This design comes from an exercise in tuning for small area on the open sky130 flow, not from production work.
Where RTL was checked, it was by simulation tests only, not by an equivalence proof against the original.
Some runs may be left out. An edit can pass the tests and still lose a function that they never use.
Function not checked in run 5: the RTL went through the layout flow alone.

<file path="config.mk">
export PLATFORM = sky130hd
export DESIGN_NAME = avalon_filter_3x3
export DESIGN_NICKNAME = avalon_filter_3x3
export VERILOG_FILES = /design/flow/design.v
export SDC_FILE = /design/flow/constraint.sdc
export NUM_CORES = 8
export LEC_CHECK = 0
export CAP_MARGIN = 20
export CORE_MARGIN = 2
export CORE_UTILIZATION = 60
export CTS_BUF_LIST = sky130_fd_sc_hd__clkbuf_8
export CTS_CLUSTER_DIAMETER = 60
export CTS_CLUSTER_SIZE = 18
export PLACE_DENSITY = 0.75
export SLEW_MARGIN = 20
</file>
<file path="constraint.sdc">
create_clock -name core_clock -period 6.0 [get_ports {Clk}]
set_input_delay 1.2000 -clock core_clock [delete_from_list [all_inputs] [get_ports {Clk}]]
set_output_delay 1.2000 -clock core_clock [all_outputs]
set_load 0.01 [all_outputs]
</file>
<file path="design.v">
module wtree(input [9:0] Co, input [7:0] Ce, input [11:0] U, input g1, input g2, input mn, output [7:0] y);
    wire w0 = ((g1) & ~Co[0]);
    wire w1 = ((g1) & ~Co[1]);
    wire w2 = ((g1) & ~Co[2]);
    wire w3 = ((g1) & ~Co[3]);
    wire w4 = ((g1) & ~Co[4]);
    wire w5 = ((g1) & ~Co[5]);
    wire w6 = ((g1) & ~Co[6]);
    wire w7 = ((g1) & ~Co[7]);
    wire w8 = ((g1) & ~Co[8]);
    wire w9 = ((g1) & ~Co[9]);
    wire w10 = ((g1) & Ce[0]);
    wire w11 = ((g1) & Ce[1]);
    wire w12 = ((g1) & Ce[2]);
    wire w13 = ((g1) & Ce[3]);
    wire w14 = ((g1) & Ce[4]);
    wire w15 = ((g1) & Ce[5]);
    wire w16 = ((g1) & Ce[6]);
    wire w17 = ((g1) & Ce[7]);
    wire w18 = ~U[0];
    wire w19 = ~U[1];
    wire w20 = ~U[2];
    wire w21 = ~U[3];
    wire w22 = ~U[4];
    wire w23 = ~U[5];
    wire w24 = ~U[6];
    wire w25 = ~U[7];
    wire w26 = ~U[8];
    wire w27 = ~U[9];
    wire w28 = ~U[10];
    wire w29 = ~U[11];
    wire w30 = ((g1|mn) & ~U[0]);
    wire w31 = ((g1|mn) & ~U[1]);
    wire w32 = ((g1|mn) & ~U[2]);
    wire w33 = ((g1|mn) & ~U[3]);
    wire w34 = ((g1|mn) & ~U[4]);
    wire w35 = ((g1|mn) & ~U[5]);
    wire w36 = ((g1|mn) & ~U[6]);
    wire w37 = ((g1|mn) & ~U[7]);
    wire w38 = ((g1|mn) & ~U[8]);
    wire w39 = ((g1|mn) & ~U[9]);
    wire w40 = ((g1|mn) & ~U[10]);
    wire w41 = ((g1|mn) & ~U[11]);
    wire w42 = ((g1|g2) & Co[0]);
    wire w43 = ((g1|g2) & Co[1]);
    wire w44 = ((g1|g2) & Co[2]);
    wire w45 = ((g1|g2) & Co[3]);
    wire w46 = ((g1|g2) & Co[4]);
    wire w47 = ((g1|g2) & Co[5]);
    wire w48 = ((g1|g2) & Co[6]);
    wire w49 = ((g1|g2) & Co[7]);
    wire w50 = ((g1|g2) & Co[8]);
    wire w51 = ((g1|g2) & Co[9]);
    wire w52 = ((g2) & ~Ce[0]);
    wire w53 = ((g2) & ~Ce[1]);
    wire w54 = ((g2) & ~Ce[2]);
    wire w55 = ((g2) & ~Ce[3]);
    wire w56 = ((g2) & ~Ce[4]);
    wire w57 = ((g2) & ~Ce[5]);
    wire w58 = ((g2) & ~Ce[6]);
    wire w59 = ((g2) & ~Ce[7]);
    wire w60 = ((g1) & Ce[0]) | ((g2) & U[0]);
    wire w61 = ((g1) & Ce[1]) | ((g2) & U[1]);
    wire w62 = ((g1) & Ce[2]) | ((g2) & U[2]);
    wire w63 = ((g1) & Ce[3]) | ((g2) & U[3]);
    wire w64 = ((g1) & Ce[4]) | ((g2) & U[4]);
    wire w65 = ((g1) & Ce[5]) | ((g2) & U[5]);
    wire w66 = ((g1) & Ce[6]) | ((g2) & U[6]);
    wire w67 = ((g1) & Ce[7]) | ((g2) & U[7]);
    wire w68 = ((g2) & U[8]);
    wire w69 = ((g2) & U[9]);
    wire w70 = ((g2) & U[10]);
    wire w71 = ((g2) & U[11]);
    wire w72 = ((g1) & ~U[0]);
    wire w73 = ((g1) & ~U[1]);
    wire w74 = ((g1) & ~U[2]);
    wire w75 = ((g1) & ~U[3]);
    wire w76 = ((g1) & ~U[4]);
    wire w77 = ((g1) & ~U[5]);
    wire w78 = ((g1) & ~U[6]);
    wire w79 = ((g1) & ~U[7]);
    wire w80 = ((g1) & ~U[8]);
    wire w81 = ((g1) & ~U[9]);
    wire w82 = ((g1) & ~U[10]);
    wire w83 = ((g1) & ~U[11]);
    wire w84 = ((g1) & ~Co[0]) | ((g2) & ~U[0]);
    wire w85 = ((g1) & ~Co[1]) | ((g2) & ~U[1]);
    wire w86 = ((g1) & ~Co[2]) | ((g2) & ~U[2]);
    wire w87 = ((g1) & ~Co[3]) | ((g2) & ~U[3]);
    wire w88 = ((g1) & ~Co[4]) | ((g2) & ~U[4]);
    wire w89 = ((g1) & ~Co[5]) | ((g2) & ~U[5]);
    wire w90 = ((g1) & ~Co[6]) | ((g2) & ~U[6]);
    wire w91 = ((g1) & ~Co[7]) | ((g2) & ~U[7]);
    wire w92 = ((g1) & ~Co[8]) | ((g2) & ~U[8]);
    wire w93 = ((g1) & ~Co[9]) | ((g2) & ~U[9]);
    wire w94 = ((g2) & ~U[10]);
    wire w95 = ((g2) & ~U[11]);
    wire w96 = ((g1) & Ce[0]) | ((g2) & Co[0]) | ((mn) & U[0]);
    wire w97 = ((g1) & Ce[1]) | ((g2) & Co[1]) | ((mn) & U[1]);
    wire w98 = ((g1) & Ce[2]) | ((g2) & Co[2]) | ((mn) & U[2]);
    wire w99 = ((g1) & Ce[3]) | ((g2) & Co[3]) | ((mn) & U[3]);
    wire w100 = ((g1) & Ce[4]) | ((g2) & Co[4]) | ((mn) & U[4]);
    wire w101 = ((g1) & Ce[5]) | ((g2) & Co[5]) | ((mn) & U[5]);
    wire w102 = ((g1) & Ce[6]) | ((g2) & Co[6]) | ((mn) & U[6]);
    wire w103 = ((g1) & Ce[7]) | ((g2) & Co[7]) | ((mn) & U[7]);
    wire w104 = ((g2) & Co[8]) | ((mn) & U[8]);
    wire w105 = ((g2) & Co[9]) | ((mn) & U[9]);
    wire w106 = ((mn) & U[10]);
    wire w107 = ((mn) & U[11]);
    wire w108 = ((g2) & ~U[0]);
    wire w109 = ((g2) & ~U[1]);
    wire w110 = ((g2) & ~U[2]);
    wire w111 = ((g2) & ~U[3]);
    wire w112 = ((g2) & ~U[4]);
    wire w113 = ((g2) & ~U[5]);
    wire w114 = ((g2) & ~U[6]);
    wire w115 = ((g2) & ~U[7]);
    wire w116 = ((g2) & ~U[8]);
    wire w117 = ((g2) & ~U[9]);
    wire w118 = ((g2) & ~U[10]);
    wire w119 = ((g2) & ~U[11]);
    wire w120 = ((g1|g2) & ~Co[0]) | ((mn) & ~U[0]);
    wire w121 = ((g1|g2) & ~Co[1]) | ((mn) & ~U[1]);
    wire w122 = ((g1|g2) & ~Co[2]) | ((mn) & ~U[2]);
    wire w123 = ((g1|g2) & ~Co[3]) | ((mn) & ~U[3]);
    wire w124 = ((g1|g2) & ~Co[4]) | ((mn) & ~U[4]);
    wire w125 = ((g1|g2) & ~Co[5]) | ((mn) & ~U[5]);
    wire w126 = ((g1|g2) & ~Co[6]) | ((mn) & ~U[6]);
    wire w127 = ((g1|g2) & ~Co[7]) | ((mn) & ~U[7]);
    wire w128 = ((g1|g2) & ~Co[8]) | ((mn) & ~U[8]);
    wire w129 = ((g1|g2) & ~Co[9]) | ((mn) & ~U[9]);
    wire w130 = ((mn) & ~U[10]);
    wire w131 = ((mn) & ~U[11]);
    wire w132 = ((g1|g2) & Ce[0]);
    wire w133 = ((g1|g2) & Ce[1]);
    wire w134 = ((g1|g2) & Ce[2]);
    wire w135 = ((g1|g2) & Ce[3]);
    wire w136 = ((g1|g2) & Ce[4]);
    wire w137 = ((g1|g2) & Ce[5]);
    wire w138 = ((g1|g2) & Ce[6]);
    wire w139 = ((g1|g2) & Ce[7]);
    wire w140 = ((g1) & ~Co[0]);
    wire w141 = ((g1) & ~Co[1]);
    wire w142 = ((g1) & ~Co[2]);
    wire w143 = ((g1) & ~Co[3]);
    wire w144 = ((g1) & ~Co[4]);
    wire w145 = ((g1) & ~Co[5]);
    wire w146 = ((g1) & ~Co[6]);
    wire w147 = ((g1) & ~Co[7]);
    wire w148 = ((g1) & ~Co[8]);
    wire w149 = ((g1) & ~Co[9]);
    wire w150 = ((g1) & Ce[0]);
    wire w151 = ((g1) & Ce[1]);
    wire w152 = ((g1) & Ce[2]);
    wire w153 = ((g1) & Ce[3]);
    wire w154 = ((g1) & Ce[4]);
    wire w155 = ((g1) & Ce[5]);
    wire w156 = ((g1) & Ce[6]);
    wire w157 = ((g1) & Ce[7]);
    wire w158 = U[0];
    wire w159 = U[1];
    wire w160 = U[2];
    wire w161 = U[3];
    wire w162 = U[4];
    wire w163 = U[5];
    wire w164 = U[6];
    wire w165 = U[7];
    wire w166 = U[8];
    wire w167 = U[9];
    wire w168 = U[10];
    wire w169 = (g1);
    wire w170 = (g1 | mn);
    wire w171 = (g2);
    wire w172 = (g1);
    wire w173 = (g1 | g2);
    wire w174 = (g2);
    wire w175 = (g2);
    wire w176 = (g2);
    wire w177 = (g1 | mn);
    wire w178 = (g2);
    wire w179 = (g2 | mn);
    wire w180 = (g2 | mn);
    wire w181 = (g1 | mn);
    wire w182 = (mn);
    wire w183 = (mn);
    wire w184 = (g1 | g2);
    wire w185 = w6 ^ w16 ^ w23;
    wire w186 = (w6 & w16) | (w23 & (w6 ^ w16));
    wire w187 = w7 ^ w17 ^ w24;
    wire w188 = (w7 & w17) | (w24 & (w7 ^ w17));
    wire w189 = w8 ^ w25 ^ w36;
    wire w190 = (w8 & w25) | (w36 & (w8 ^ w25));
    wire w191 = w48 ^ w57;
    wire w192 = w48 & w57;
    wire w193 = w9 ^ w26 ^ w37;
    wire w194 = (w9 & w26) | (w37 & (w9 ^ w26));
    wire w195 = w49 ^ w58 ^ w66;
    wire w196 = (w49 & w58) | (w66 & (w49 ^ w58));
    wire w197 = w76 ^ w87 ^ w99;
    wire w198 = (w76 & w87) | (w99 & (w76 ^ w87));
    wire w199 = w27 ^ w38 ^ w50;
    wire w200 = (w27 & w38) | (w50 & (w27 ^ w38));
    wire w201 = w59 ^ w67 ^ w77;
    wire w202 = (w59 & w67) | (w77 & (w59 ^ w67));
    wire w203 = w88 ^ w100 ^ w110;
    wire w204 = (w88 & w100) | (w110 & (w88 ^ w100));
    wire w205 = w28 ^ w39 ^ w51;
    wire w206 = (w28 & w39) | (w51 & (w28 ^ w39));
    wire w207 = w68 ^ w78 ^ w89;
    wire w208 = (w68 & w78) | (w89 & (w68 ^ w78));
    wire w209 = w101 ^ w111 ^ w122;
    wire w210 = (w101 & w111) | (w122 & (w101 ^ w111));
    wire w211 = w134 ^ w141;
    wire w212 = w134 & w141;
    wire w213 = w29 ^ w40 ^ w69;
    wire w214 = (w29 & w40) | (w69 & (w29 ^ w40));
    wire w215 = w79 ^ w90 ^ w102;
    wire w216 = (w79 & w90) | (w102 & (w79 ^ w90));
    wire w217 = w112 ^ w123 ^ w135;
    wire w218 = (w112 & w123) | (w135 & (w112 ^ w123));
    wire w219 = w142 ^ w151 ^ w158;
    wire w220 = (w142 & w151) | (w158 & (w142 ^ w151));
    wire w221 = w41 ^ w70 ^ w80;
    wire w222 = (w41 & w70) | (w80 & (w41 ^ w70));
    wire w223 = w91 ^ w103 ^ w113;
    wire w224 = (w91 & w103) | (w113 & (w91 ^ w103));
    wire w225 = w124 ^ w136 ^ w143;
    wire w226 = (w124 & w136) | (w143 & (w124 ^ w136));
    wire w227 = w152 ^ w159;
    wire w228 = w152 & w159;
    wire w229 = w71 ^ w81 ^ w92;
    wire w230 = (w71 & w81) | (w92 & (w71 ^ w81));
    wire w231 = w104 ^ w114 ^ w125;
    wire w232 = (w104 & w114) | (w125 & (w104 ^ w114));
    wire w233 = w137 ^ w144 ^ w153;
    wire w234 = (w137 & w144) | (w153 & (w137 ^ w144));
    wire w235 = w82 ^ w93 ^ w105;
    wire w236 = (w82 & w93) | (w105 & (w82 ^ w93));
    wire w237 = w115 ^ w126 ^ w138;
    wire w238 = (w115 & w126) | (w138 & (w115 ^ w126));
    wire w239 = w83 ^ w94 ^ w106;
    wire w240 = (w83 & w94) | (w106 & (w83 ^ w94));
    wire w241 = w116 ^ w127;
    wire w242 = w116 & w127;
    wire w243 = w95 ^ w107;
    wire w244 = w95 & w107;
    wire w245 = w3 ^ w13 ^ w20;
    wire w246 = (w3 & w13) | (w20 & (w3 ^ w13));
    wire w247 = w4 ^ w14 ^ w21;
    wire w248 = (w4 & w14) | (w21 & (w4 ^ w14));
    wire w249 = w5 ^ w15 ^ w22;
    wire w250 = (w5 & w15) | (w22 & (w5 ^ w15));
    wire w251 = w33 ^ w45 ^ w54;
    wire w252 = (w33 & w45) | (w54 & (w33 ^ w45));
    wire w253 = w185 ^ w34 ^ w46;
    wire w254 = (w185 & w34) | (w46 & (w185 ^ w34));
    wire w255 = w55 ^ w63 ^ w73;
    wire w256 = (w55 & w63) | (w73 & (w55 ^ w63));
    wire w257 = w84 ^ w96;
    wire w258 = w84 & w96;
    wire w259 = w186 ^ w187 ^ w35;
    wire w260 = (w186 & w187) | (w35 & (w186 ^ w187));
    wire w261 = w47 ^ w56 ^ w64;
    wire w262 = (w47 & w56) | (w64 & (w47 ^ w56));
    wire w263 = w74 ^ w85 ^ w97;
    wire w264 = (w74 & w85) | (w97 & (w74 ^ w85));
    wire w265 = w188 ^ w189 ^ w191;
    wire w266 = (w188 & w189) | (w191 & (w188 ^ w189));
    wire w267 = w65 ^ w75 ^ w86;
    wire w268 = (w65 & w75) | (w86 & (w65 ^ w75));
    wire w269 = w98 ^ w108 ^ w174;
    wire w270 = (w98 & w108) | (w174 & (w98 ^ w108));
    wire w271 = w190 ^ w192 ^ w193;
    wire w272 = (w190 & w192) | (w193 & (w190 ^ w192));
    wire w273 = w195 ^ w197 ^ w109;
    wire w274 = (w195 & w197) | (w109 & (w195 ^ w197));
    wire w275 = w120 ^ w132 ^ 1'b1;
    wire w276 = (w120 & w132) | (1'b1 & (w120 ^ w132));
    wire w277 = w194 ^ w196 ^ w198;
    wire w278 = (w194 & w196) | (w198 & (w194 ^ w196));
    wire w279 = w199 ^ w201 ^ w203;
    wire w280 = (w199 & w201) | (w203 & (w199 ^ w201));
    wire w281 = w121 ^ w133 ^ w140;
    wire w282 = (w121 & w133) | (w140 & (w121 ^ w133));
    wire w283 = w200 ^ w202 ^ w204;
    wire w284 = (w200 & w202) | (w204 & (w200 ^ w202));
    wire w285 = w205 ^ w207 ^ w209;
    wire w286 = (w205 & w207) | (w209 & (w205 ^ w207));
    wire w287 = w211 ^ w150 ^ w175;
    wire w288 = (w211 & w150) | (w175 & (w211 ^ w150));
    wire w289 = w206 ^ w208 ^ w210;
    wire w290 = (w206 & w208) | (w210 & (w206 ^ w208));
    wire w291 = w212 ^ w213 ^ w215;
    wire w292 = (w212 & w213) | (w215 & (w212 ^ w213));
    wire w293 = w217 ^ w219 ^ w176;
    wire w294 = (w217 & w219) | (w176 & (w217 ^ w219));
    wire w295 = w214 ^ w216 ^ w218;
    wire w296 = (w214 & w216) | (w218 & (w214 ^ w216));
    wire w297 = w220 ^ w221 ^ w223;
    wire w298 = (w220 & w221) | (w223 & (w220 ^ w221));
    wire w299 = w225 ^ w227 ^ w177;
    wire w300 = (w225 & w227) | (w177 & (w225 ^ w227));
    wire w301 = w222 ^ w224 ^ w226;
    wire w302 = (w222 & w224) | (w226 & (w222 ^ w224));
    wire w303 = w228 ^ w229 ^ w231;
    wire w304 = (w228 & w229) | (w231 & (w228 ^ w229));
    wire w305 = w233 ^ w160 ^ w178;
    wire w306 = (w233 & w160) | (w178 & (w233 ^ w160));
    wire w307 = w230 ^ w232 ^ w234;
    wire w308 = (w230 & w232) | (w234 & (w230 ^ w232));
    wire w309 = w235 ^ w237 ^ w145;
    wire w310 = (w235 & w237) | (w145 & (w235 ^ w237));
    wire w311 = w154 ^ w161 ^ 1'b1;
    wire w312 = (w154 & w161) | (1'b1 & (w154 ^ w161));
    wire w313 = w236 ^ w238 ^ w239;
    wire w314 = (w236 & w238) | (w239 & (w236 ^ w238));
    wire w315 = w241 ^ w139 ^ w146;
    wire w316 = (w241 & w139) | (w146 & (w241 ^ w139));
    wire w317 = w155 ^ w162 ^ w179;
    wire w318 = (w155 & w162) | (w179 & (w155 ^ w162));
    wire w319 = w240 ^ w242 ^ w243;
    wire w320 = (w240 & w242) | (w243 & (w240 ^ w242));
    wire w321 = w117 ^ w128 ^ w147;
    wire w322 = (w117 & w128) | (w147 & (w117 ^ w128));
    wire w323 = w156 ^ w163 ^ w180;
    wire w324 = (w156 & w163) | (w180 & (w156 ^ w163));
    wire w325 = w244 ^ w118 ^ w129;
    wire w326 = (w244 & w118) | (w129 & (w244 ^ w118));
    wire w327 = w148 ^ w157 ^ w164;
    wire w328 = (w148 & w157) | (w164 & (w148 ^ w157));
    wire w329 = w119 ^ w130;
    wire w330 = w119 & w130;
    wire w331 = w2 ^ w12 ^ w19;
    wire w332 = (w2 & w12) | (w19 & (w2 ^ w12));
    wire w333 = w245 ^ w31 ^ w43;
    wire w334 = (w245 & w31) | (w43 & (w245 ^ w31));
    wire w335 = w52 ^ w60;
    wire w336 = w52 & w60;
    wire w337 = w246 ^ w247 ^ w32;
    wire w338 = (w246 & w247) | (w32 & (w246 ^ w247));
    wire w339 = w44 ^ w53 ^ w61;
    wire w340 = (w44 & w53) | (w61 & (w44 ^ w53));
    wire w341 = w248 ^ w249 ^ w251;
    wire w342 = (w248 & w249) | (w251 & (w248 ^ w249));
    wire w343 = w62 ^ w72 ^ w172;
    wire w344 = (w62 & w72) | (w172 & (w62 ^ w72));
    wire w345 = w250 ^ w252 ^ w253;
    wire w346 = (w250 & w252) | (w253 & (w250 ^ w252));
    wire w347 = w255 ^ w257 ^ w173;
    wire w348 = (w255 & w257) | (w173 & (w255 ^ w257));
    wire w349 = w254 ^ w256 ^ w258;
    wire w350 = (w254 & w256) | (w258 & (w254 ^ w256));
    wire w351 = w259 ^ w261 ^ w263;
    wire w352 = (w259 & w261) | (w263 & (w259 ^ w261));
    wire w353 = w260 ^ w262 ^ w264;
    wire w354 = (w260 & w262) | (w264 & (w260 ^ w262));
    wire w355 = w265 ^ w267 ^ w269;
    wire w356 = (w265 & w267) | (w269 & (w265 ^ w267));
    wire w357 = w266 ^ w268 ^ w270;
    wire w358 = (w266 & w268) | (w270 & (w266 ^ w268));
    wire w359 = w271 ^ w273 ^ w275;
    wire w360 = (w271 & w273) | (w275 & (w271 ^ w273));
    wire w361 = w272 ^ w274 ^ w276;
    wire w362 = (w272 & w274) | (w276 & (w272 ^ w274));
    wire w363 = w277 ^ w279 ^ w281;
    wire w364 = (w277 & w279) | (w281 & (w277 ^ w279));
    wire w365 = w278 ^ w280 ^ w282;
    wire w366 = (w278 & w280) | (w282 & (w278 ^ w280));
    wire w367 = w283 ^ w285 ^ w287;
    wire w368 = (w283 & w285) | (w287 & (w283 ^ w285));
    wire w369 = w284 ^ w286 ^ w288;
    wire w370 = (w284 & w286) | (w288 & (w284 ^ w286));
    wire w371 = w289 ^ w291 ^ w293;
    wire w372 = (w289 & w291) | (w293 & (w289 ^ w291));
    wire w373 = w290 ^ w292 ^ w294;
    wire w374 = (w290 & w292) | (w294 & (w290 ^ w292));
    wire w375 = w295 ^ w297 ^ w299;
    wire w376 = (w295 & w297) | (w299 & (w295 ^ w297));
    wire w377 = w296 ^ w298 ^ w300;
    wire w378 = (w296 & w298) | (w300 & (w296 ^ w298));
    wire w379 = w301 ^ w303 ^ w305;
    wire w380 = (w301 & w303) | (w305 & (w301 ^ w303));
    wire w381 = w302 ^ w304 ^ w306;
    wire w382 = (w302 & w304) | (w306 & (w302 ^ w304));
    wire w383 = w307 ^ w309 ^ w311;
    wire w384 = (w307 & w309) | (w311 & (w307 ^ w309));
    wire w385 = w308 ^ w310 ^ w312;
    wire w386 = (w308 & w310) | (w312 & (w308 ^ w310));
    wire w387 = w313 ^ w315 ^ w317;
    wire w388 = (w313 & w315) | (w317 & (w313 ^ w315));
    wire w389 = w314 ^ w316 ^ w318;
    wire w390 = (w314 & w316) | (w318 & (w314 ^ w316));
    wire w391 = w319 ^ w321 ^ w323;
    wire w392 = (w319 & w321) | (w323 & (w319 ^ w321));
    wire w393 = w320 ^ w322 ^ w324;
    wire w394 = (w320 & w322) | (w324 & (w320 ^ w322));
    wire w395 = w325 ^ w327 ^ w181;
    wire w396 = (w325 & w327) | (w181 & (w325 ^ w327));
    wire w397 = w326 ^ w328 ^ w329;
    wire w398 = (w326 & w328) | (w329 & (w326 ^ w328));
    wire w399 = w149 ^ w165 ^ w182;
    wire w400 = (w149 & w165) | (w182 & (w149 ^ w165));
    wire w401 = w330 ^ w131 ^ w166;
    wire w402 = (w330 & w131) | (w166 & (w330 ^ w131));
    wire w403 = w1 ^ w11;
    wire w404 = w1 & w11;
    wire w405 = w331 ^ w30 ^ w42;
    wire w406 = (w331 & w30) | (w42 & (w331 ^ w30));
    wire w407 = w332 ^ w333 ^ w335;
    wire w408 = (w332 & w333) | (w335 & (w332 ^ w333));
    wire w409 = w334 ^ w336 ^ w337;
    wire w410 = (w334 & w336) | (w337 & (w334 ^ w336));
    wire w411 = w338 ^ w340 ^ w341;
    wire w412 = (w338 & w340) | (w341 & (w338 ^ w340));
    wire w413 = w342 ^ w344 ^ w345;
    wire w414 = (w342 & w344) | (w345 & (w342 ^ w344));
    wire w415 = w346 ^ w348 ^ w349;
    wire w416 = (w346 & w348) | (w349 & (w346 ^ w348));
    wire w417 = w350 ^ w352 ^ w353;
    wire w418 = (w350 & w352) | (w353 & (w350 ^ w352));
    wire w419 = w354 ^ w356 ^ w357;
    wire w420 = (w354 & w356) | (w357 & (w354 ^ w356));
    wire w421 = w358 ^ w360 ^ w361;
    wire w422 = (w358 & w360) | (w361 & (w358 ^ w360));
    wire w423 = w362 ^ w364 ^ w365;
    wire w424 = (w362 & w364) | (w365 & (w362 ^ w364));
    wire w425 = w366 ^ w368 ^ w369;
    wire w426 = (w366 & w368) | (w369 & (w366 ^ w368));
    wire w427 = w370 ^ w372 ^ w373;
    wire w428 = (w370 & w372) | (w373 & (w370 ^ w372));
    wire w429 = w374 ^ w376 ^ w377;
    wire w430 = (w374 & w376) | (w377 & (w374 ^ w376));
    wire w431 = w378 ^ w380 ^ w381;
    wire w432 = (w378 & w380) | (w381 & (w378 ^ w380));
    wire w433 = w382 ^ w384 ^ w385;
    wire w434 = (w382 & w384) | (w385 & (w382 ^ w384));
    wire w435 = w386 ^ w388 ^ w389;
    wire w436 = (w386 & w388) | (w389 & (w386 ^ w388));
    wire w437 = w390 ^ w392 ^ w393;
    wire w438 = (w390 & w392) | (w393 & (w390 ^ w392));
    wire w439 = w394 ^ w396 ^ w397;
    wire w440 = (w394 & w396) | (w397 & (w394 ^ w396));
    wire w441 = w398 ^ w400 ^ w401;
    wire w442 = (w398 & w400) | (w401 & (w398 ^ w400));
    wire w443 = w402 ^ w167;
    wire w444 = w402 & w167;
    wire w445 = w0 ^ w10;
    wire w446 = w0 & w10;
    wire w447 = w403 ^ w18 ^ 1'b1;
    wire w448 = (w403 & w18) | (1'b1 & (w403 ^ w18));
    wire w449 = w404 ^ w405 ^ w170;
    wire w450 = (w404 & w405) | (w170 & (w404 ^ w405));
    wire w451 = w406 ^ w407 ^ w171;
    wire w452 = (w406 & w407) | (w171 & (w406 ^ w407));
    wire w453 = w408 ^ w409 ^ w339;
    wire w454 = (w408 & w409) | (w339 & (w408 ^ w409));
    wire w455 = w410 ^ w411 ^ w343;
    wire w456 = (w410 & w411) | (w343 & (w410 ^ w411));
    wire w457 = w412 ^ w413 ^ w347;
    wire w458 = (w412 & w413) | (w347 & (w412 ^ w413));
    wire w459 = w414 ^ w415 ^ w351;
    wire w460 = (w414 & w415) | (w351 & (w414 ^ w415));
    wire w461 = w416 ^ w417 ^ w355;
    wire w462 = (w416 & w417) | (w355 & (w416 ^ w417));
    wire w463 = w418 ^ w419 ^ w359;
    wire w464 = (w418 & w419) | (w359 & (w418 ^ w419));
    wire w465 = w420 ^ w421 ^ w363;
    wire w466 = (w420 & w421) | (w363 & (w420 ^ w421));
    wire w467 = w422 ^ w423 ^ w367;
    wire w468 = (w422 & w423) | (w367 & (w422 ^ w423));
    wire w469 = w424 ^ w425 ^ w371;
    wire w470 = (w424 & w425) | (w371 & (w424 ^ w425));
    wire w471 = w426 ^ w427 ^ w375;
    wire w472 = (w426 & w427) | (w375 & (w426 ^ w427));
    wire w473 = w428 ^ w429 ^ w379;
    wire w474 = (w428 & w429) | (w379 & (w428 ^ w429));
    wire w475 = w430 ^ w431 ^ w383;
    wire w476 = (w430 & w431) | (w383 & (w430 ^ w431));
    wire w477 = w432 ^ w433 ^ w387;
    wire w478 = (w432 & w433) | (w387 & (w432 ^ w433));
    wire w479 = w434 ^ w435 ^ w391;
    wire w480 = (w434 & w435) | (w391 & (w434 ^ w435));
    wire w481 = w436 ^ w437 ^ w395;
    wire w482 = (w436 & w437) | (w395 & (w436 ^ w437));
    wire w483 = w438 ^ w439 ^ w399;
    wire w484 = (w438 & w439) | (w399 & (w438 ^ w439));
    wire w485 = w440 ^ w441 ^ w183;
    wire w486 = (w440 & w441) | (w183 & (w440 ^ w441));
    wire w487 = w442 ^ w443 ^ w184;
    wire w488 = (w442 & w443) | (w184 & (w442 ^ w443));
    wire w489 = w444 ^ w168 ^ 1'b1;
    wire w490 = (w444 & w168) | (1'b1 & (w444 ^ w168));
    wire [22:0] wa = {w488, w486, w484, w482, w480, w478, w476, w474, w472, w470, w468, w466, w464, w462, w460, w458, w456, w454, w452, w450, w448, w446, w445};
    wire [22:0] wb = {w489, w487, w485, w483, w481, w479, w477, w475, w473, w471, w469, w467, w465, w463, w461, w459, w457, w455, w453, w451, w449, w447, w169};
    wire [22:0] ws = wa + wb;
    assign y = ws[22:15];
endmodule
`timescale 1 ns / 1 ps
module avalon_filter_3x3 #(
    parameter integer IMAGE_HEIGHT = 48,
    parameter integer IMAGE_WIDTH  = 64,
    parameter integer KERNEL_SIZE  = 3,
    parameter integer FP_WORD_LENGTH = 32,
    parameter integer FP_FRAC_LENGTH = 15,
    parameter integer SINK_DATA_WIDTH   = 24,
    parameter integer SOURCE_DATA_WIDTH = 24
) (
    input  wire Clk,
    input  wire Reset,
    input  wire [6:0] Display_mode,
    output wire Sink_ready,
    input  wire Sink_valid,
    input  wire Sink_sop,
    input  wire Sink_eop,
    input  wire [SINK_DATA_WIDTH-1:0] Sink_data,
    input  wire Source_ready,
    output wire Source_valid,
    output wire Source_sop,
    output wire Source_eop,
    output wire [SOURCE_DATA_WIDTH-1:0] Source_data
);
    localparam integer W = IMAGE_WIDTH;
    assign Sink_ready = 1'b1;
    wire acc = Sink_valid & ~Reset;
    reg m_id, g1, g2, sx, sy, px, py, mn;
    always @(posedge Clk) begin
        if (Reset) begin
            m_id <= Display_mode == 7'd0;
            g1   <= Display_mode == 7'd1;
            g2   <= Display_mode == 7'd2;
            sx   <= Display_mode == 7'd4;
            sy   <= Display_mode == 7'd8;
            px   <= Display_mode == 7'd16;
            py   <= Display_mode == 7'd32;
            mn   <= Display_mode != 7'd0 && Display_mode != 7'd1 && Display_mode != 7'd2 &&
                    Display_mode != 7'd4 && Display_mode != 7'd8 && Display_mode != 7'd16 &&
                    Display_mode != 7'd32;
        end
    end
    wire xm = sx | px;
    wire ym = sy | py;
    wire wm = g1 | g2 | mn;
    reg [7:0] lb [0:2*W-1];
    integer i;
    always @(posedge Clk) begin
        if (acc) begin
            lb[0] <= Sink_data[7:0];
            for (i = 1; i < 2*W; i = i + 1) lb[i] <= lb[i-1];
        end
    end
    wire [7:0] cb = Sink_data[7:0] ^ {8{py}};
    wire [7:0] ct = lb[2*W-1] ^ {8{sy}};
    reg [8:0] x0, x1, x2;
    always @(posedge Clk) begin
        if (acc) begin
            x2 <= cb + ct;
            x1 <= x2;
            x0 <= x1;
        end
    end
    reg [5:0] col, row;
    reg primed;
    always @(posedge Clk) begin
        if (Reset) begin
            col <= 6'd0; row <= 6'd0; primed <= 1'b0;
        end else if (Sink_valid) begin
            col <= col + 6'd1;
            if (col == W - 1) row <= (row == IMAGE_HEIGHT - 1) ? 6'd0 : row + 6'd1;
            if (row == 6'd1 && col == 6'd0) primed <= 1'b1;
        end
    end
    reg v1, v2, v3, s1, s2, s3, e1, e2, e3, b1, b2;
    always @(posedge Clk) begin
        v1 <= acc & primed;
        v2 <= v1 & ~Reset;
        v3 <= v2 & ~Reset;
        s1 <= (row == 6'd1) & (col == 6'd1);
        e1 <= (row == 6'd1) & (col == 6'd0);
        b1 <= (row[5:1] == 5'd0) | (col[5:1] == 5'd0);
        s2 <= s1; s3 <= s2;
        e2 <= e1; e3 <= e2;
        b2 <= b1;
    end
    assign Source_valid = v3;
    assign Source_sop = s3;
    assign Source_eop = e3;
    wire [7:0] m0 = lb[W+2], m1 = lb[W+1], m2 = lb[W];
    wire [10:0] f1n = {2'b00, x0} + (xm ? {2'b11, ~x2} : {2'b00, x2}) + {10'd0, xm};
    wire [11:0] f2n = (wm ? {3'd0, x0} + {3'd0, x2} + {4'd0, m1} : 12'd0)
                    + (xm ? 12'd0 : {3'd0, x1})
                    + (ym ? 12'd0 : {4'd0, m0})
                    + (ym ? 12'd0 : (xm ? {4'hf, ~m2} + 12'd1 : {4'd0, m2}));
    reg [10:0] f1;
    reg [11:0] f2;
    reg [7:0] f3;
    always @(posedge Clk) begin
        f1 <= f1n;
        f2 <= f2n;
        f3 <= m1;
    end
    wire [7:0] yw;
    wtree wt (.Co(f1[9:0]), .Ce(f3), .U(f2), .g1(g1), .g2(g2), .mn(mn), .y(yw));
    wire [11:0] t = {f1[10], f1} + ((sx | sy) ? {f2[10:0], 1'b0} : f2)
                  + (sy ? 12'hc04 : py ? 12'hd03 : 12'h000);
    wire [7:0] yi = t[11] ? 8'd0 : (t[10:8] != 3'd0 ? 8'd255 : t[7:0]);
    wire [7:0] y = wm ? yw : (m_id ? f3 : yi);
    reg [7:0] yo;
    always @(posedge Clk) yo <= b2 ? 8'd0 : y;
    assign Source_data = {yo, yo, yo};
endmodule
</file>
<file path="run.sh">
#!/bin/bash
# synth_recipe.tcl (not shown) runs the flow's synth.tcl, then flattens the netlist and writes it again
# the make line also repeats each setting of config.mk as NAME=value (left out here)
make -C /OpenROAD-flow-scripts/flow DESIGN_CONFIG=/design/flow/config.mk WORK_HOME=/design/flow/orfs CLKGATE_MAP_FILE= SYNTH_SCRIPT=/design/flow/synth_recipe.tcl finish
</file>
==> out/summary.txt, run 1 <==
Status: no timing/DRC/antenna violations
Met2 wire length: 32900 um
Crit path kind: flop to flop
Wire length on met1: 31700 um
Crit end category: flop
Top post-synthesis cells by area: edfxtp_1 (75%), fa_1 (8.1%), dfxtp_1 (3.0%)
Top cell by count, worst path: buf_4
Worst path slowest cell: a221oi_1
GRT Max-Usage Layer: met2
Post-synth net total: 2568
Die H: 269 um
Vias in the first global route: 18600
Final #Nets: 2739
Layout Area Growth over Synthesis: 8.98%
Placed Cells: 3274
Fin area: 46100 sq um
Largest Register: lb
Routed WL per cell: 20.2 um
Largest net degree at the start of global routing: 170
Ys async rst share: 0%
Total negative slack: 0 ns
Non-Filler Instances: 3406
Max layer used: met4
Crit path largest cell delay: 0.54 ns
Minimum clock period: 5.90 ns
Share of layout cells above drive strength 1: 9.66%
CTS tree: yes
Mapped Cells: 2261
Most common cell after layout, fill and taps aside: edfxtp_1
Initial Util: 60.5%
Critical path's top delay family: adder cells
Hold/Removal Path Class: flop to flop
Top Registers: lb x1024, f2 x12, f1 x11
Commonest non-fill, non-tap cells in the layout: edfxtp_1 (1059), inv_1 (275), fa_1 (164), ha_1 (94), nand2_1 (88)
Clk Latency, worst-skew pair: 0.70 ns
CTS H-tree lvls: 3
RSZ-0062 raised after global routing: true
Core area: 69900 sq um
Drt drc: 0
Drt first pass iters: 7
IO buf count: 44
Area share of the largest cell type after synthesis: 75.2%
Initial antenna violation count: 1
Final Hold Viols: 0
Clock Sinks: 1122
Final Setup Violations: 0
Cell area after synthesis: 42300 sq um
Arrival time at the worst endpoint: 6.56 ns
Ports: 65
Drt initial violations: 1576
TritonCTS Buffers: 77
Antenna Violating Nets Remaining: 0
R2r setup slk: 0.1 ns
Overall routing resource usage: 19.3%
Startpoint Class: flop
## run 1: path summary, 6_finish.rpt
kind	from	end	cells past startpoint
setup / recovery	mn	yo[3]	24
hold / removal	e2	e3	0
setup reg to reg	mn	yo[3]	24
hold reg to reg	e2	e3	0
## run 1: synth_stat cells, types with 4 or more instances
cell type  count
clkbuf_1      24
and2_1        17
or2_2          4
nor4_1         4
nor2b_1       19
a211oi_1       7
dfxtp_1       63
o21bai_1       6
or3_1          7
nand2_1       89
o22ai_1        6
fa_1         171
o21ai_0       38
xnor2_1       41
a31oi_1        8
a21oi_1       63
mux2i_1        8
a22oi_1        5
nor2_1        75
clkinv_1       4
nor3_1        11
inv_1        263
ha_1          99
nand3_1       10
buf_1          4
xor2_1        38
edfxtp_1    1059
buf_4         17
nor3b_1        6
nand2b_1      16
o21a_1         7
a221oi_1       8
a21o_1        19
## run 1: cells by family after synthesis
| group | share of synthesized area (%) |
|---|---|
| xor+xnor | 1.64 |
| fa+ha+maj | 11.0 |
| flops | 78.2 |
| simple gates | 3.09 |
| mux | 0.189 |
| other cells | 0.00887 |
| buf+inv | 2.92 |
| compound gates | 2.95 |
## run 1: final cells by class
cell class	instances	area [sq um]
multi-input cells	827	8170
inverters	267	1010
fillers	4557	23800
clock buffers	78	1070
clock inverters	34	267
diodes	1	2.50
repair buffers	137	1320
flip-flops and latches	1122	33100
well taps	940	1180
## run 1: metrics by stage
step           worst slack, ns  util, %
2_1_floorplan           -11.54        -
3_3_place_gp           -0.0676     63.5
3_5_place_dp            -0.243     63.5
4_1_cts                 0.0118     65.5
5_1_grt                -0.0697     65.9
6_report                0.0950     65.9
## run 1: worst register-to-register path: stages (launching register included)
cell	delay [ns]
edfxtp_1	0.47
buf_4	0.19
buf_4	0.14
clkinvlp_4	0.12
buf_6	0.14
a21oi_1	0.08
fa_1	0.52
inv_1	0.07
fa_1	0.39
inv_1	0.09
fa_2	0.44
fa_1	0.51
inv_1	0.07
fa_1	0.51
inv_1	0.04
ha_1	0.21
a21o_1	0.21
a21oi_2	0.17
nand3_2	0.10
buf_4	0.14
buf_4	0.12
o31ai_1	0.23
xor2_1	0.21
a221oi_1	0.54
buf_4	0.20
## run 1: what timing repair did
item	CTS	global route
buffers inserted	2	17
endpoints found under the setup margin	6	8
pin swaps	1	21
resized for setup	4	43
Figure 1. M1 wires (run 1).
Supply wires on this layer in grey.
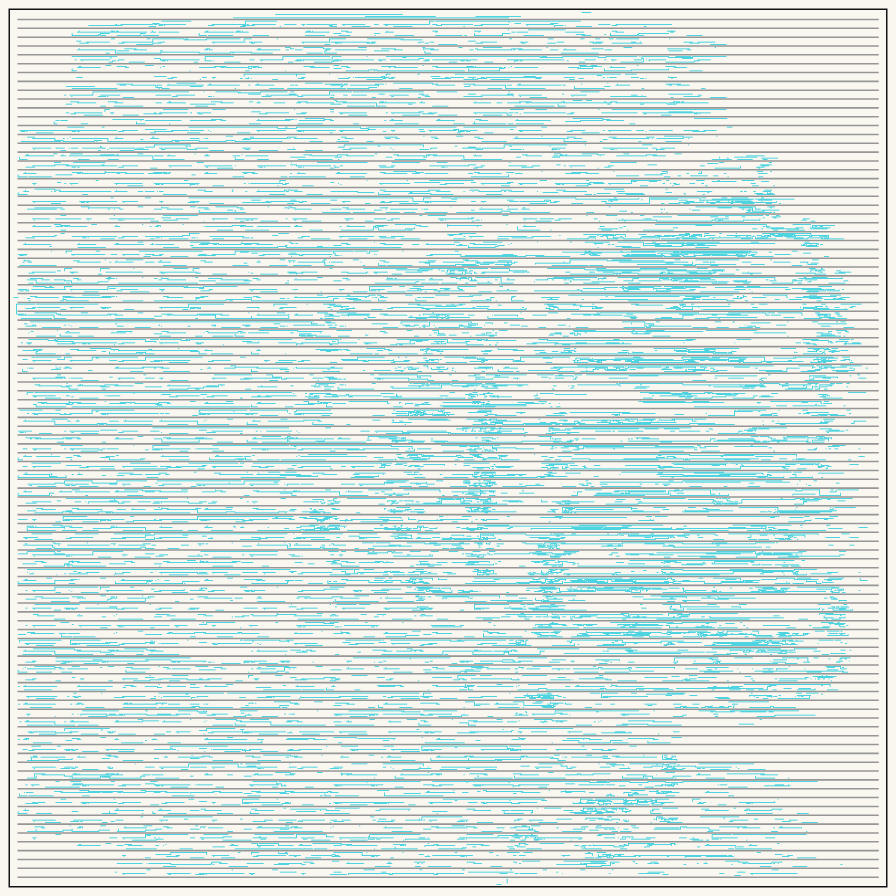
The wires run mostly horizontal. The layer carries 31.7 mm of wire. The longest straight run is 86.5 um. 2642 nets have wire on it.
Vias: 18100
met1 Resource Use GR: 28.3%
DRT Wirelength: 68900 um

Figure 2. Metal 2 (run 1).
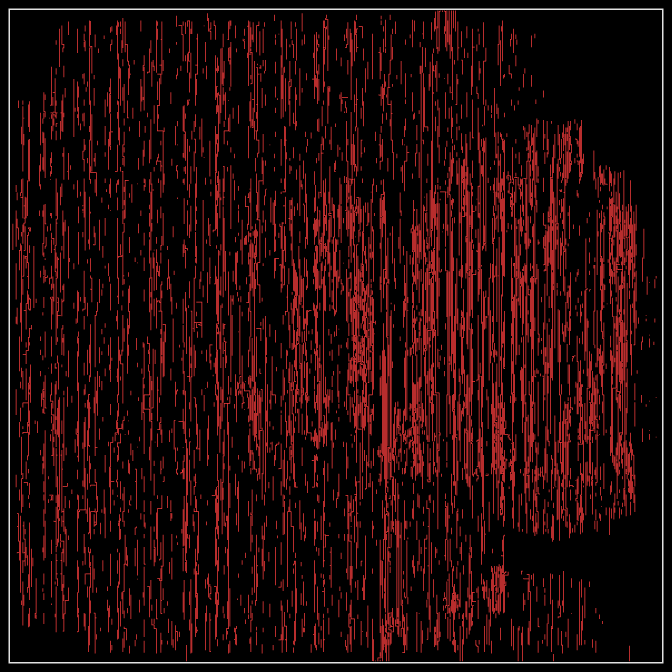
The longest straight run is 89.9 um. The layer carries 32.9 mm of wire.
met2 Track Usage GR: 30.6%

Figure 3. M3 wires (run 1).
The bar under the picture is 100 um long.
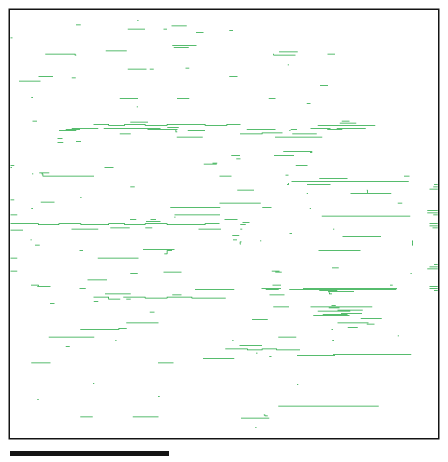
The layer carries 2430 um of wire. The layer holds 3.5% of the routed length. The longest straight run is 73.6 um.
GRT met3 Usage: 2.86%

Figure 4. Metal 4 (run 1).
Supply wires on this layer in grey.
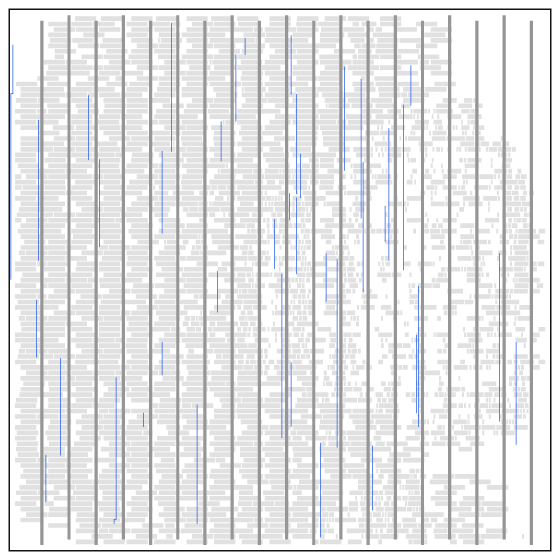
19 nets have wire on it. The layer holds 2.6% of the routed length. The wires run mostly vertical. The layer carries 1810 um of wire. The longest straight run is 93.8 um.

Figure 5. Full-chip view from the flow's report step (run 1).
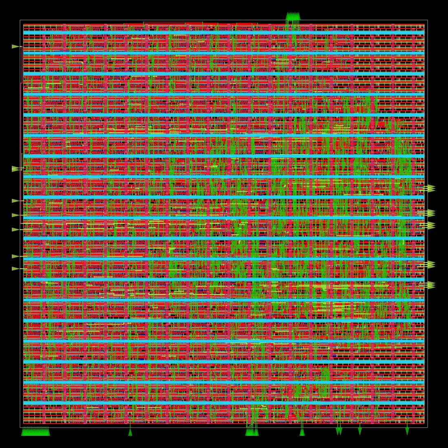

==> run 2, diff against run 1 <==
--- a/config.mk
+++ b/config.mk
@@ -11,4 +11,2 @@
 export CTS_BUF_LIST = sky130_fd_sc_hd__clkbuf_8
-export CTS_CLUSTER_DIAMETER = 60
-export CTS_CLUSTER_SIZE = 18
 export PLACE_DENSITY = 0.75
Figure 6. Full-chip view from the flow's report step (run 2).
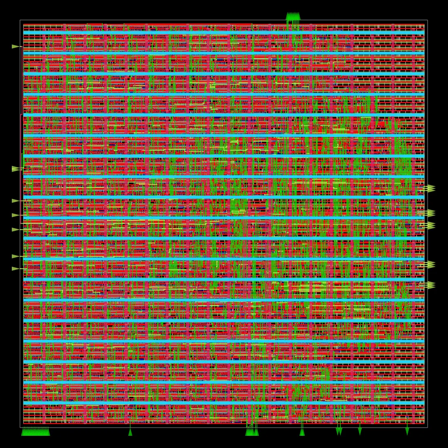
Die W: 269 um
Rows: 97
Ports: 65
Die H: 269 um
Non-Filler Instances: 3589

Figure 7. M3 wires (run 2).
The bar under the picture is 100 um long.
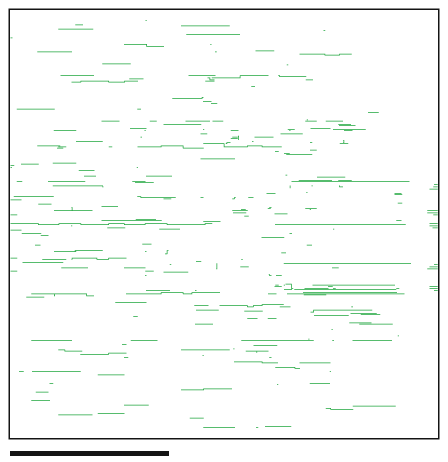
The wires run mostly horizontal. 137 nets have wire on it. The layer carries 3190 um of wire. The longest straight run is 82.1 um. The layer holds 4.5% of the routed length.
DRT Wirelength: 71300 um
Vias: 18800
GRT met3 Usage: 4.79%

Figure 8. Metal 2 (run 2).
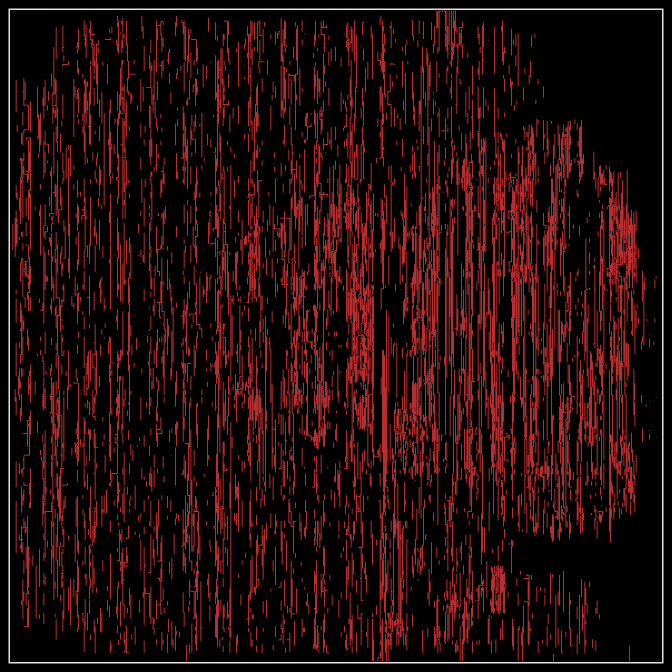
The layer holds 47% of the routed length. The wires run mostly vertical. 2513 nets have wire on it.
met2 Track Usage GR: 30.8%

Figure 9. Metal 4 (run 2).
Supply wires on this layer in grey.
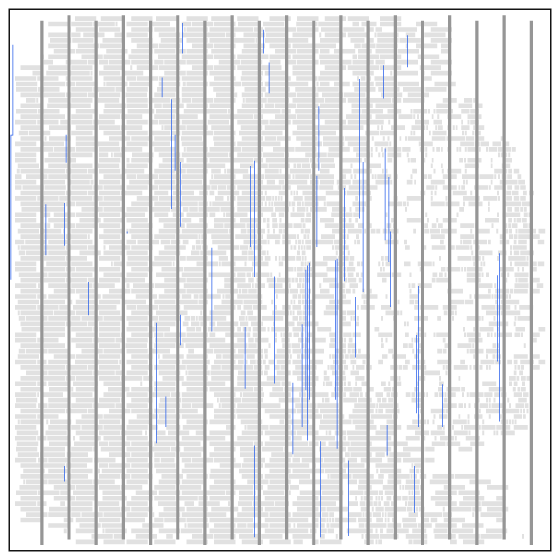
36 nets have wire on it. The layer carries 1990 um of wire. The wires run mostly vertical.

==> run 2 against run 1 <==
Net effect:
- still clean
- register-to-register slack improved by 0.08 ns
- fmax is 1.4% higher
- cell count up 5.4%
- via count rose by 3.4%
- clock skew is 0.014 ns lower
- synthesized cell count stayed put
- design area grew 3.7%
- critical path depth fell by 4
- non-clock buffer count fell by 3
- worst setup slack better by 0.081 ns
- count of clock-buffer cells in the layout up 91
- critical endpoint is now yo[7]
- largest cell class unchanged
==> out/summary.txt, run 2 <==
Status: no timing/DRC/antenna violations
Drt first pass iters: 5
Clk buf depth: 3
Root Buffer: clkbuf_8
Main synth FF type: edfxtp_1
Overall routing resource usage: 20.1%
Antenna Violating Nets Remaining: 0
Cell area after synthesis: 42300 sq um
Layout Area Growth over Synthesis: 13.0%
Initial Util: 60.5%
Fin area: 47800 sq um
Initial antenna violation count: 1
Total negative slack: 0 ns
Top Registers: lb x1024, f2 x12, f1 x11
First-pass GRT wire length: 110000 um
Fin Hold WS: 0.324 ns
Clock Sinks: 1122
Final Setup Violations: 0
CTS H-tree lvls: 4
IO buf count: 44
Max FFs per register: 1024
Clk Latency, worst-skew pair: 0.79 ns
Vias in the first global route: 19600
GRT overflow: 0
Drt drc: 0
Area share of the largest cell type after synthesis: 75.2%
Placed Cells: 3274
Post-DP Area: 44400 sq um
Arrival time at the worst endpoint: 6.45 ns
Max-cap violations: 0
DP HPWL: 45200 um
#FFs+latches synth: 1122
FMAX: 172 MHz
Clock Skew: 0.0366 ns
Largest net degree at the start of global routing: 170
Die ar.: 72600 sq um
Pre-CTS WS: -0.243 ns
Most common cell after layout, fill and taps aside: edfxtp_1
Minimum clock period: 5.82 ns
CTS clk-pin slew, worst paths: 0.06 ns
TritonCTS Buffers: 164
Mapped Avg Cell Area: 18.7 sq um
Share of layout cells above drive strength 1: 13.1%
Final Wtd Congestion: 0.882
Final Cycle Share: 97.1%
CP max FO: 7
Top post-synthesis cells by area: edfxtp_1 (75%), fa_1 (8.1%), dfxtp_1 (3.0%)
Drt initial violations: 1573
Top cells by count, synth: edfxtp_1 (1059), inv_1 (263), fa_1 (171)
Worst Slack Setup Final: 0.176 ns
CTS tree: yes
Worst-Margin Slew: 0.967 ns
Crit end category: flop
Cell taking the most area after synthesis: edfxtp_1
Vias/cell: 5.23
Seq/Total Area, Yosys: 78.2%
Routed WL per cell: 19.9 um
Commonest non-fill, non-tap cells in the layout: edfxtp_1 (1059), inv_1 (312), clkbuf_8 (169), fa_1 (163), ha_1 (95)
Largest Register: lb
Startpoint Class: flop
Relative slew slack: 35.3%
Ys Warns: 2
Distinct cells, synth: 61
Final #Nets: 2823
Final Hold Viols: 0
Mapped Cells: 2261
Most common cell in the netlist: edfxtp_1
Worst path required time: 6.63 ns
Crit path kind: flop to flop
Core area: 69900 sq um
Final Core Density: 68.4%
Ys async rst share: 0%
Post-synth EDFFs: 1059
Post-synth net total: 2568
Final Max Slew Viols: 0
Hold/Removal Path Class: flop to flop
Cts hold-fix bufs: 0
[run 2: area by class of cell]
| class | count | area [sq um] |
|---|---|---|
| timing repair buffer | 134 | 1280 |
| multi-input combinational | 827 | 8150 |
| inverter | 267 | 1010 |
| clock buffer | 169 | 2330 |
| fill | 4337 | 22100 |
| tap | 940 | 1180 |
| antenna | 2 | 5.00 |
| clock inverter | 128 | 777 |
| sequential | 1122 | 33100 |
[run 2: routing by layer]
layer / share of wire [%] / global-route usage, %
met5: 0 / 0
met4: 2.8 / 7.73
met3: 4.5 / 4.79
met2: 47 / 30.8
met1: 46 / 28.4
[run 2: timing repair]
action / CTS / global route
gates resized for setup: 3 / 40
pin swaps: 1 / 19
setup endpoints to repair: 6 / 8
setup buffers: 4 / 12
[run 2: cell families after synthesis]
family	after synthesis	share of synthesized area, %
DFF	1122	78.2
buffers and inverters	312	2.92
and+or+nand+nor	274	3.09
adders and majority gates	270	11.0
AOI/OAI and AO/OA	195	2.95
xor gates and xnor gates	79	1.64
muxes	8	0.189
other	1	0.00887
[run 2: critical path, stage by stage (launching register included)]
cell and delay [ns]:
edfxtp_1 0.45, buf_6 0.18, and2_2 0.22, fa_1 0.51
inv_1 0.10, fa_1 0.51, fa_1 0.49, inv_1 0.05
fa_1 0.48, inv_1 0.05, fa_1 0.54, inv_1 0.05
ha_1 0.31, a21o_1 0.19, nand3_1 0.09, a31oi_2 0.13
o311a_4 0.41, a31o_1 0.20, or4_1 0.48, a31oi_1 0.18
a211oi_1 0.06
[run 2: final timing paths]
kind,endpoint,start,slack [ns],cells after the start
max reg2reg,yo[7],g1,0.18,20
max,yo[7],g1,0.18,20
min reg2reg,s3,s2,0.32,0
min,s3,s2,0.32,0
Figure 10. M1 wires (run 2).
Supply wires on this layer in grey.
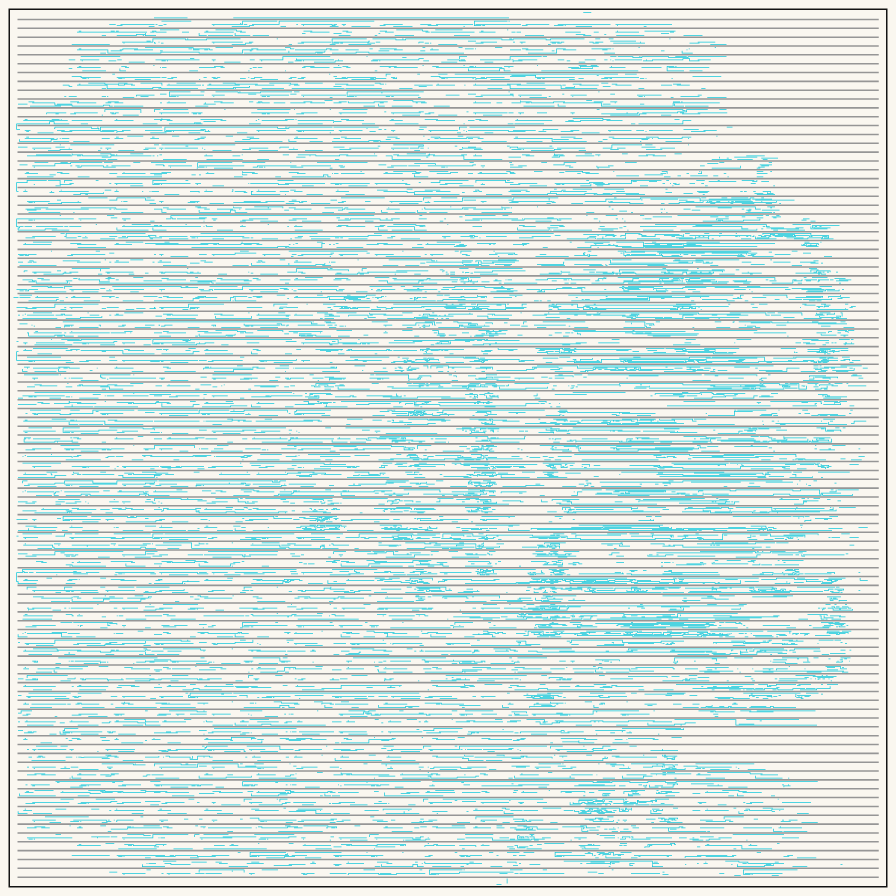

==> run 3, diff against run 2 <==
--- a/config.mk
+++ b/config.mk
@@ -11,2 +11,4 @@
 export CTS_BUF_LIST = sky130_fd_sc_hd__clkbuf_8
+export CTS_CLUSTER_DIAMETER = 60
+export CTS_CLUSTER_SIZE = 20
 export PLACE_DENSITY = 0.75
Figure 11. M1 wires (run 3).
Supply wires on this layer in grey.
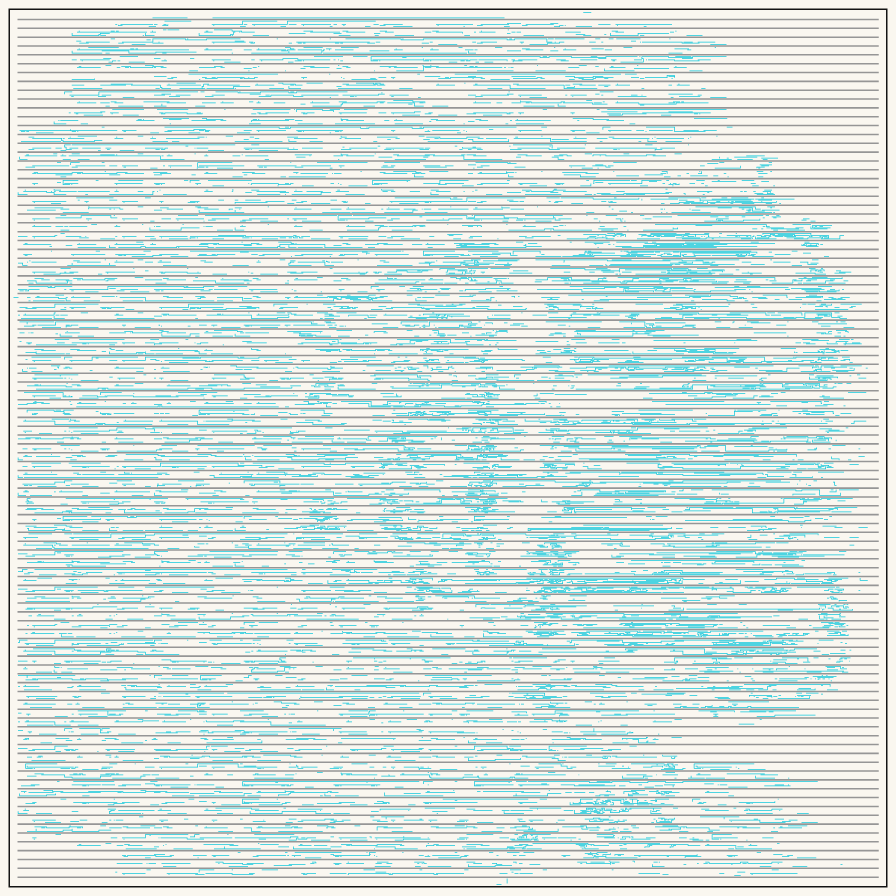
The wires run mostly horizontal. The layer carries 31.5 mm of wire. The longest straight run is 89.7 um.
met1 Resource Use GR: 28.0%
Vias: 18000
DRT Wirelength: 68500 um

Figure 12. Metal 4 (run 3).
Supply wires on this layer in grey.
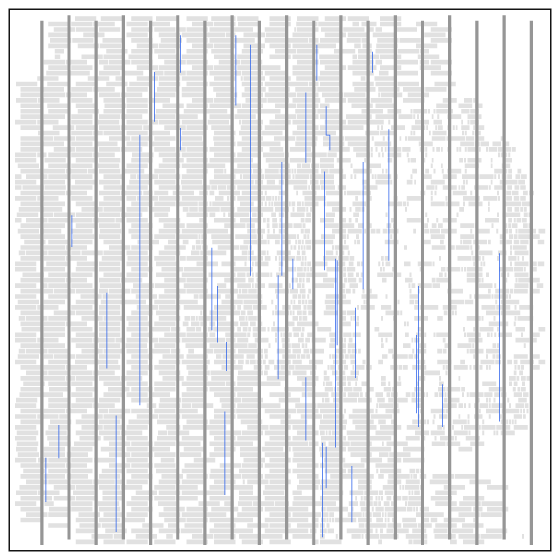
The layer holds 2.2% of the routed length. The layer carries 1510 um of wire.

==> run 3 against run 2 <==
Net effect:
- synthesized cell count unchanged
- register-to-register slack got worse by 0.08 ns
- critical path depth grew 1
- hold slack gained 0.015 ns
- via count shrank 3.8%
- design area is 3.7% lower
- count of clock-buffer cells in the layout fell by 96
- core utilization down 2.5 points
- sequential share of layout area grew 2.7 points
- critical endpoint unchanged
- highest routed layer unchanged
==> out/summary.txt, run 3 <==
Status: no timing/DRC/antenna violations
Bufs w/o clock: 134
Drt drc: 0
Most common cell in the netlist: edfxtp_1
Top cells by count, synth: edfxtp_1 (1059), inv_1 (263), fa_1 (171)
Initial Util: 60.5%
Top post-synthesis cells by area: edfxtp_1 (75%), fa_1 (8.1%), dfxtp_1 (3.0%)
Distinct cells, synth: 61
Top Registers: lb x1024, f2 x12, f1 x11
Cell taking the most area after synthesis: edfxtp_1
R2r setup slk: 0.1 ns
Final Max Slew Viols: 0
Clock Skew: 0.0294 ns
GRT overflow: 0
Drt initial violations: 1481
Fraction of area in multi-input gates: 17.8%
Number of clock buffers in the layout: 73
Minimum clock period: 5.90 ns
Relative slew slack: 37.1%
Final Hold Viols: 0
Cts hold-fix bufs: 0
RSZ-0062 raised after global routing: true
Routed WL per cell: 20.2 um
Post-synth net total: 2568
Ports: 65
Ys Warns: 2
Core area: 69900 sq um
Ys async rst share: 0%
Crit path largest cell delay: 0.63 ns
Main synth FF type: edfxtp_1
CTS clk-pin slew, worst paths: 0.11 ns
Worst path required time: 6.54 ns
Depth of the worst hold-timing path: 0
Area share of the largest cell type after synthesis: 75.2%
Root Buffer: clkbuf_8
Vias in the first global route: 18500
Mapped Cells: 2261
Clock-cell share: 2.75%
Crit end category: flop
Clock Sinks: 1122
HP Start: e2
CTS H-tree lvls: 3
Final Core Density: 65.8%
Die ar.: 72600 sq um
TritonCTS Buffers: 71
Final sequential cell count: 1122
Final #Nets: 2730
Worst r2r path cells: 21
Hold/Removal Path Class: flop to flop
Startpoint Class: flop
Worst path slowest cell: fa_2
Non-CTS inverters: 267
Share of layout cells above drive strength 1: 9.87%
Crit path kind: flop to flop
Final Setup Violations: 0
Final Wtd Congestion: 0.882
Clk Latency, worst-skew pair: 0.69 ns
Tap cells: 940
Top cell category: flip-flops and latches
Cell area after synthesis: 42300 sq um
R2R Path Start: g2
Top cell by count, worst path: inv_2
Crit-path cells: buf_12, a221o_1, fa_2, inv_2, fa_2, inv_2, fa_1, fa_1, inv_2, fa_1, inv_2, ha_4, buf_4, and3_2, nor3_2, a21oi_2, o311a_4, a31o_1, or4_1, a31oi_1, a211oi_1
Max FFs per register: 1024
Rows: 97
Figure 13. Metal 2 (run 3).
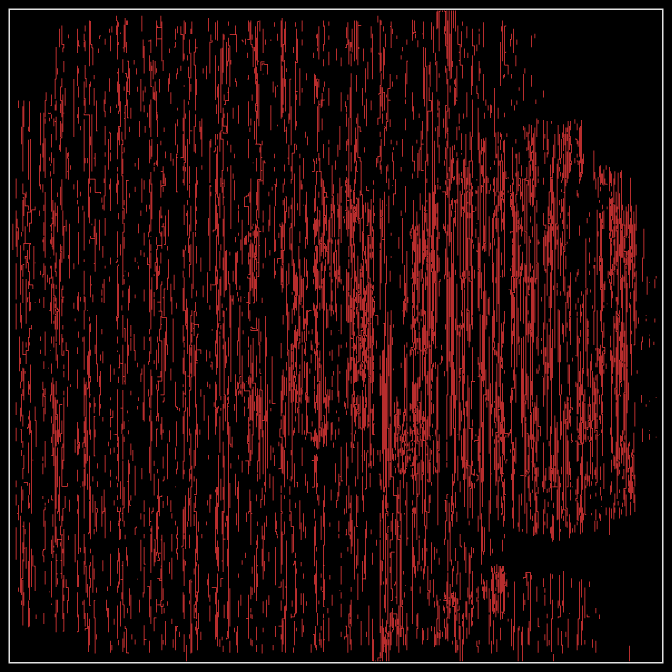
The longest straight run is 89.9 um. The wires run mostly vertical. The layer carries 32.9 mm of wire.
met2 Track Usage GR: 30.7%

Figure 14. M3 wires (run 3).
The bar under the picture is 100 um long.
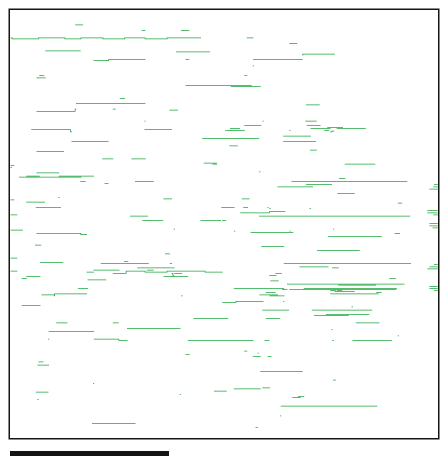
The layer carries 2640 um of wire. 117 nets have wire on it. The longest straight run is 95.0 um. The wires run mostly horizontal. The layer holds 3.9% of the routed length.
GRT met3 Usage: 2.71%

==> run 3: per-layer routing <==
metal / part of all wire, % / vias to the layer above / global-route usage, %
met2: 48 / 316 / 30.7
li1: - / 8380 / -
met3: 3.9 / 89 / 2.71
met4: 2.2 / 0 / 5.60
met1: 46 / 9256 / 28.0
met5: 0 / - / 0
==> run 3: worst max-delay path by stage <==
stage	from	endpoint	slack, ns
after global placement	g1	yo[7]	-0.07
after global routing	g1	yo[7]	-0.1
after detailed placement	g1	yo[7]	-0.24
final	g2	yo[7]	0.1
after floorplan	Sink_valid	v1	-11.54
after CTS	g2	yo[7]	0.008
==> run 3: cells by family (layout without fill, tap and decap cells) <==
group	after synthesis	count (layout)	synth area share (%)
muxes	8	8	0.189
DFF	1122	1122	78.2
xor gates and xnor gates	79	79	1.64
other	1	3	0.00887
and+or+nand+nor	274	274	3.09
buffers and inverters	312	502	2.92
AOI/OAI and AO/OA	195	195	2.95
adders and majority gates	270	270	11.0
==> run 3: critical path: cells and delay by family (launching register included) <==
kind,cells,cell delay (ns)
adder cells (fa/ha/maj),6,2.73
AO/OA/AOI/OAI,6,1.11
AND/OR/NAND/NOR,3,0.96
buffers and inverters,6,0.50
flip-flops,1,0.46
==> run 3: repair_timing <==
| action | in CTS | in global routing |
|---|---|---|
| pin swaps | 1 | 31 |
| endpoints found under the setup margin | 6 | 8 |
| gates resized for setup | 3 | 63 |
| endpoints found under the hold margin | 0 | 0 |
| setup buffers | 4 | 12 |
==> run 3: through the flow <==
stage	setup slack (ns)	cell area [sq um]	std cells	TNS, ns	hold WS [ns]
3_5_place_dp	-0.243	44400	3274	-0.700	0.312
3_3_place_gp	-0.0676	44400	3274	-0.0711	0.311
4_1_cts	0.00810	45700	3379	0	0.339
2_1_floorplan	-11.54	42300	2261	-	0.310
6_report	0.0963	46000	3393	0	0.339
5_1_grt	-0.0968	46000	3392	-0.0968	0.346
Figure 15. Full-chip view from the flow's report step (run 3).
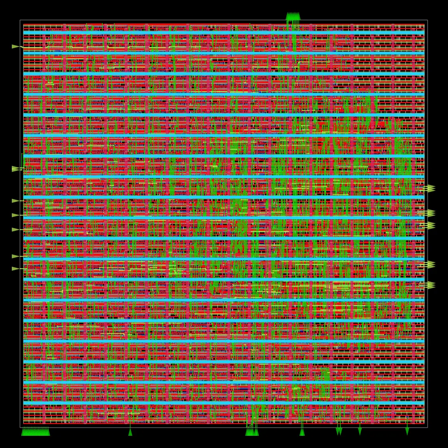

==> run 4, diff against run 3 <==
--- a/config.mk
+++ b/config.mk
@@ -10,5 +10,5 @@
 export CORE_UTILIZATION = 60
-export CTS_BUF_LIST = sky130_fd_sc_hd__clkbuf_8
+export CTS_BUF_LIST = sky130_fd_sc_hd__clkbuf_16
 export CTS_CLUSTER_DIAMETER = 60
-export CTS_CLUSTER_SIZE = 20
+export CTS_CLUSTER_SIZE = 36
 export PLACE_DENSITY = 0.75
Figure 16. Full-chip view from the flow's report step (run 4).
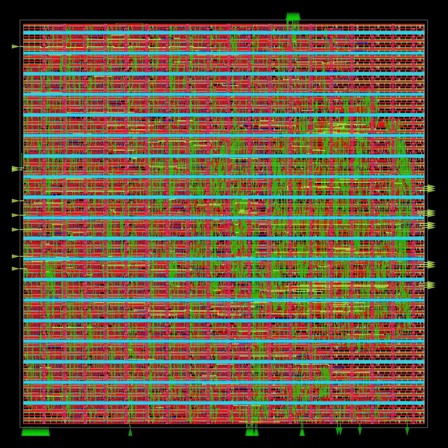
DRT Wirelength: 71500 um
Die ar.: 72600 sq um
fin area: 46800 sq um

Figure 17. Metal 2 (run 4).
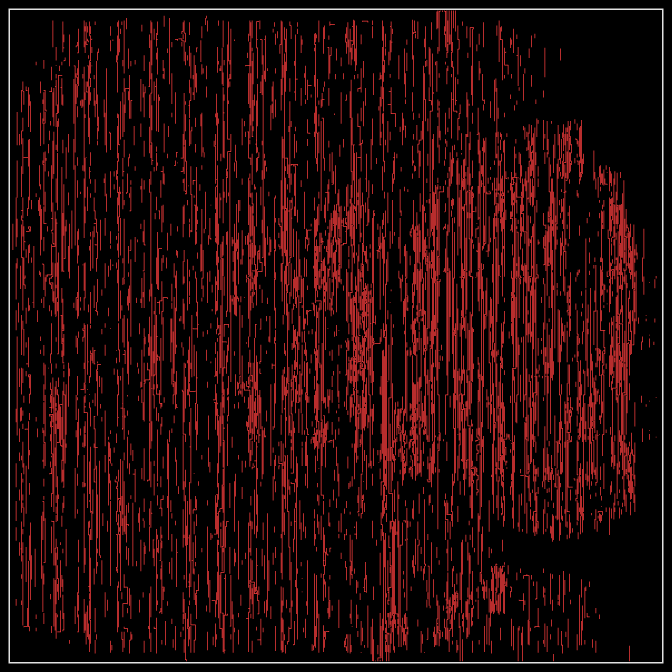
The wires run mostly vertical. 2404 nets have wire on it. The longest straight run is 83.6 um. The layer carries 35.2 mm of wire. The layer holds 49% of the routed length.
Vias: 18100
met2 Track Usage GR: 33.1%

==> run 4 against run 3 <==
Net effect:
- register-to-register slack is essentially flat
- flip-flop and latch count is the same
- design area grew 1.7%
- global-route usage grew 0.76 points
- non-clock buffer count shrank 1
- core utilization grew 1.1 points
- hold slack lost 0.00057 ns
- first-iteration DRC count grew 3.8%
- critical path type unchanged
- largest cell class unchanged
==> out/summary.txt, run 4 <==
FMAX: 170 MHz
Mapped Cells: 2261
Drt first pass iters: 5
Post-Synth Simple-Gate Area: 3.09%
CTS tree: yes
CTS H-tree lvls: 2
Most common cell after layout, fill and taps aside: edfxtp_1
Hold Path Sink: e2
TritonCTS Buffers: 53
DP HPWL: 45200 um
Minimum clock period: 5.90 ns
Multi-input logic area: 8180 sq um
Seq/Total Area, Yosys: 78.2%
Hold/Removal Path Class: flop to flop
CP max FO: 7
Worst Slack Setup Final: 0.105 ns
Share of layout cells above drive strength 1: 9.98%
Final Cycle Share: 98.3%
Worst-Margin Slew: 0.940 ns
Pre-CTS WS: -0.243 ns
Ys async rst share: 0%
Total negative slack: 0 ns
Crit end category: flop
Status: no timing/DRC/antenna violations
Register area: 33100 sq um
Post-synth EDFFs: 1059
Worst r2r path cells: 20
Die H: 269 um
Distinct cells, synth: 61
Largest family of logic cells by synthesized area: adder cells
RR Endpoint: yo[7]
N_diodes: 0
Clk buf depth: 3
Vias/cell: 5.35
Vias in the first global route: 18700
Crit path largest cell delay: 0.53 ns
Post-synth net total: 2568
Core area: 69900 sq um
HP Start: e1
Synth Area in Adders: 11.0%
Figure 18. Metal 4 (run 4).
Supply wires on this layer in grey.
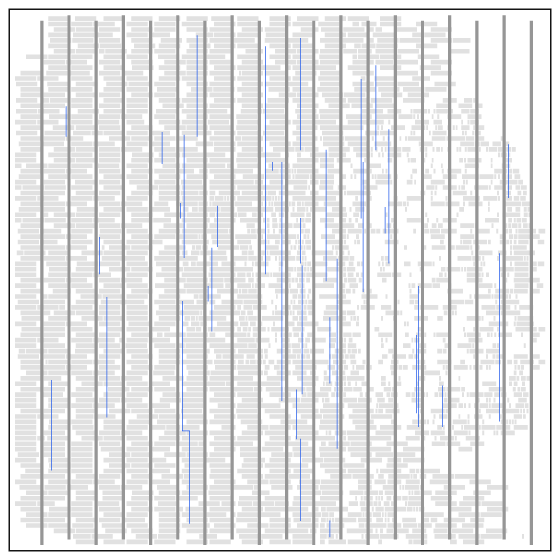
The layer carries 1600 um of wire. The layer holds 2.2% of the routed length.

Figure 19. M3 wires (run 4).
The bar under the picture is 100 um long.
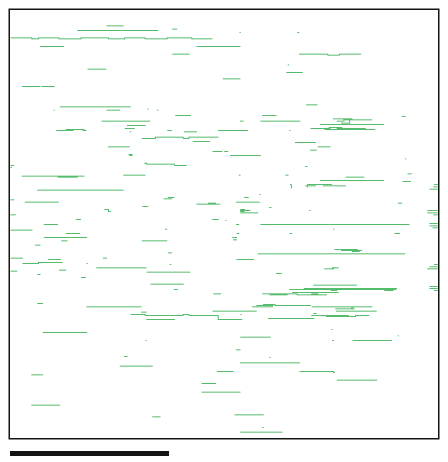
120 nets have wire on it. The wires run mostly horizontal.
GRT met3 Usage: 2.63%

[run 4: changes by cell type in the layout (fill, tap and decap cells not counted), sizes merged]
| cell | delta |
|---|---|
| inv | -7 |
| clkinv | +19 |
| buf | -1 |
| clkbuf | -19 |
| diode | -2 |
| clkinvlp | +2 |
[run 4: repair_timing]
item,4_1_cts,5_1_grt
gates resized for setup,3,60
setup endpoints to repair,6,8
setup buffers,5,10
pin swaps,3,28
gates cloned,0,0
hold buffers,0,0
[run 4: final cells by class]
class	instances	share of cell area, %
Inverter	267	2.16
Tap cell	940	2.51
Clock inverter	42	1.59
Timing Repair Buffer	133	2.75
Clock buffer	54	2.89
Multi-Input combinational cell	827	17.5
Sequential cell	1122	70.6
[run 4: per-layer routing]
| layer | vias up | global-route usage [%] | share of wire [%] |
|---|---|---|---|
| met3 | 85 | 2.63 | 3.7 |
| li1 | 8370 | - | - |
| met4 | 0 | 4.94 | 2.2 |
| met2 | 339 | 33.1 | 49 |
| met1 | 9332 | 28.5 | 45 |
| met5 | - | 0 | 0 |
[run 4: through the flow]
stage / cells / instance area, sq um / util, %
global route: 3385 / 46800 / 67.0
detailed placement: 3274 / 44400 / 63.5
floorplan: 2261 / 42300 / -
CTS: 3375 / 46500 / 66.6
finish: 3385 / 46800 / 67.0
global placement: 3274 / 44400 / 63.5
[run 4: worst max path at each step]
| stage | slack [ns] | endpoint | depth (start not counted) | startpoint |
|---|---|---|---|---|
| after global placement | -0.07 | yo[7] | 22 | g1 |
| after CTS | 0.01 | yo[1] | 21 | mn |
| after global routing | -0.06 | yo[7] | 21 | mn |
| after detailed placement | -0.24 | yo[7] | 22 | g1 |
| after floorplan | -11.54 | v1 | 3 | Sink_valid |
| final | 0.10 | yo[7] | 20 | g1 |
[run 4: cells by family after synthesis]
family | count (synthesis)
and+or+nand+nor | 274
buffers and inverters | 312
xor gates and xnor gates | 79
adders and majority gates | 270
DFF | 1122
muxes | 8
other | 1
AOI/OAI and AO/OA | 195
Figure 20. M1 wires (run 4).
Supply wires on this layer in grey.
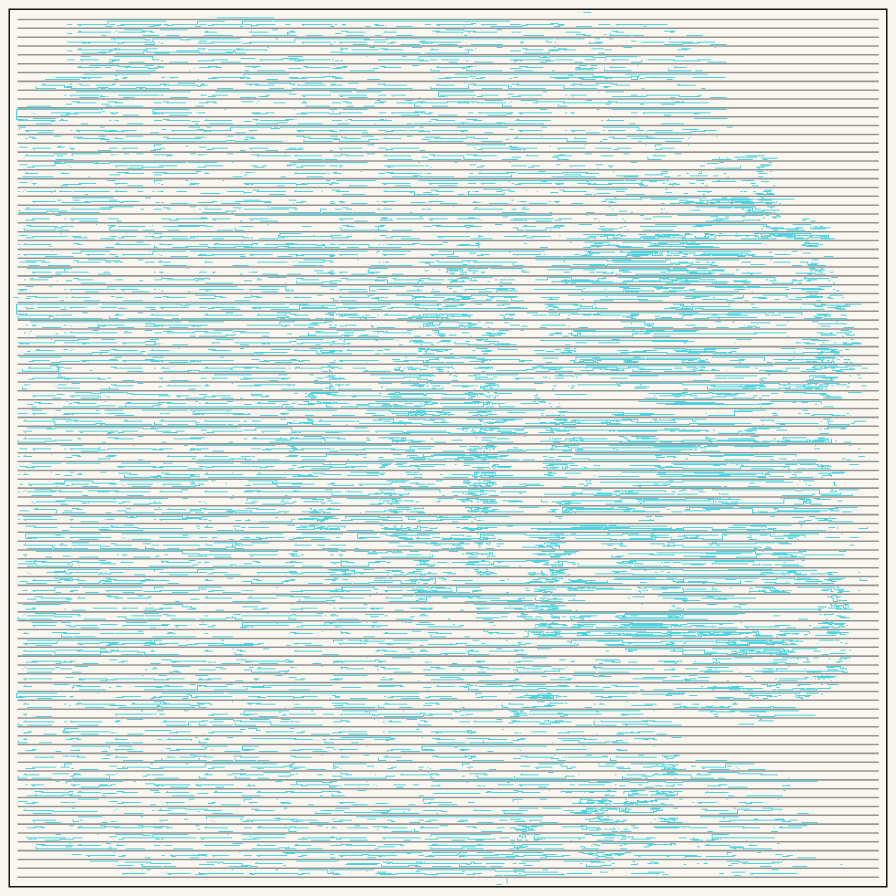

## Run 5: files that changed since run 4, shown whole
==> design.v <==
`timescale 1ns / 1ps
module qadd #(
	parameter FP_WORD_LENGTH = 32,
    parameter FP_FRAC_LENGTH = 15
)
(
    input [FP_WORD_LENGTH-1:0] a,
    input [FP_WORD_LENGTH-1:0] b,
    output [FP_WORD_LENGTH-1:0] c
);
reg [FP_WORD_LENGTH-1:0] res;
assign c = res;
always @(a,b) begin
    if(a[FP_WORD_LENGTH-1] == b[FP_WORD_LENGTH-1]) begin						 
        res[FP_WORD_LENGTH-2:0] = a[FP_WORD_LENGTH-2:0] + b[FP_WORD_LENGTH-2:0];		 
        res[FP_WORD_LENGTH-1] = a[FP_WORD_LENGTH-1];							 
        end												 
    else if(a[FP_WORD_LENGTH-1] == 0 && b[FP_WORD_LENGTH-1] == 1) begin		 
        if( a[FP_WORD_LENGTH-2:0] > b[FP_WORD_LENGTH-2:0] ) begin					 
            res[FP_WORD_LENGTH-2:0] = a[FP_WORD_LENGTH-2:0] - b[FP_WORD_LENGTH-2:0];			 
            res[FP_WORD_LENGTH-1] = 0;										 
            end
        else begin												 
            res[FP_WORD_LENGTH-2:0] = b[FP_WORD_LENGTH-2:0] - a[FP_WORD_LENGTH-2:0];			 
            if (res[FP_WORD_LENGTH-2:0] == 0)
                res[FP_WORD_LENGTH-1] = 0;										 
            else
                res[FP_WORD_LENGTH-1] = 1;										 
            end
        end
    else begin												 
        if( a[FP_WORD_LENGTH-2:0] > b[FP_WORD_LENGTH-2:0] ) begin					 
            res[FP_WORD_LENGTH-2:0] = a[FP_WORD_LENGTH-2:0] - b[FP_WORD_LENGTH-2:0];			 
            if (res[FP_WORD_LENGTH-2:0] == 0)
                res[FP_WORD_LENGTH-1] = 0;										 
            else
                res[FP_WORD_LENGTH-1] = 1;										 
            end
        else begin												 
            res[FP_WORD_LENGTH-2:0] = b[FP_WORD_LENGTH-2:0] - a[FP_WORD_LENGTH-2:0];			 
            res[FP_WORD_LENGTH-1] = 0;										 
            end
    end
end
endmodule
`timescale 1ns / 1ps
module qmults 
    #(
	parameter FP_WORD_LENGTH = 32,
	parameter FP_FRAC_LENGTH = 15
	)
	(
	input wire clk,
	input wire valid,
	input wire [7:0] a,
	input wire [FP_WORD_LENGTH-1:0] b,
	output wire [FP_WORD_LENGTH-1:0] y
	);
    reg [7:0] a_pipeline [0:6];
    reg [2*FP_WORD_LENGTH-2:0] b_pipeline [0:6];
    reg [2*FP_WORD_LENGTH-2:0] partials [0:7];
    reg [0:7] signs;
    integer i;
	always @( posedge clk )
	begin
        if( valid ) begin
            a_pipeline[0] <= a;
            b_pipeline[0] <= b;
            signs[0] <= b[FP_WORD_LENGTH-1];
            for (i = 1; i < 7; i = i+1) begin
                a_pipeline[i] <= a_pipeline[i-1];
                b_pipeline[i] <= b_pipeline[i-1];
            end
            partials[0] <= a[0] ? b : 0;
            for (i = 1; i < 8; i = i+1) begin
                partials[i] <= (a_pipeline[i-1][i] ? b_pipeline[i-1] << i : 0) +
                        partials[i-1];
                signs[i] <= signs[i-1];
            end
        end
	end
	assign y[FP_WORD_LENGTH-1] = signs[7];
	assign y[FP_WORD_LENGTH-2:0] = partials[7][FP_WORD_LENGTH-2:0];
endmodule
`timescale 1ns / 1ps
module mac
#(
    parameter integer FP_WORD_LENGTH = 32,
    parameter integer FP_FRAC_LENGTH = 15
)
(
    input clk,
    input valid,
    input [7:0] in,
    input [FP_WORD_LENGTH-1:0] w,
    input [FP_WORD_LENGTH-1:0] b,
    output [FP_WORD_LENGTH-1:0] out
    );
	wire [FP_WORD_LENGTH-1:0] d;
    qmults 
    #(
        .FP_WORD_LENGTH(FP_WORD_LENGTH),
        .FP_FRAC_LENGTH(FP_FRAC_LENGTH)
    )qmults_unit(
        .clk(clk),
        .valid(valid),
        .a(in),
        .b(w),
        .y(d)
    );
    qadd #(
        .FP_WORD_LENGTH(FP_WORD_LENGTH),
        .FP_FRAC_LENGTH(FP_FRAC_LENGTH)
    )qadd_unit(
        .a(d),
        .b(b),
        .c(out)
    );
endmodule
`timescale 1 ns / 1 ps
module register
#(
    parameter FP_WORD_LENGTH = 32
) 
(
	input clk,
	input reset, 
	input valid,
	input [FP_WORD_LENGTH-1:0] w, 
	output reg [FP_WORD_LENGTH-1:0] r
);
always @(posedge clk)
begin
	if( reset ) 
		r <= 0;
	else if( valid )
		r <= w;
end	 
endmodule 
module shift
#(
    parameter FP_WORD_LENGTH = 32,
    parameter IMAGE_WIDTH = 640,
    parameter KERNEL_SIZE = 3
)
(
	input clk,
	input valid,
	input [FP_WORD_LENGTH-1:0] data_in,
	output [FP_WORD_LENGTH-1:0] data_out
);
	localparam D = IMAGE_WIDTH-KERNEL_SIZE;
	reg [FP_WORD_LENGTH-1:0] hr[D-1:0];
	integer i;
	always @(posedge clk) 
	begin
	   if( valid ) begin
            hr[0] <= data_in;
            for(i=1; i<D; i=i+1)
                hr[i] <= hr[i-1];
       end
	end
	assign data_out = hr[D-1];
endmodule
`timescale 1ns / 1ps
module conv
#(
    parameter integer IMAGE_HEIGHT = 480,
    parameter integer IMAGE_WIDTH  = 640,
    parameter integer KERNEL_SIZE  = 3,
    parameter integer FP_WORD_LENGTH = 32,
    parameter integer FP_FRAC_LENGTH = 15
)
(	
    input wire clk,
    input wire reset,
	input wire [6:0] display_mode,
    input wire [7:0] pxl_in,
    output reg [23:0] pxl_out,
    output wire ready_in,
	input wire valid_in,
	output wire valid_out,
	output wire sop_out,
	output wire eop_out
);
    reg [FP_WORD_LENGTH-1 : 0] kernel_00;
    reg [FP_WORD_LENGTH-1 : 0] kernel_01;
    reg [FP_WORD_LENGTH-1 : 0] kernel_02;
    reg [FP_WORD_LENGTH-1 : 0] kernel_10;
    reg [FP_WORD_LENGTH-1 : 0] kernel_11;
    reg [FP_WORD_LENGTH-1 : 0] kernel_12;
    reg [FP_WORD_LENGTH-1 : 0] kernel_20;
    reg [FP_WORD_LENGTH-1 : 0] kernel_21;
    reg [FP_WORD_LENGTH-1 : 0] kernel_22;
	always @*
	begin 
		case(display_mode)
			7'b0000000:			 
				begin
					kernel_00 = 32'b00000000000000000000000000000000;
					kernel_01 = 32'b00000000000000000000000000000000;
					kernel_02 = 32'b00000000000000000000000000000000;
					kernel_10 = 32'b00000000000000000000000000000000;
					kernel_11 = 32'b00000000000000001000000000000000;
					kernel_12 = 32'b00000000000000000000000000000000;
					kernel_20 = 32'b00000000000000000000000000000000;
					kernel_21 = 32'b00000000000000000000000000000000;
					kernel_22 = 32'b00000000000000000000000000000000;
				end
			7'b0000001:			 
				begin
					kernel_00 = 32'b00000000000000000000100110011101;
					kernel_01 = 32'b00000000000000000000111111011010;
					kernel_02 = 32'b00000000000000000000100110011101;
					kernel_10 = 32'b00000000000000000000111111011010;
					kernel_11 = 32'b00000000000000000001101000100011;
					kernel_12 = 32'b00000000000000000000111111011010;
					kernel_20 = 32'b00000000000000000000100110011101;
					kernel_21 = 32'b00000000000000000000111111011010;
					kernel_22 = 32'b00000000000000000000100110011101;
				end
			7'b0000010:			 
				begin
					kernel_00 = 32'b00000000000000000000110100001010;
					kernel_01 = 32'b00000000000000000000111011000110;
					kernel_02 = 32'b00000000000000000000110100001010;
					kernel_10 = 32'b00000000000000000000111011000110;
					kernel_11 = 32'b00000000000000000001000010111110;
					kernel_12 = 32'b00000000000000000000111011000110;
					kernel_20 = 32'b00000000000000000000110100001010;
					kernel_21 = 32'b00000000000000000000111011000110;
					kernel_22 = 32'b00000000000000000000110100001010;
				end
			7'b0000100:			 
				begin
					kernel_00 = 32'b00000000000000001000000000000000;
					kernel_01 = 32'b00000000000000000000000000000000;
					kernel_02 = 32'b10000000000000001000000000000000;
					kernel_10 = 32'b00000000000000010000000000000000;
					kernel_11 = 32'b00000000000000000000000000000000;
					kernel_12 = 32'b10000000000000010000000000000000;
					kernel_20 = 32'b00000000000000001000000000000000;
					kernel_21 = 32'b00000000000000000000000000000000;
					kernel_22 = 32'b10000000000000001000000000000000;
				end
			7'b0001000:			 
				begin
					kernel_00 = 32'b10000000000000001000000000000000;
					kernel_01 = 32'b10000000000000010000000000000000;
					kernel_02 = 32'b10000000000000001000000000000000;
					kernel_10 = 32'b00000000000000000000000000000000;
					kernel_11 = 32'b00000000000000000000000000000000;
					kernel_12 = 32'b00000000000000000000000000000000;
					kernel_20 = 32'b00000000000000001000000000000000;
					kernel_21 = 32'b00000000000000010000000000000000;
					kernel_22 = 32'b00000000000000001000000000000000;
				end
			7'b00010000:			 
				begin
					kernel_00 = 32'b00000000000000001000000000000000;
					kernel_01 = 32'b00000000000000000000000000000000;
					kernel_02 = 32'b10000000000000001000000000000000;
					kernel_10 = 32'b00000000000000001000000000000000;
					kernel_11 = 32'b00000000000000000000000000000000;
					kernel_12 = 32'b10000000000000001000000000000000;
					kernel_20 = 32'b00000000000000001000000000000000;
					kernel_21 = 32'b00000000000000000000000000000000;
					kernel_22 = 32'b10000000000000001000000000000000;
				end
			7'b0100000:			 
				begin
					kernel_00 = 32'b00000000000000001000000000000000;
					kernel_01 = 32'b00000000000000001000000000000000;
					kernel_02 = 32'b00000000000000001000000000000000;
					kernel_10 = 32'b00000000000000000000000000000000;
					kernel_11 = 32'b00000000000000000000000000000000;
					kernel_12 = 32'b00000000000000000000000000000000;
					kernel_20 = 32'b10000000000000001000000000000000;
					kernel_21 = 32'b10000000000000001000000000000000;
					kernel_22 = 32'b10000000000000001000000000000000;
				end
			default:		 
				begin
					kernel_00 = 32'b00000000000000000000111000111001;
					kernel_01 = 32'b00000000000000000000111000111001;
					kernel_02 = 32'b00000000000000000000111000111001;
					kernel_10 = 32'b00000000000000000000111000111001;
					kernel_11 = 32'b00000000000000000000111000111001;
					kernel_12 = 32'b00000000000000000000111000111001;
					kernel_20 = 32'b00000000000000000000111000111001;
					kernel_21 = 32'b00000000000000000000111000111001;
					kernel_22 = 32'b00000000000000000000111000111001;
				end
		endcase
	end 
	wire [FP_WORD_LENGTH-1:0] wire_00; wire [FP_WORD_LENGTH-1:0] wire_01; wire [FP_WORD_LENGTH-1:0] wire_02;
    wire [FP_WORD_LENGTH-1:0] wire_10; wire [FP_WORD_LENGTH-1:0] wire_11; wire [FP_WORD_LENGTH-1:0] wire_12;
    wire [FP_WORD_LENGTH-1:0] wire_20; wire [FP_WORD_LENGTH-1:0] wire_21; wire [FP_WORD_LENGTH-1:0] wire_22;
    wire [FP_WORD_LENGTH-1:0] reg_00; wire [FP_WORD_LENGTH-1:0] reg_01; wire [FP_WORD_LENGTH-1:0] reg_02; wire[FP_WORD_LENGTH-1:0] sr_0; 	
    wire [FP_WORD_LENGTH-1:0] reg_10; wire [FP_WORD_LENGTH-1:0] reg_11; wire [FP_WORD_LENGTH-1:0] reg_12; wire[FP_WORD_LENGTH-1:0] sr_1; 
    wire [FP_WORD_LENGTH-1:0] reg_20; wire [FP_WORD_LENGTH-1:0] reg_21; wire [FP_WORD_LENGTH-1:0] reg_22; 
	mac mac_00(clk, valid_in, pxl_in, kernel_00, 0, wire_00);
	register r_00(clk, reset, valid_in, wire_00, reg_00); 
	mac mac_01(clk, valid_in, pxl_in, kernel_01, reg_00, wire_01);
	register r_01(clk, reset, valid_in, wire_01, reg_01); 
	mac mac_02r(clk, valid_in, pxl_in, kernel_02, reg_01, wire_02);
	register r_02r(clk, reset, valid_in, wire_02, reg_02); 
    shift #(.FP_WORD_LENGTH(FP_WORD_LENGTH), .IMAGE_WIDTH(IMAGE_WIDTH), .KERNEL_SIZE(KERNEL_SIZE)) row_1r(clk, valid_in, reg_02, sr_0);
	mac mac_10(clk, valid_in, pxl_in, kernel_10, sr_0, wire_10); 
	register r_10(clk, reset, valid_in, wire_10, reg_10); 
	mac mac_11(clk, valid_in, pxl_in, kernel_11, reg_10, wire_11);
	register r_11(clk, reset, valid_in, wire_11, reg_11);
    mac mac_12r(clk, valid_in, pxl_in, kernel_12, reg_11, wire_12); 
	register r_12(clk, reset, valid_in, wire_12, reg_12); 
	shift #(.FP_WORD_LENGTH(FP_WORD_LENGTH), .IMAGE_WIDTH(IMAGE_WIDTH), .KERNEL_SIZE(KERNEL_SIZE)) row_2(clk, valid_in, reg_12, sr_1);
	mac mac_20(clk, valid_in, pxl_in, kernel_20, sr_1, wire_20);
	register r_20r(clk, reset, valid_in, wire_20, reg_20); 
	mac mac_21(clk, valid_in, pxl_in, kernel_21, reg_20, wire_21); 
	register r_21r(clk, reset, valid_in, wire_21, reg_21); 
	mac mac_22(clk, valid_in, pxl_in, kernel_22, reg_21, wire_22); 
	register r_22r(clk, reset, valid_in, wire_22, reg_22); 
    wire [7:0] temp;
	assign temp = reg_22[FP_WORD_LENGTH-1] ? 8'd0 : (reg_22[FP_WORD_LENGTH-2:FP_FRAC_LENGTH+8] ? 8'd255 : reg_22[FP_FRAC_LENGTH+7:FP_FRAC_LENGTH]);        
	wire zeros_padding;
	assign zeros_padding = (irow < KERNEL_SIZE-1) | (irow > IMAGE_HEIGHT) | 
						   (irow == KERNEL_SIZE-1 && icol0 < 8+1+1) | (irow == IMAGE_HEIGHT && icol0 > 8+1) |
						   (icol0 == 8+1) | (icol0 == KERNEL_SIZE-1+8);
	always @( posedge clk ) 
	begin
		if( zeros_padding ) 
			pxl_out <= 24'd0; 
		else 
			pxl_out <= {3{temp}};
	end 
	reg [9:0] irow;
    reg [9:0] icol0;
    reg [9:0] icol1;
    always @( posedge clk )
    begin
        if( reset ) begin 
			irow <= 10'd0;
			icol0 <= 10'd0;
		end
		else if( irow==IMAGE_HEIGHT+1 && icol0==8+1 ) begin 
			irow <= 10'd1;
			if ( valid_in ) 
				icol0 <= 10'd10;
			else 
				icol0 <= 10'd9;
		end
		else if( valid_in ) begin 
            icol0 <= icol0 + 1;
			if( icol0==IMAGE_WIDTH-1 ) begin
                irow <= irow + 1;
				icol0 <= 10'd0;
			end
		end 
    end
	always @( posedge clk )
	begin 
		if( reset ) 
			icol1 <= 10'd0;
		else 
			icol1 <= icol0;
	end 
	assign ready_in = 1'b1;
	reg valid_out_reg;
	always @( posedge clk )
	begin 
		if( reset )
			valid_out_reg <= 1'b0;
		else if( icol0 != icol1 ) begin 
			if( irow>KERNEL_SIZE/2-1 && irow<IMAGE_HEIGHT+1 ) begin
				if ( icol0>KERNEL_SIZE-1+8-1 )
					valid_out_reg <= 1'b1;
				else if ( irow>KERNEL_SIZE/2 && icol0<8+1+1 )
					valid_out_reg <= 1'b1;
				else
					valid_out_reg <= 1'b0;
			end 
			else if( irow==IMAGE_HEIGHT+1 ) begin 
			    if ( icol0<8+1+1 )
					valid_out_reg <= 1'b1;
				else
					valid_out_reg <= 1'b0; 
			end
			else 
				valid_out_reg <= 1'b0;
		end
		else 
			valid_out_reg <= 1'b0;
	end
    assign valid_out = valid_out_reg;
    reg eop_out_reg;
    always @( posedge clk )
    begin
		if( reset )
			eop_out_reg <= 1'b0;
		else if( icol0 != icol1 ) begin 
			if( irow==IMAGE_HEIGHT+1 && icol0==8+1 ) 
				eop_out_reg <= 1'b1;
			else 
				eop_out_reg <= 1'b0; 
		end
		else
		  eop_out_reg <= 1'b0;
    end
    assign eop_out = eop_out_reg;
	reg sop_out_reg;
    always @( posedge clk )
    begin
		if( reset )
			sop_out_reg <= 1'b0;
		else if( icol0 != icol1 ) begin 
			if( irow==KERNEL_SIZE/2 && icol0==KERNEL_SIZE-1+8 )
				sop_out_reg <= 1'b1;
			else 
				sop_out_reg <= 1'b0;
		end
		else
		  sop_out_reg <= 1'b0;
    end
    assign sop_out = sop_out_reg;
endmodule
`timescale 1 ns / 1 ps
	module avalon_filter_3x3 #
	(
        parameter integer IMAGE_HEIGHT = 48,
        parameter integer IMAGE_WIDTH  = 64,
        parameter integer KERNEL_SIZE  = 3,
        parameter integer FP_WORD_LENGTH = 32,
        parameter integer FP_FRAC_LENGTH = 15,
		parameter integer SINK_DATA_WIDTH	= 24,
		parameter integer SOURCE_DATA_WIDTH	= 24
	)
	(
		input wire Clk,
		input wire Reset,
		input wire [6:0] Display_mode,
		output wire Sink_ready,
		input wire Sink_valid,
		input wire Sink_sop,
		input wire Sink_eop,
		input wire [SINK_DATA_WIDTH-1 : 0] Sink_data,
		input wire Source_ready,
		output wire Source_valid,
		output wire Source_sop,
		output wire Source_eop,
		output wire [SOURCE_DATA_WIDTH-1 : 0] Source_data
	);
    conv #(
        .IMAGE_HEIGHT(IMAGE_HEIGHT),
        .IMAGE_WIDTH(IMAGE_WIDTH),
        .KERNEL_SIZE(KERNEL_SIZE),
        .FP_WORD_LENGTH(FP_WORD_LENGTH),
        .FP_FRAC_LENGTH(FP_FRAC_LENGTH)
    )conv_unit(
        .clk(Clk),
        .reset(Reset),
		.display_mode(Display_mode),
        .pxl_in(Sink_data[7:0]),
        .pxl_out(Source_data),
        .ready_in(Sink_ready),
		.valid_in(Sink_valid),
        .valid_out(Source_valid),
		.sop_out(Source_sop),
        .eop_out(Source_eop)
    );    
	endmodule
==> config.mk <==
export PLATFORM = sky130hd
export DESIGN_NAME = avalon_filter_3x3
export DESIGN_NICKNAME = avalon_filter_3x3
export VERILOG_FILES = /design/flow/design.v
export SDC_FILE = /design/flow/constraint.sdc
export NUM_CORES = 8
export LEC_CHECK = 0
export CAP_MARGIN = 20
export CORE_MARGIN = 2
export CORE_UTILIZATION = 40
export SLEW_MARGIN = 20
Figure 21. M1 wires (run 5).
Supply wires on this layer in grey.
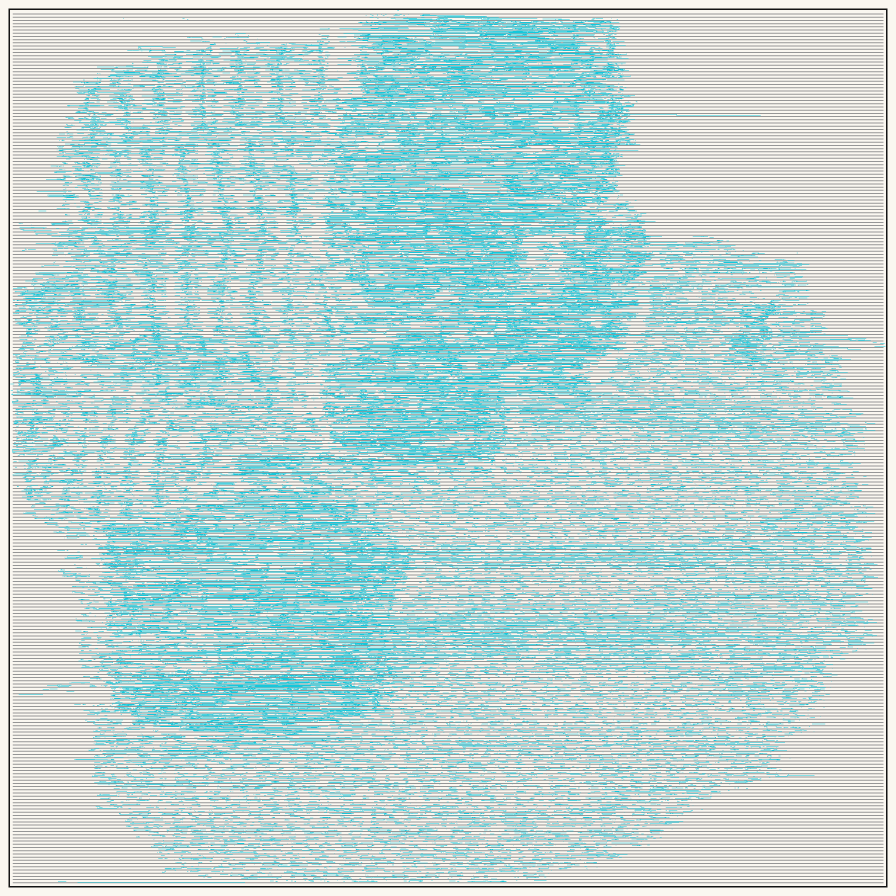
The layer carries 231 mm of wire. 15316 nets have wire on it.
Vias: 114000
DRT Wirelength: 473000 um
met1 Resource Use GR: 25.2%

Figure 22. Metal 2 (run 5).
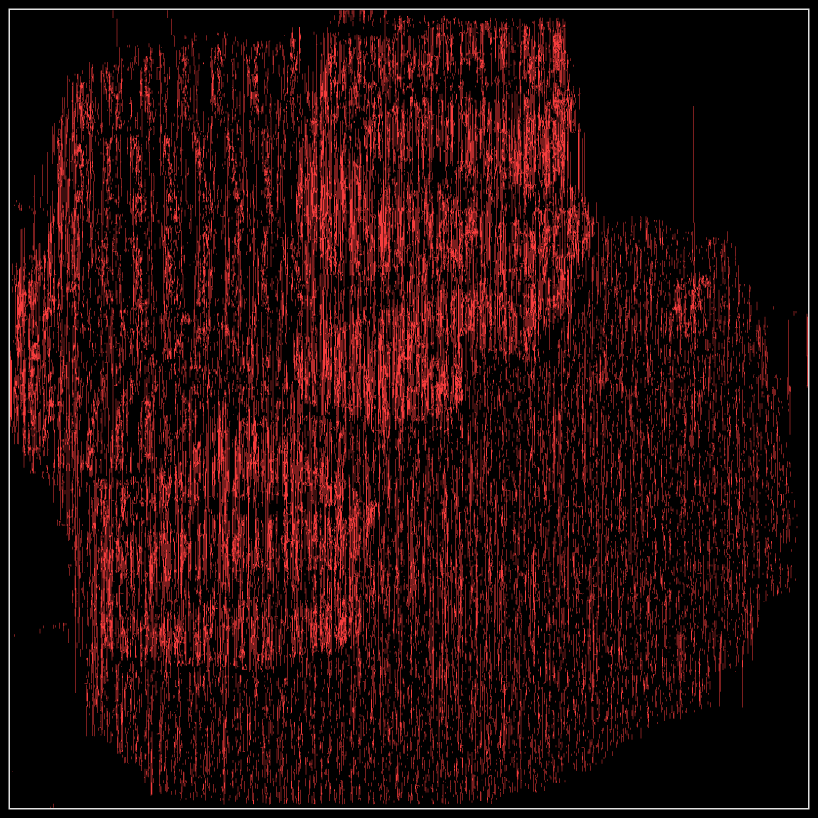
The longest straight run is 179 um. The layer holds 44% of the routed length. 13099 nets have wire on it.
met2 Track Usage GR: 25.0%

Figure 23. Metal 4 (run 5).
Supply wires on this layer in grey.
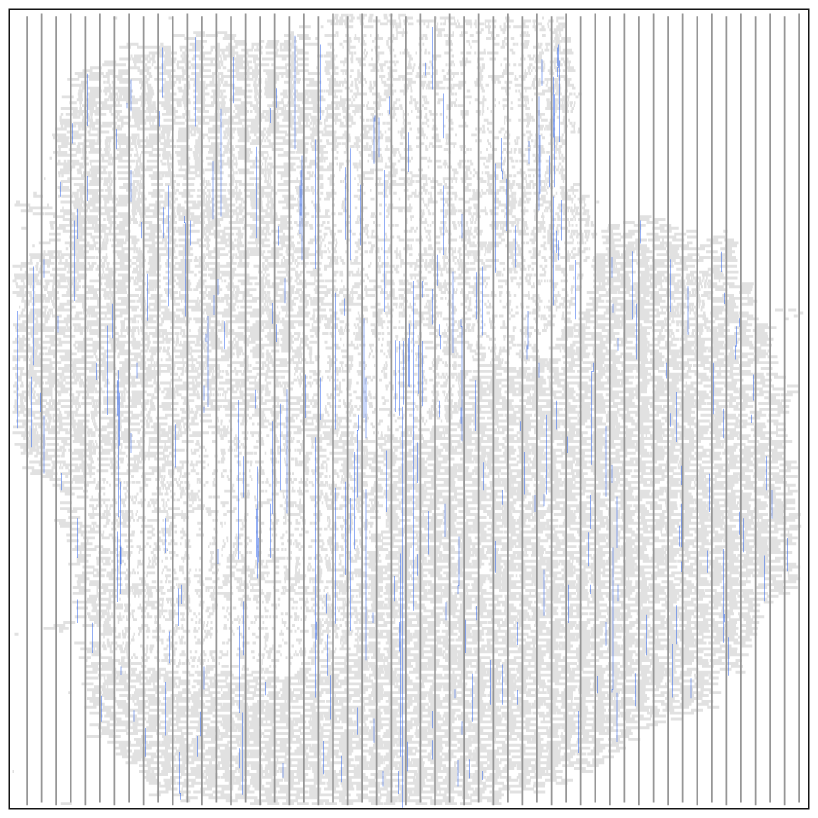
The longest straight run is 373 um. 140 nets have wire on it. The layer holds 2.5% of the routed length.

Figure 24. Full-chip view from the flow's report step (run 5).
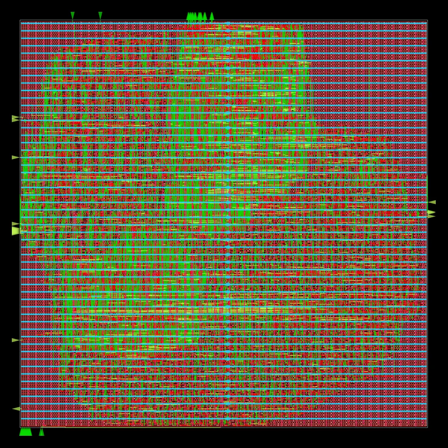
Rows: 271
Die ar.: 552000 sq um
Final Core Density: 45.2%

==> run 5 against run 4 <==
Net effect:
- synthesized cell count rose to 6.5 times the previous value
- highest routed layer is now met5
- fmax rose by 16%
- critical endpoint is now conv_unit.r_20r.r[28]
==> out/summary.txt, run 5 <==
Total negative slack: 0 ns
Post-synth net total: 15800
CP max FO: 7
Depth of the worst hold-timing path: 0
RSZ-0062 raised after global routing: false
Top Registers: conv_unit.row_1r.hr x1952, conv_unit.row_2.hr x1952, conv_unit.mac_21.qmults_unit.partials x161
Final Setup Violations: 0
Arrival time at the worst endpoint: 5.98 ns
Max-cap violations: 0
CTS tree: yes
Post-CTS sizing: 0
Clock Sinks: 5332
HP Start: conv_unit.row_2.hr[9][5]
Main synth FF type: edfxtp_1
Antenna Violating Nets Remaining: 0
Startpoint Class: flop
Status: no timing/DRC/antenna violations
Drt drc: 0
Final Hold Viols: 0
Top cells by count, synth: edfxtp_1 (5018), ha_1 (1032), a21oi_1 (896)
Final #Nets: 16100
Mapped Cells: 14600
Most common cell after layout, fill and taps aside: edfxtp_1
DP HPWL: 330000 um
Die W: 743 um
Layout Area Growth over Synthesis: 12.5%
R2R Path Start: conv_unit.mac_20.qmults_unit.partials[7][1]
Clk buf depth: 4
#FFs+latches synth: 5332
FMAX: 197 MHz
Most common cell in the netlist: edfxtp_1
Cell taking the most area after synthesis: edfxtp_1
Top post-synthesis cells by area: edfxtp_1 (69%), ha_1 (5.9%), dfxtp_1 (2.9%)
Worst-Margin Slew: 1.18 ns
Final Cycle Share: 84.6%
Mapped Avg Cell Area: 14.9 sq um
Commonest non-fill, non-tap cells in the layout: edfxtp_1 (5018), ha_1 (1030), a21oi_1 (896), nor2_1 (882), inv_1 (837)
TritonCTS Buffers: 558
Drt first pass iters: 6
CTS H-tree lvls: 6
Worst r2r path cells: 15
[run 5: final cells by class]
cell class	instances	area (sq um)
Antenna cell	4	10.0
Sequential cell	5332	157000
Multi-Input combinational cell	7989	56500
Fill cell	47800	299000
Clock buffer	709	14900
Inverter	856	3210
Clock inverter	304	3130
Timing Repair Buffer	238	2250
Tap cell	7234	9050
[run 5: path summary, 6_finish.rpt]
kind | slack (ns) | to
worst min register to register | 0.35 | conv_unit.row_2.hr[10][5]
worst max register to register | 0.93 | conv_unit.r_20r.r[28]
worst min-delay path | 0.35 | conv_unit.row_2.hr[10][5]
worst max-delay path | 0.93 | conv_unit.r_20r.r[28]
[run 5: cells by family (layout without fill, tap and decap cells)]
family / Yosys count / count (layout) / synth area share (%)
other: 1 / 5 / 0.00172
flip-flops: 5332 / 5332 / 71.8
XOR/XNOR: 890 / 890 / 3.57
AO/OA/AOI/OAI: 2929 / 2929 / 8.54
multiplexers: 167 / 167 / 0.778
adder cells (fa/ha/maj): 1091 / 1091 / 6.45
buffers and inverters: 1322 / 2107 / 2.37
AND/OR/NAND/NOR: 2911 / 2911 / 6.49
[run 5: stage by stage]
stage	instances	setup WS, ns	hold WS (ns)	cell area, sq um
after floorplan	14600	2.28	0.400	219000
after global placement	21600	1.02	0.400	228000
after detailed placement	21600	1.06	0.405	228000
after CTS	22700	1.00	0.336	246000
after global routing	22700	0.659	0.350	246000
final	22700	0.926	0.347	246000
[run 5: per-layer routing]
metal	share of wire, %	wire [um]	vias up
li1	-	-	55100
met1	49	231000	56100
met2	44	206000	2495
met3	5.1	24200	670
met4	2.5	11900	2
met5	0.0032	15	-
[run 5: critical path: stages, from the launching register on]
cell and delay, ns:
edfxtp_1 0.62, inv_1 0.49, fa_1 0.31, o21bai_1 0.08
a21oi_1 0.28, o221ai_1 0.27, a21oi_1 0.40, o21bai_1 0.22
a2111oi_0 0.78, o41a_1 0.30, o22ai_1 0.12, o41a_1 0.45
nand3_1 0.14, xnor2_1 0.13, nand2_1 0.08, a221oi_1 0.28

==> re-timing with driven ports <==
The flow's constraints put no driver on any port. The routed layouts listed below were extracted and timed again, unchanged, in two steps.
Step 1 (the two cells are an assumption about what drives the block):
set clk [get_ports {Clk}]
set_driving_cell -lib_cell sky130_fd_sc_hd__clkbuf_16 $clk
set_driving_cell -lib_cell sky130_fd_sc_hd__buf_2 [delete_from_list [all_inputs] $clk]
Step 2 times the ports against the registers' clock, not the clock port: input delays grow and output delays shrink by t, the midpoint of the rising clock arrivals with the driver on.
Three values: no drivers, after step 1, after step 2; two values: the first two.
run | t, ns | setup WS [ns] | worst setup path after step 2 | clock arrival spread, ns | worst register clock-pin slew, ns
run 1 | 0.732 | 0.095 / 0.095 / 0.095 | register to register | 0.052 / 0.052 | 0.11 / 0.11
run 2 | 0.831 | 0.176 / 0.176 / 0.176 | register to register | 0.040 / 0.040 | 0.07 / 0.07
run 3 | 0.738 | 0.096 / 0.096 / 0.096 | register to register | 0.034 / 0.034 | 0.12 / 0.12
run 4 | 0.699 | 0.105 / 0.105 / 0.105 | register to register | 0.055 / 0.055 | 0.12 / 0.12
run 5 | 1.153 | 0.926 / 0.926 / 0.926 | register to register | 0.143 / 0.144 | 0.07 / 0.07
After both steps setup and hold are still met in every run listed.
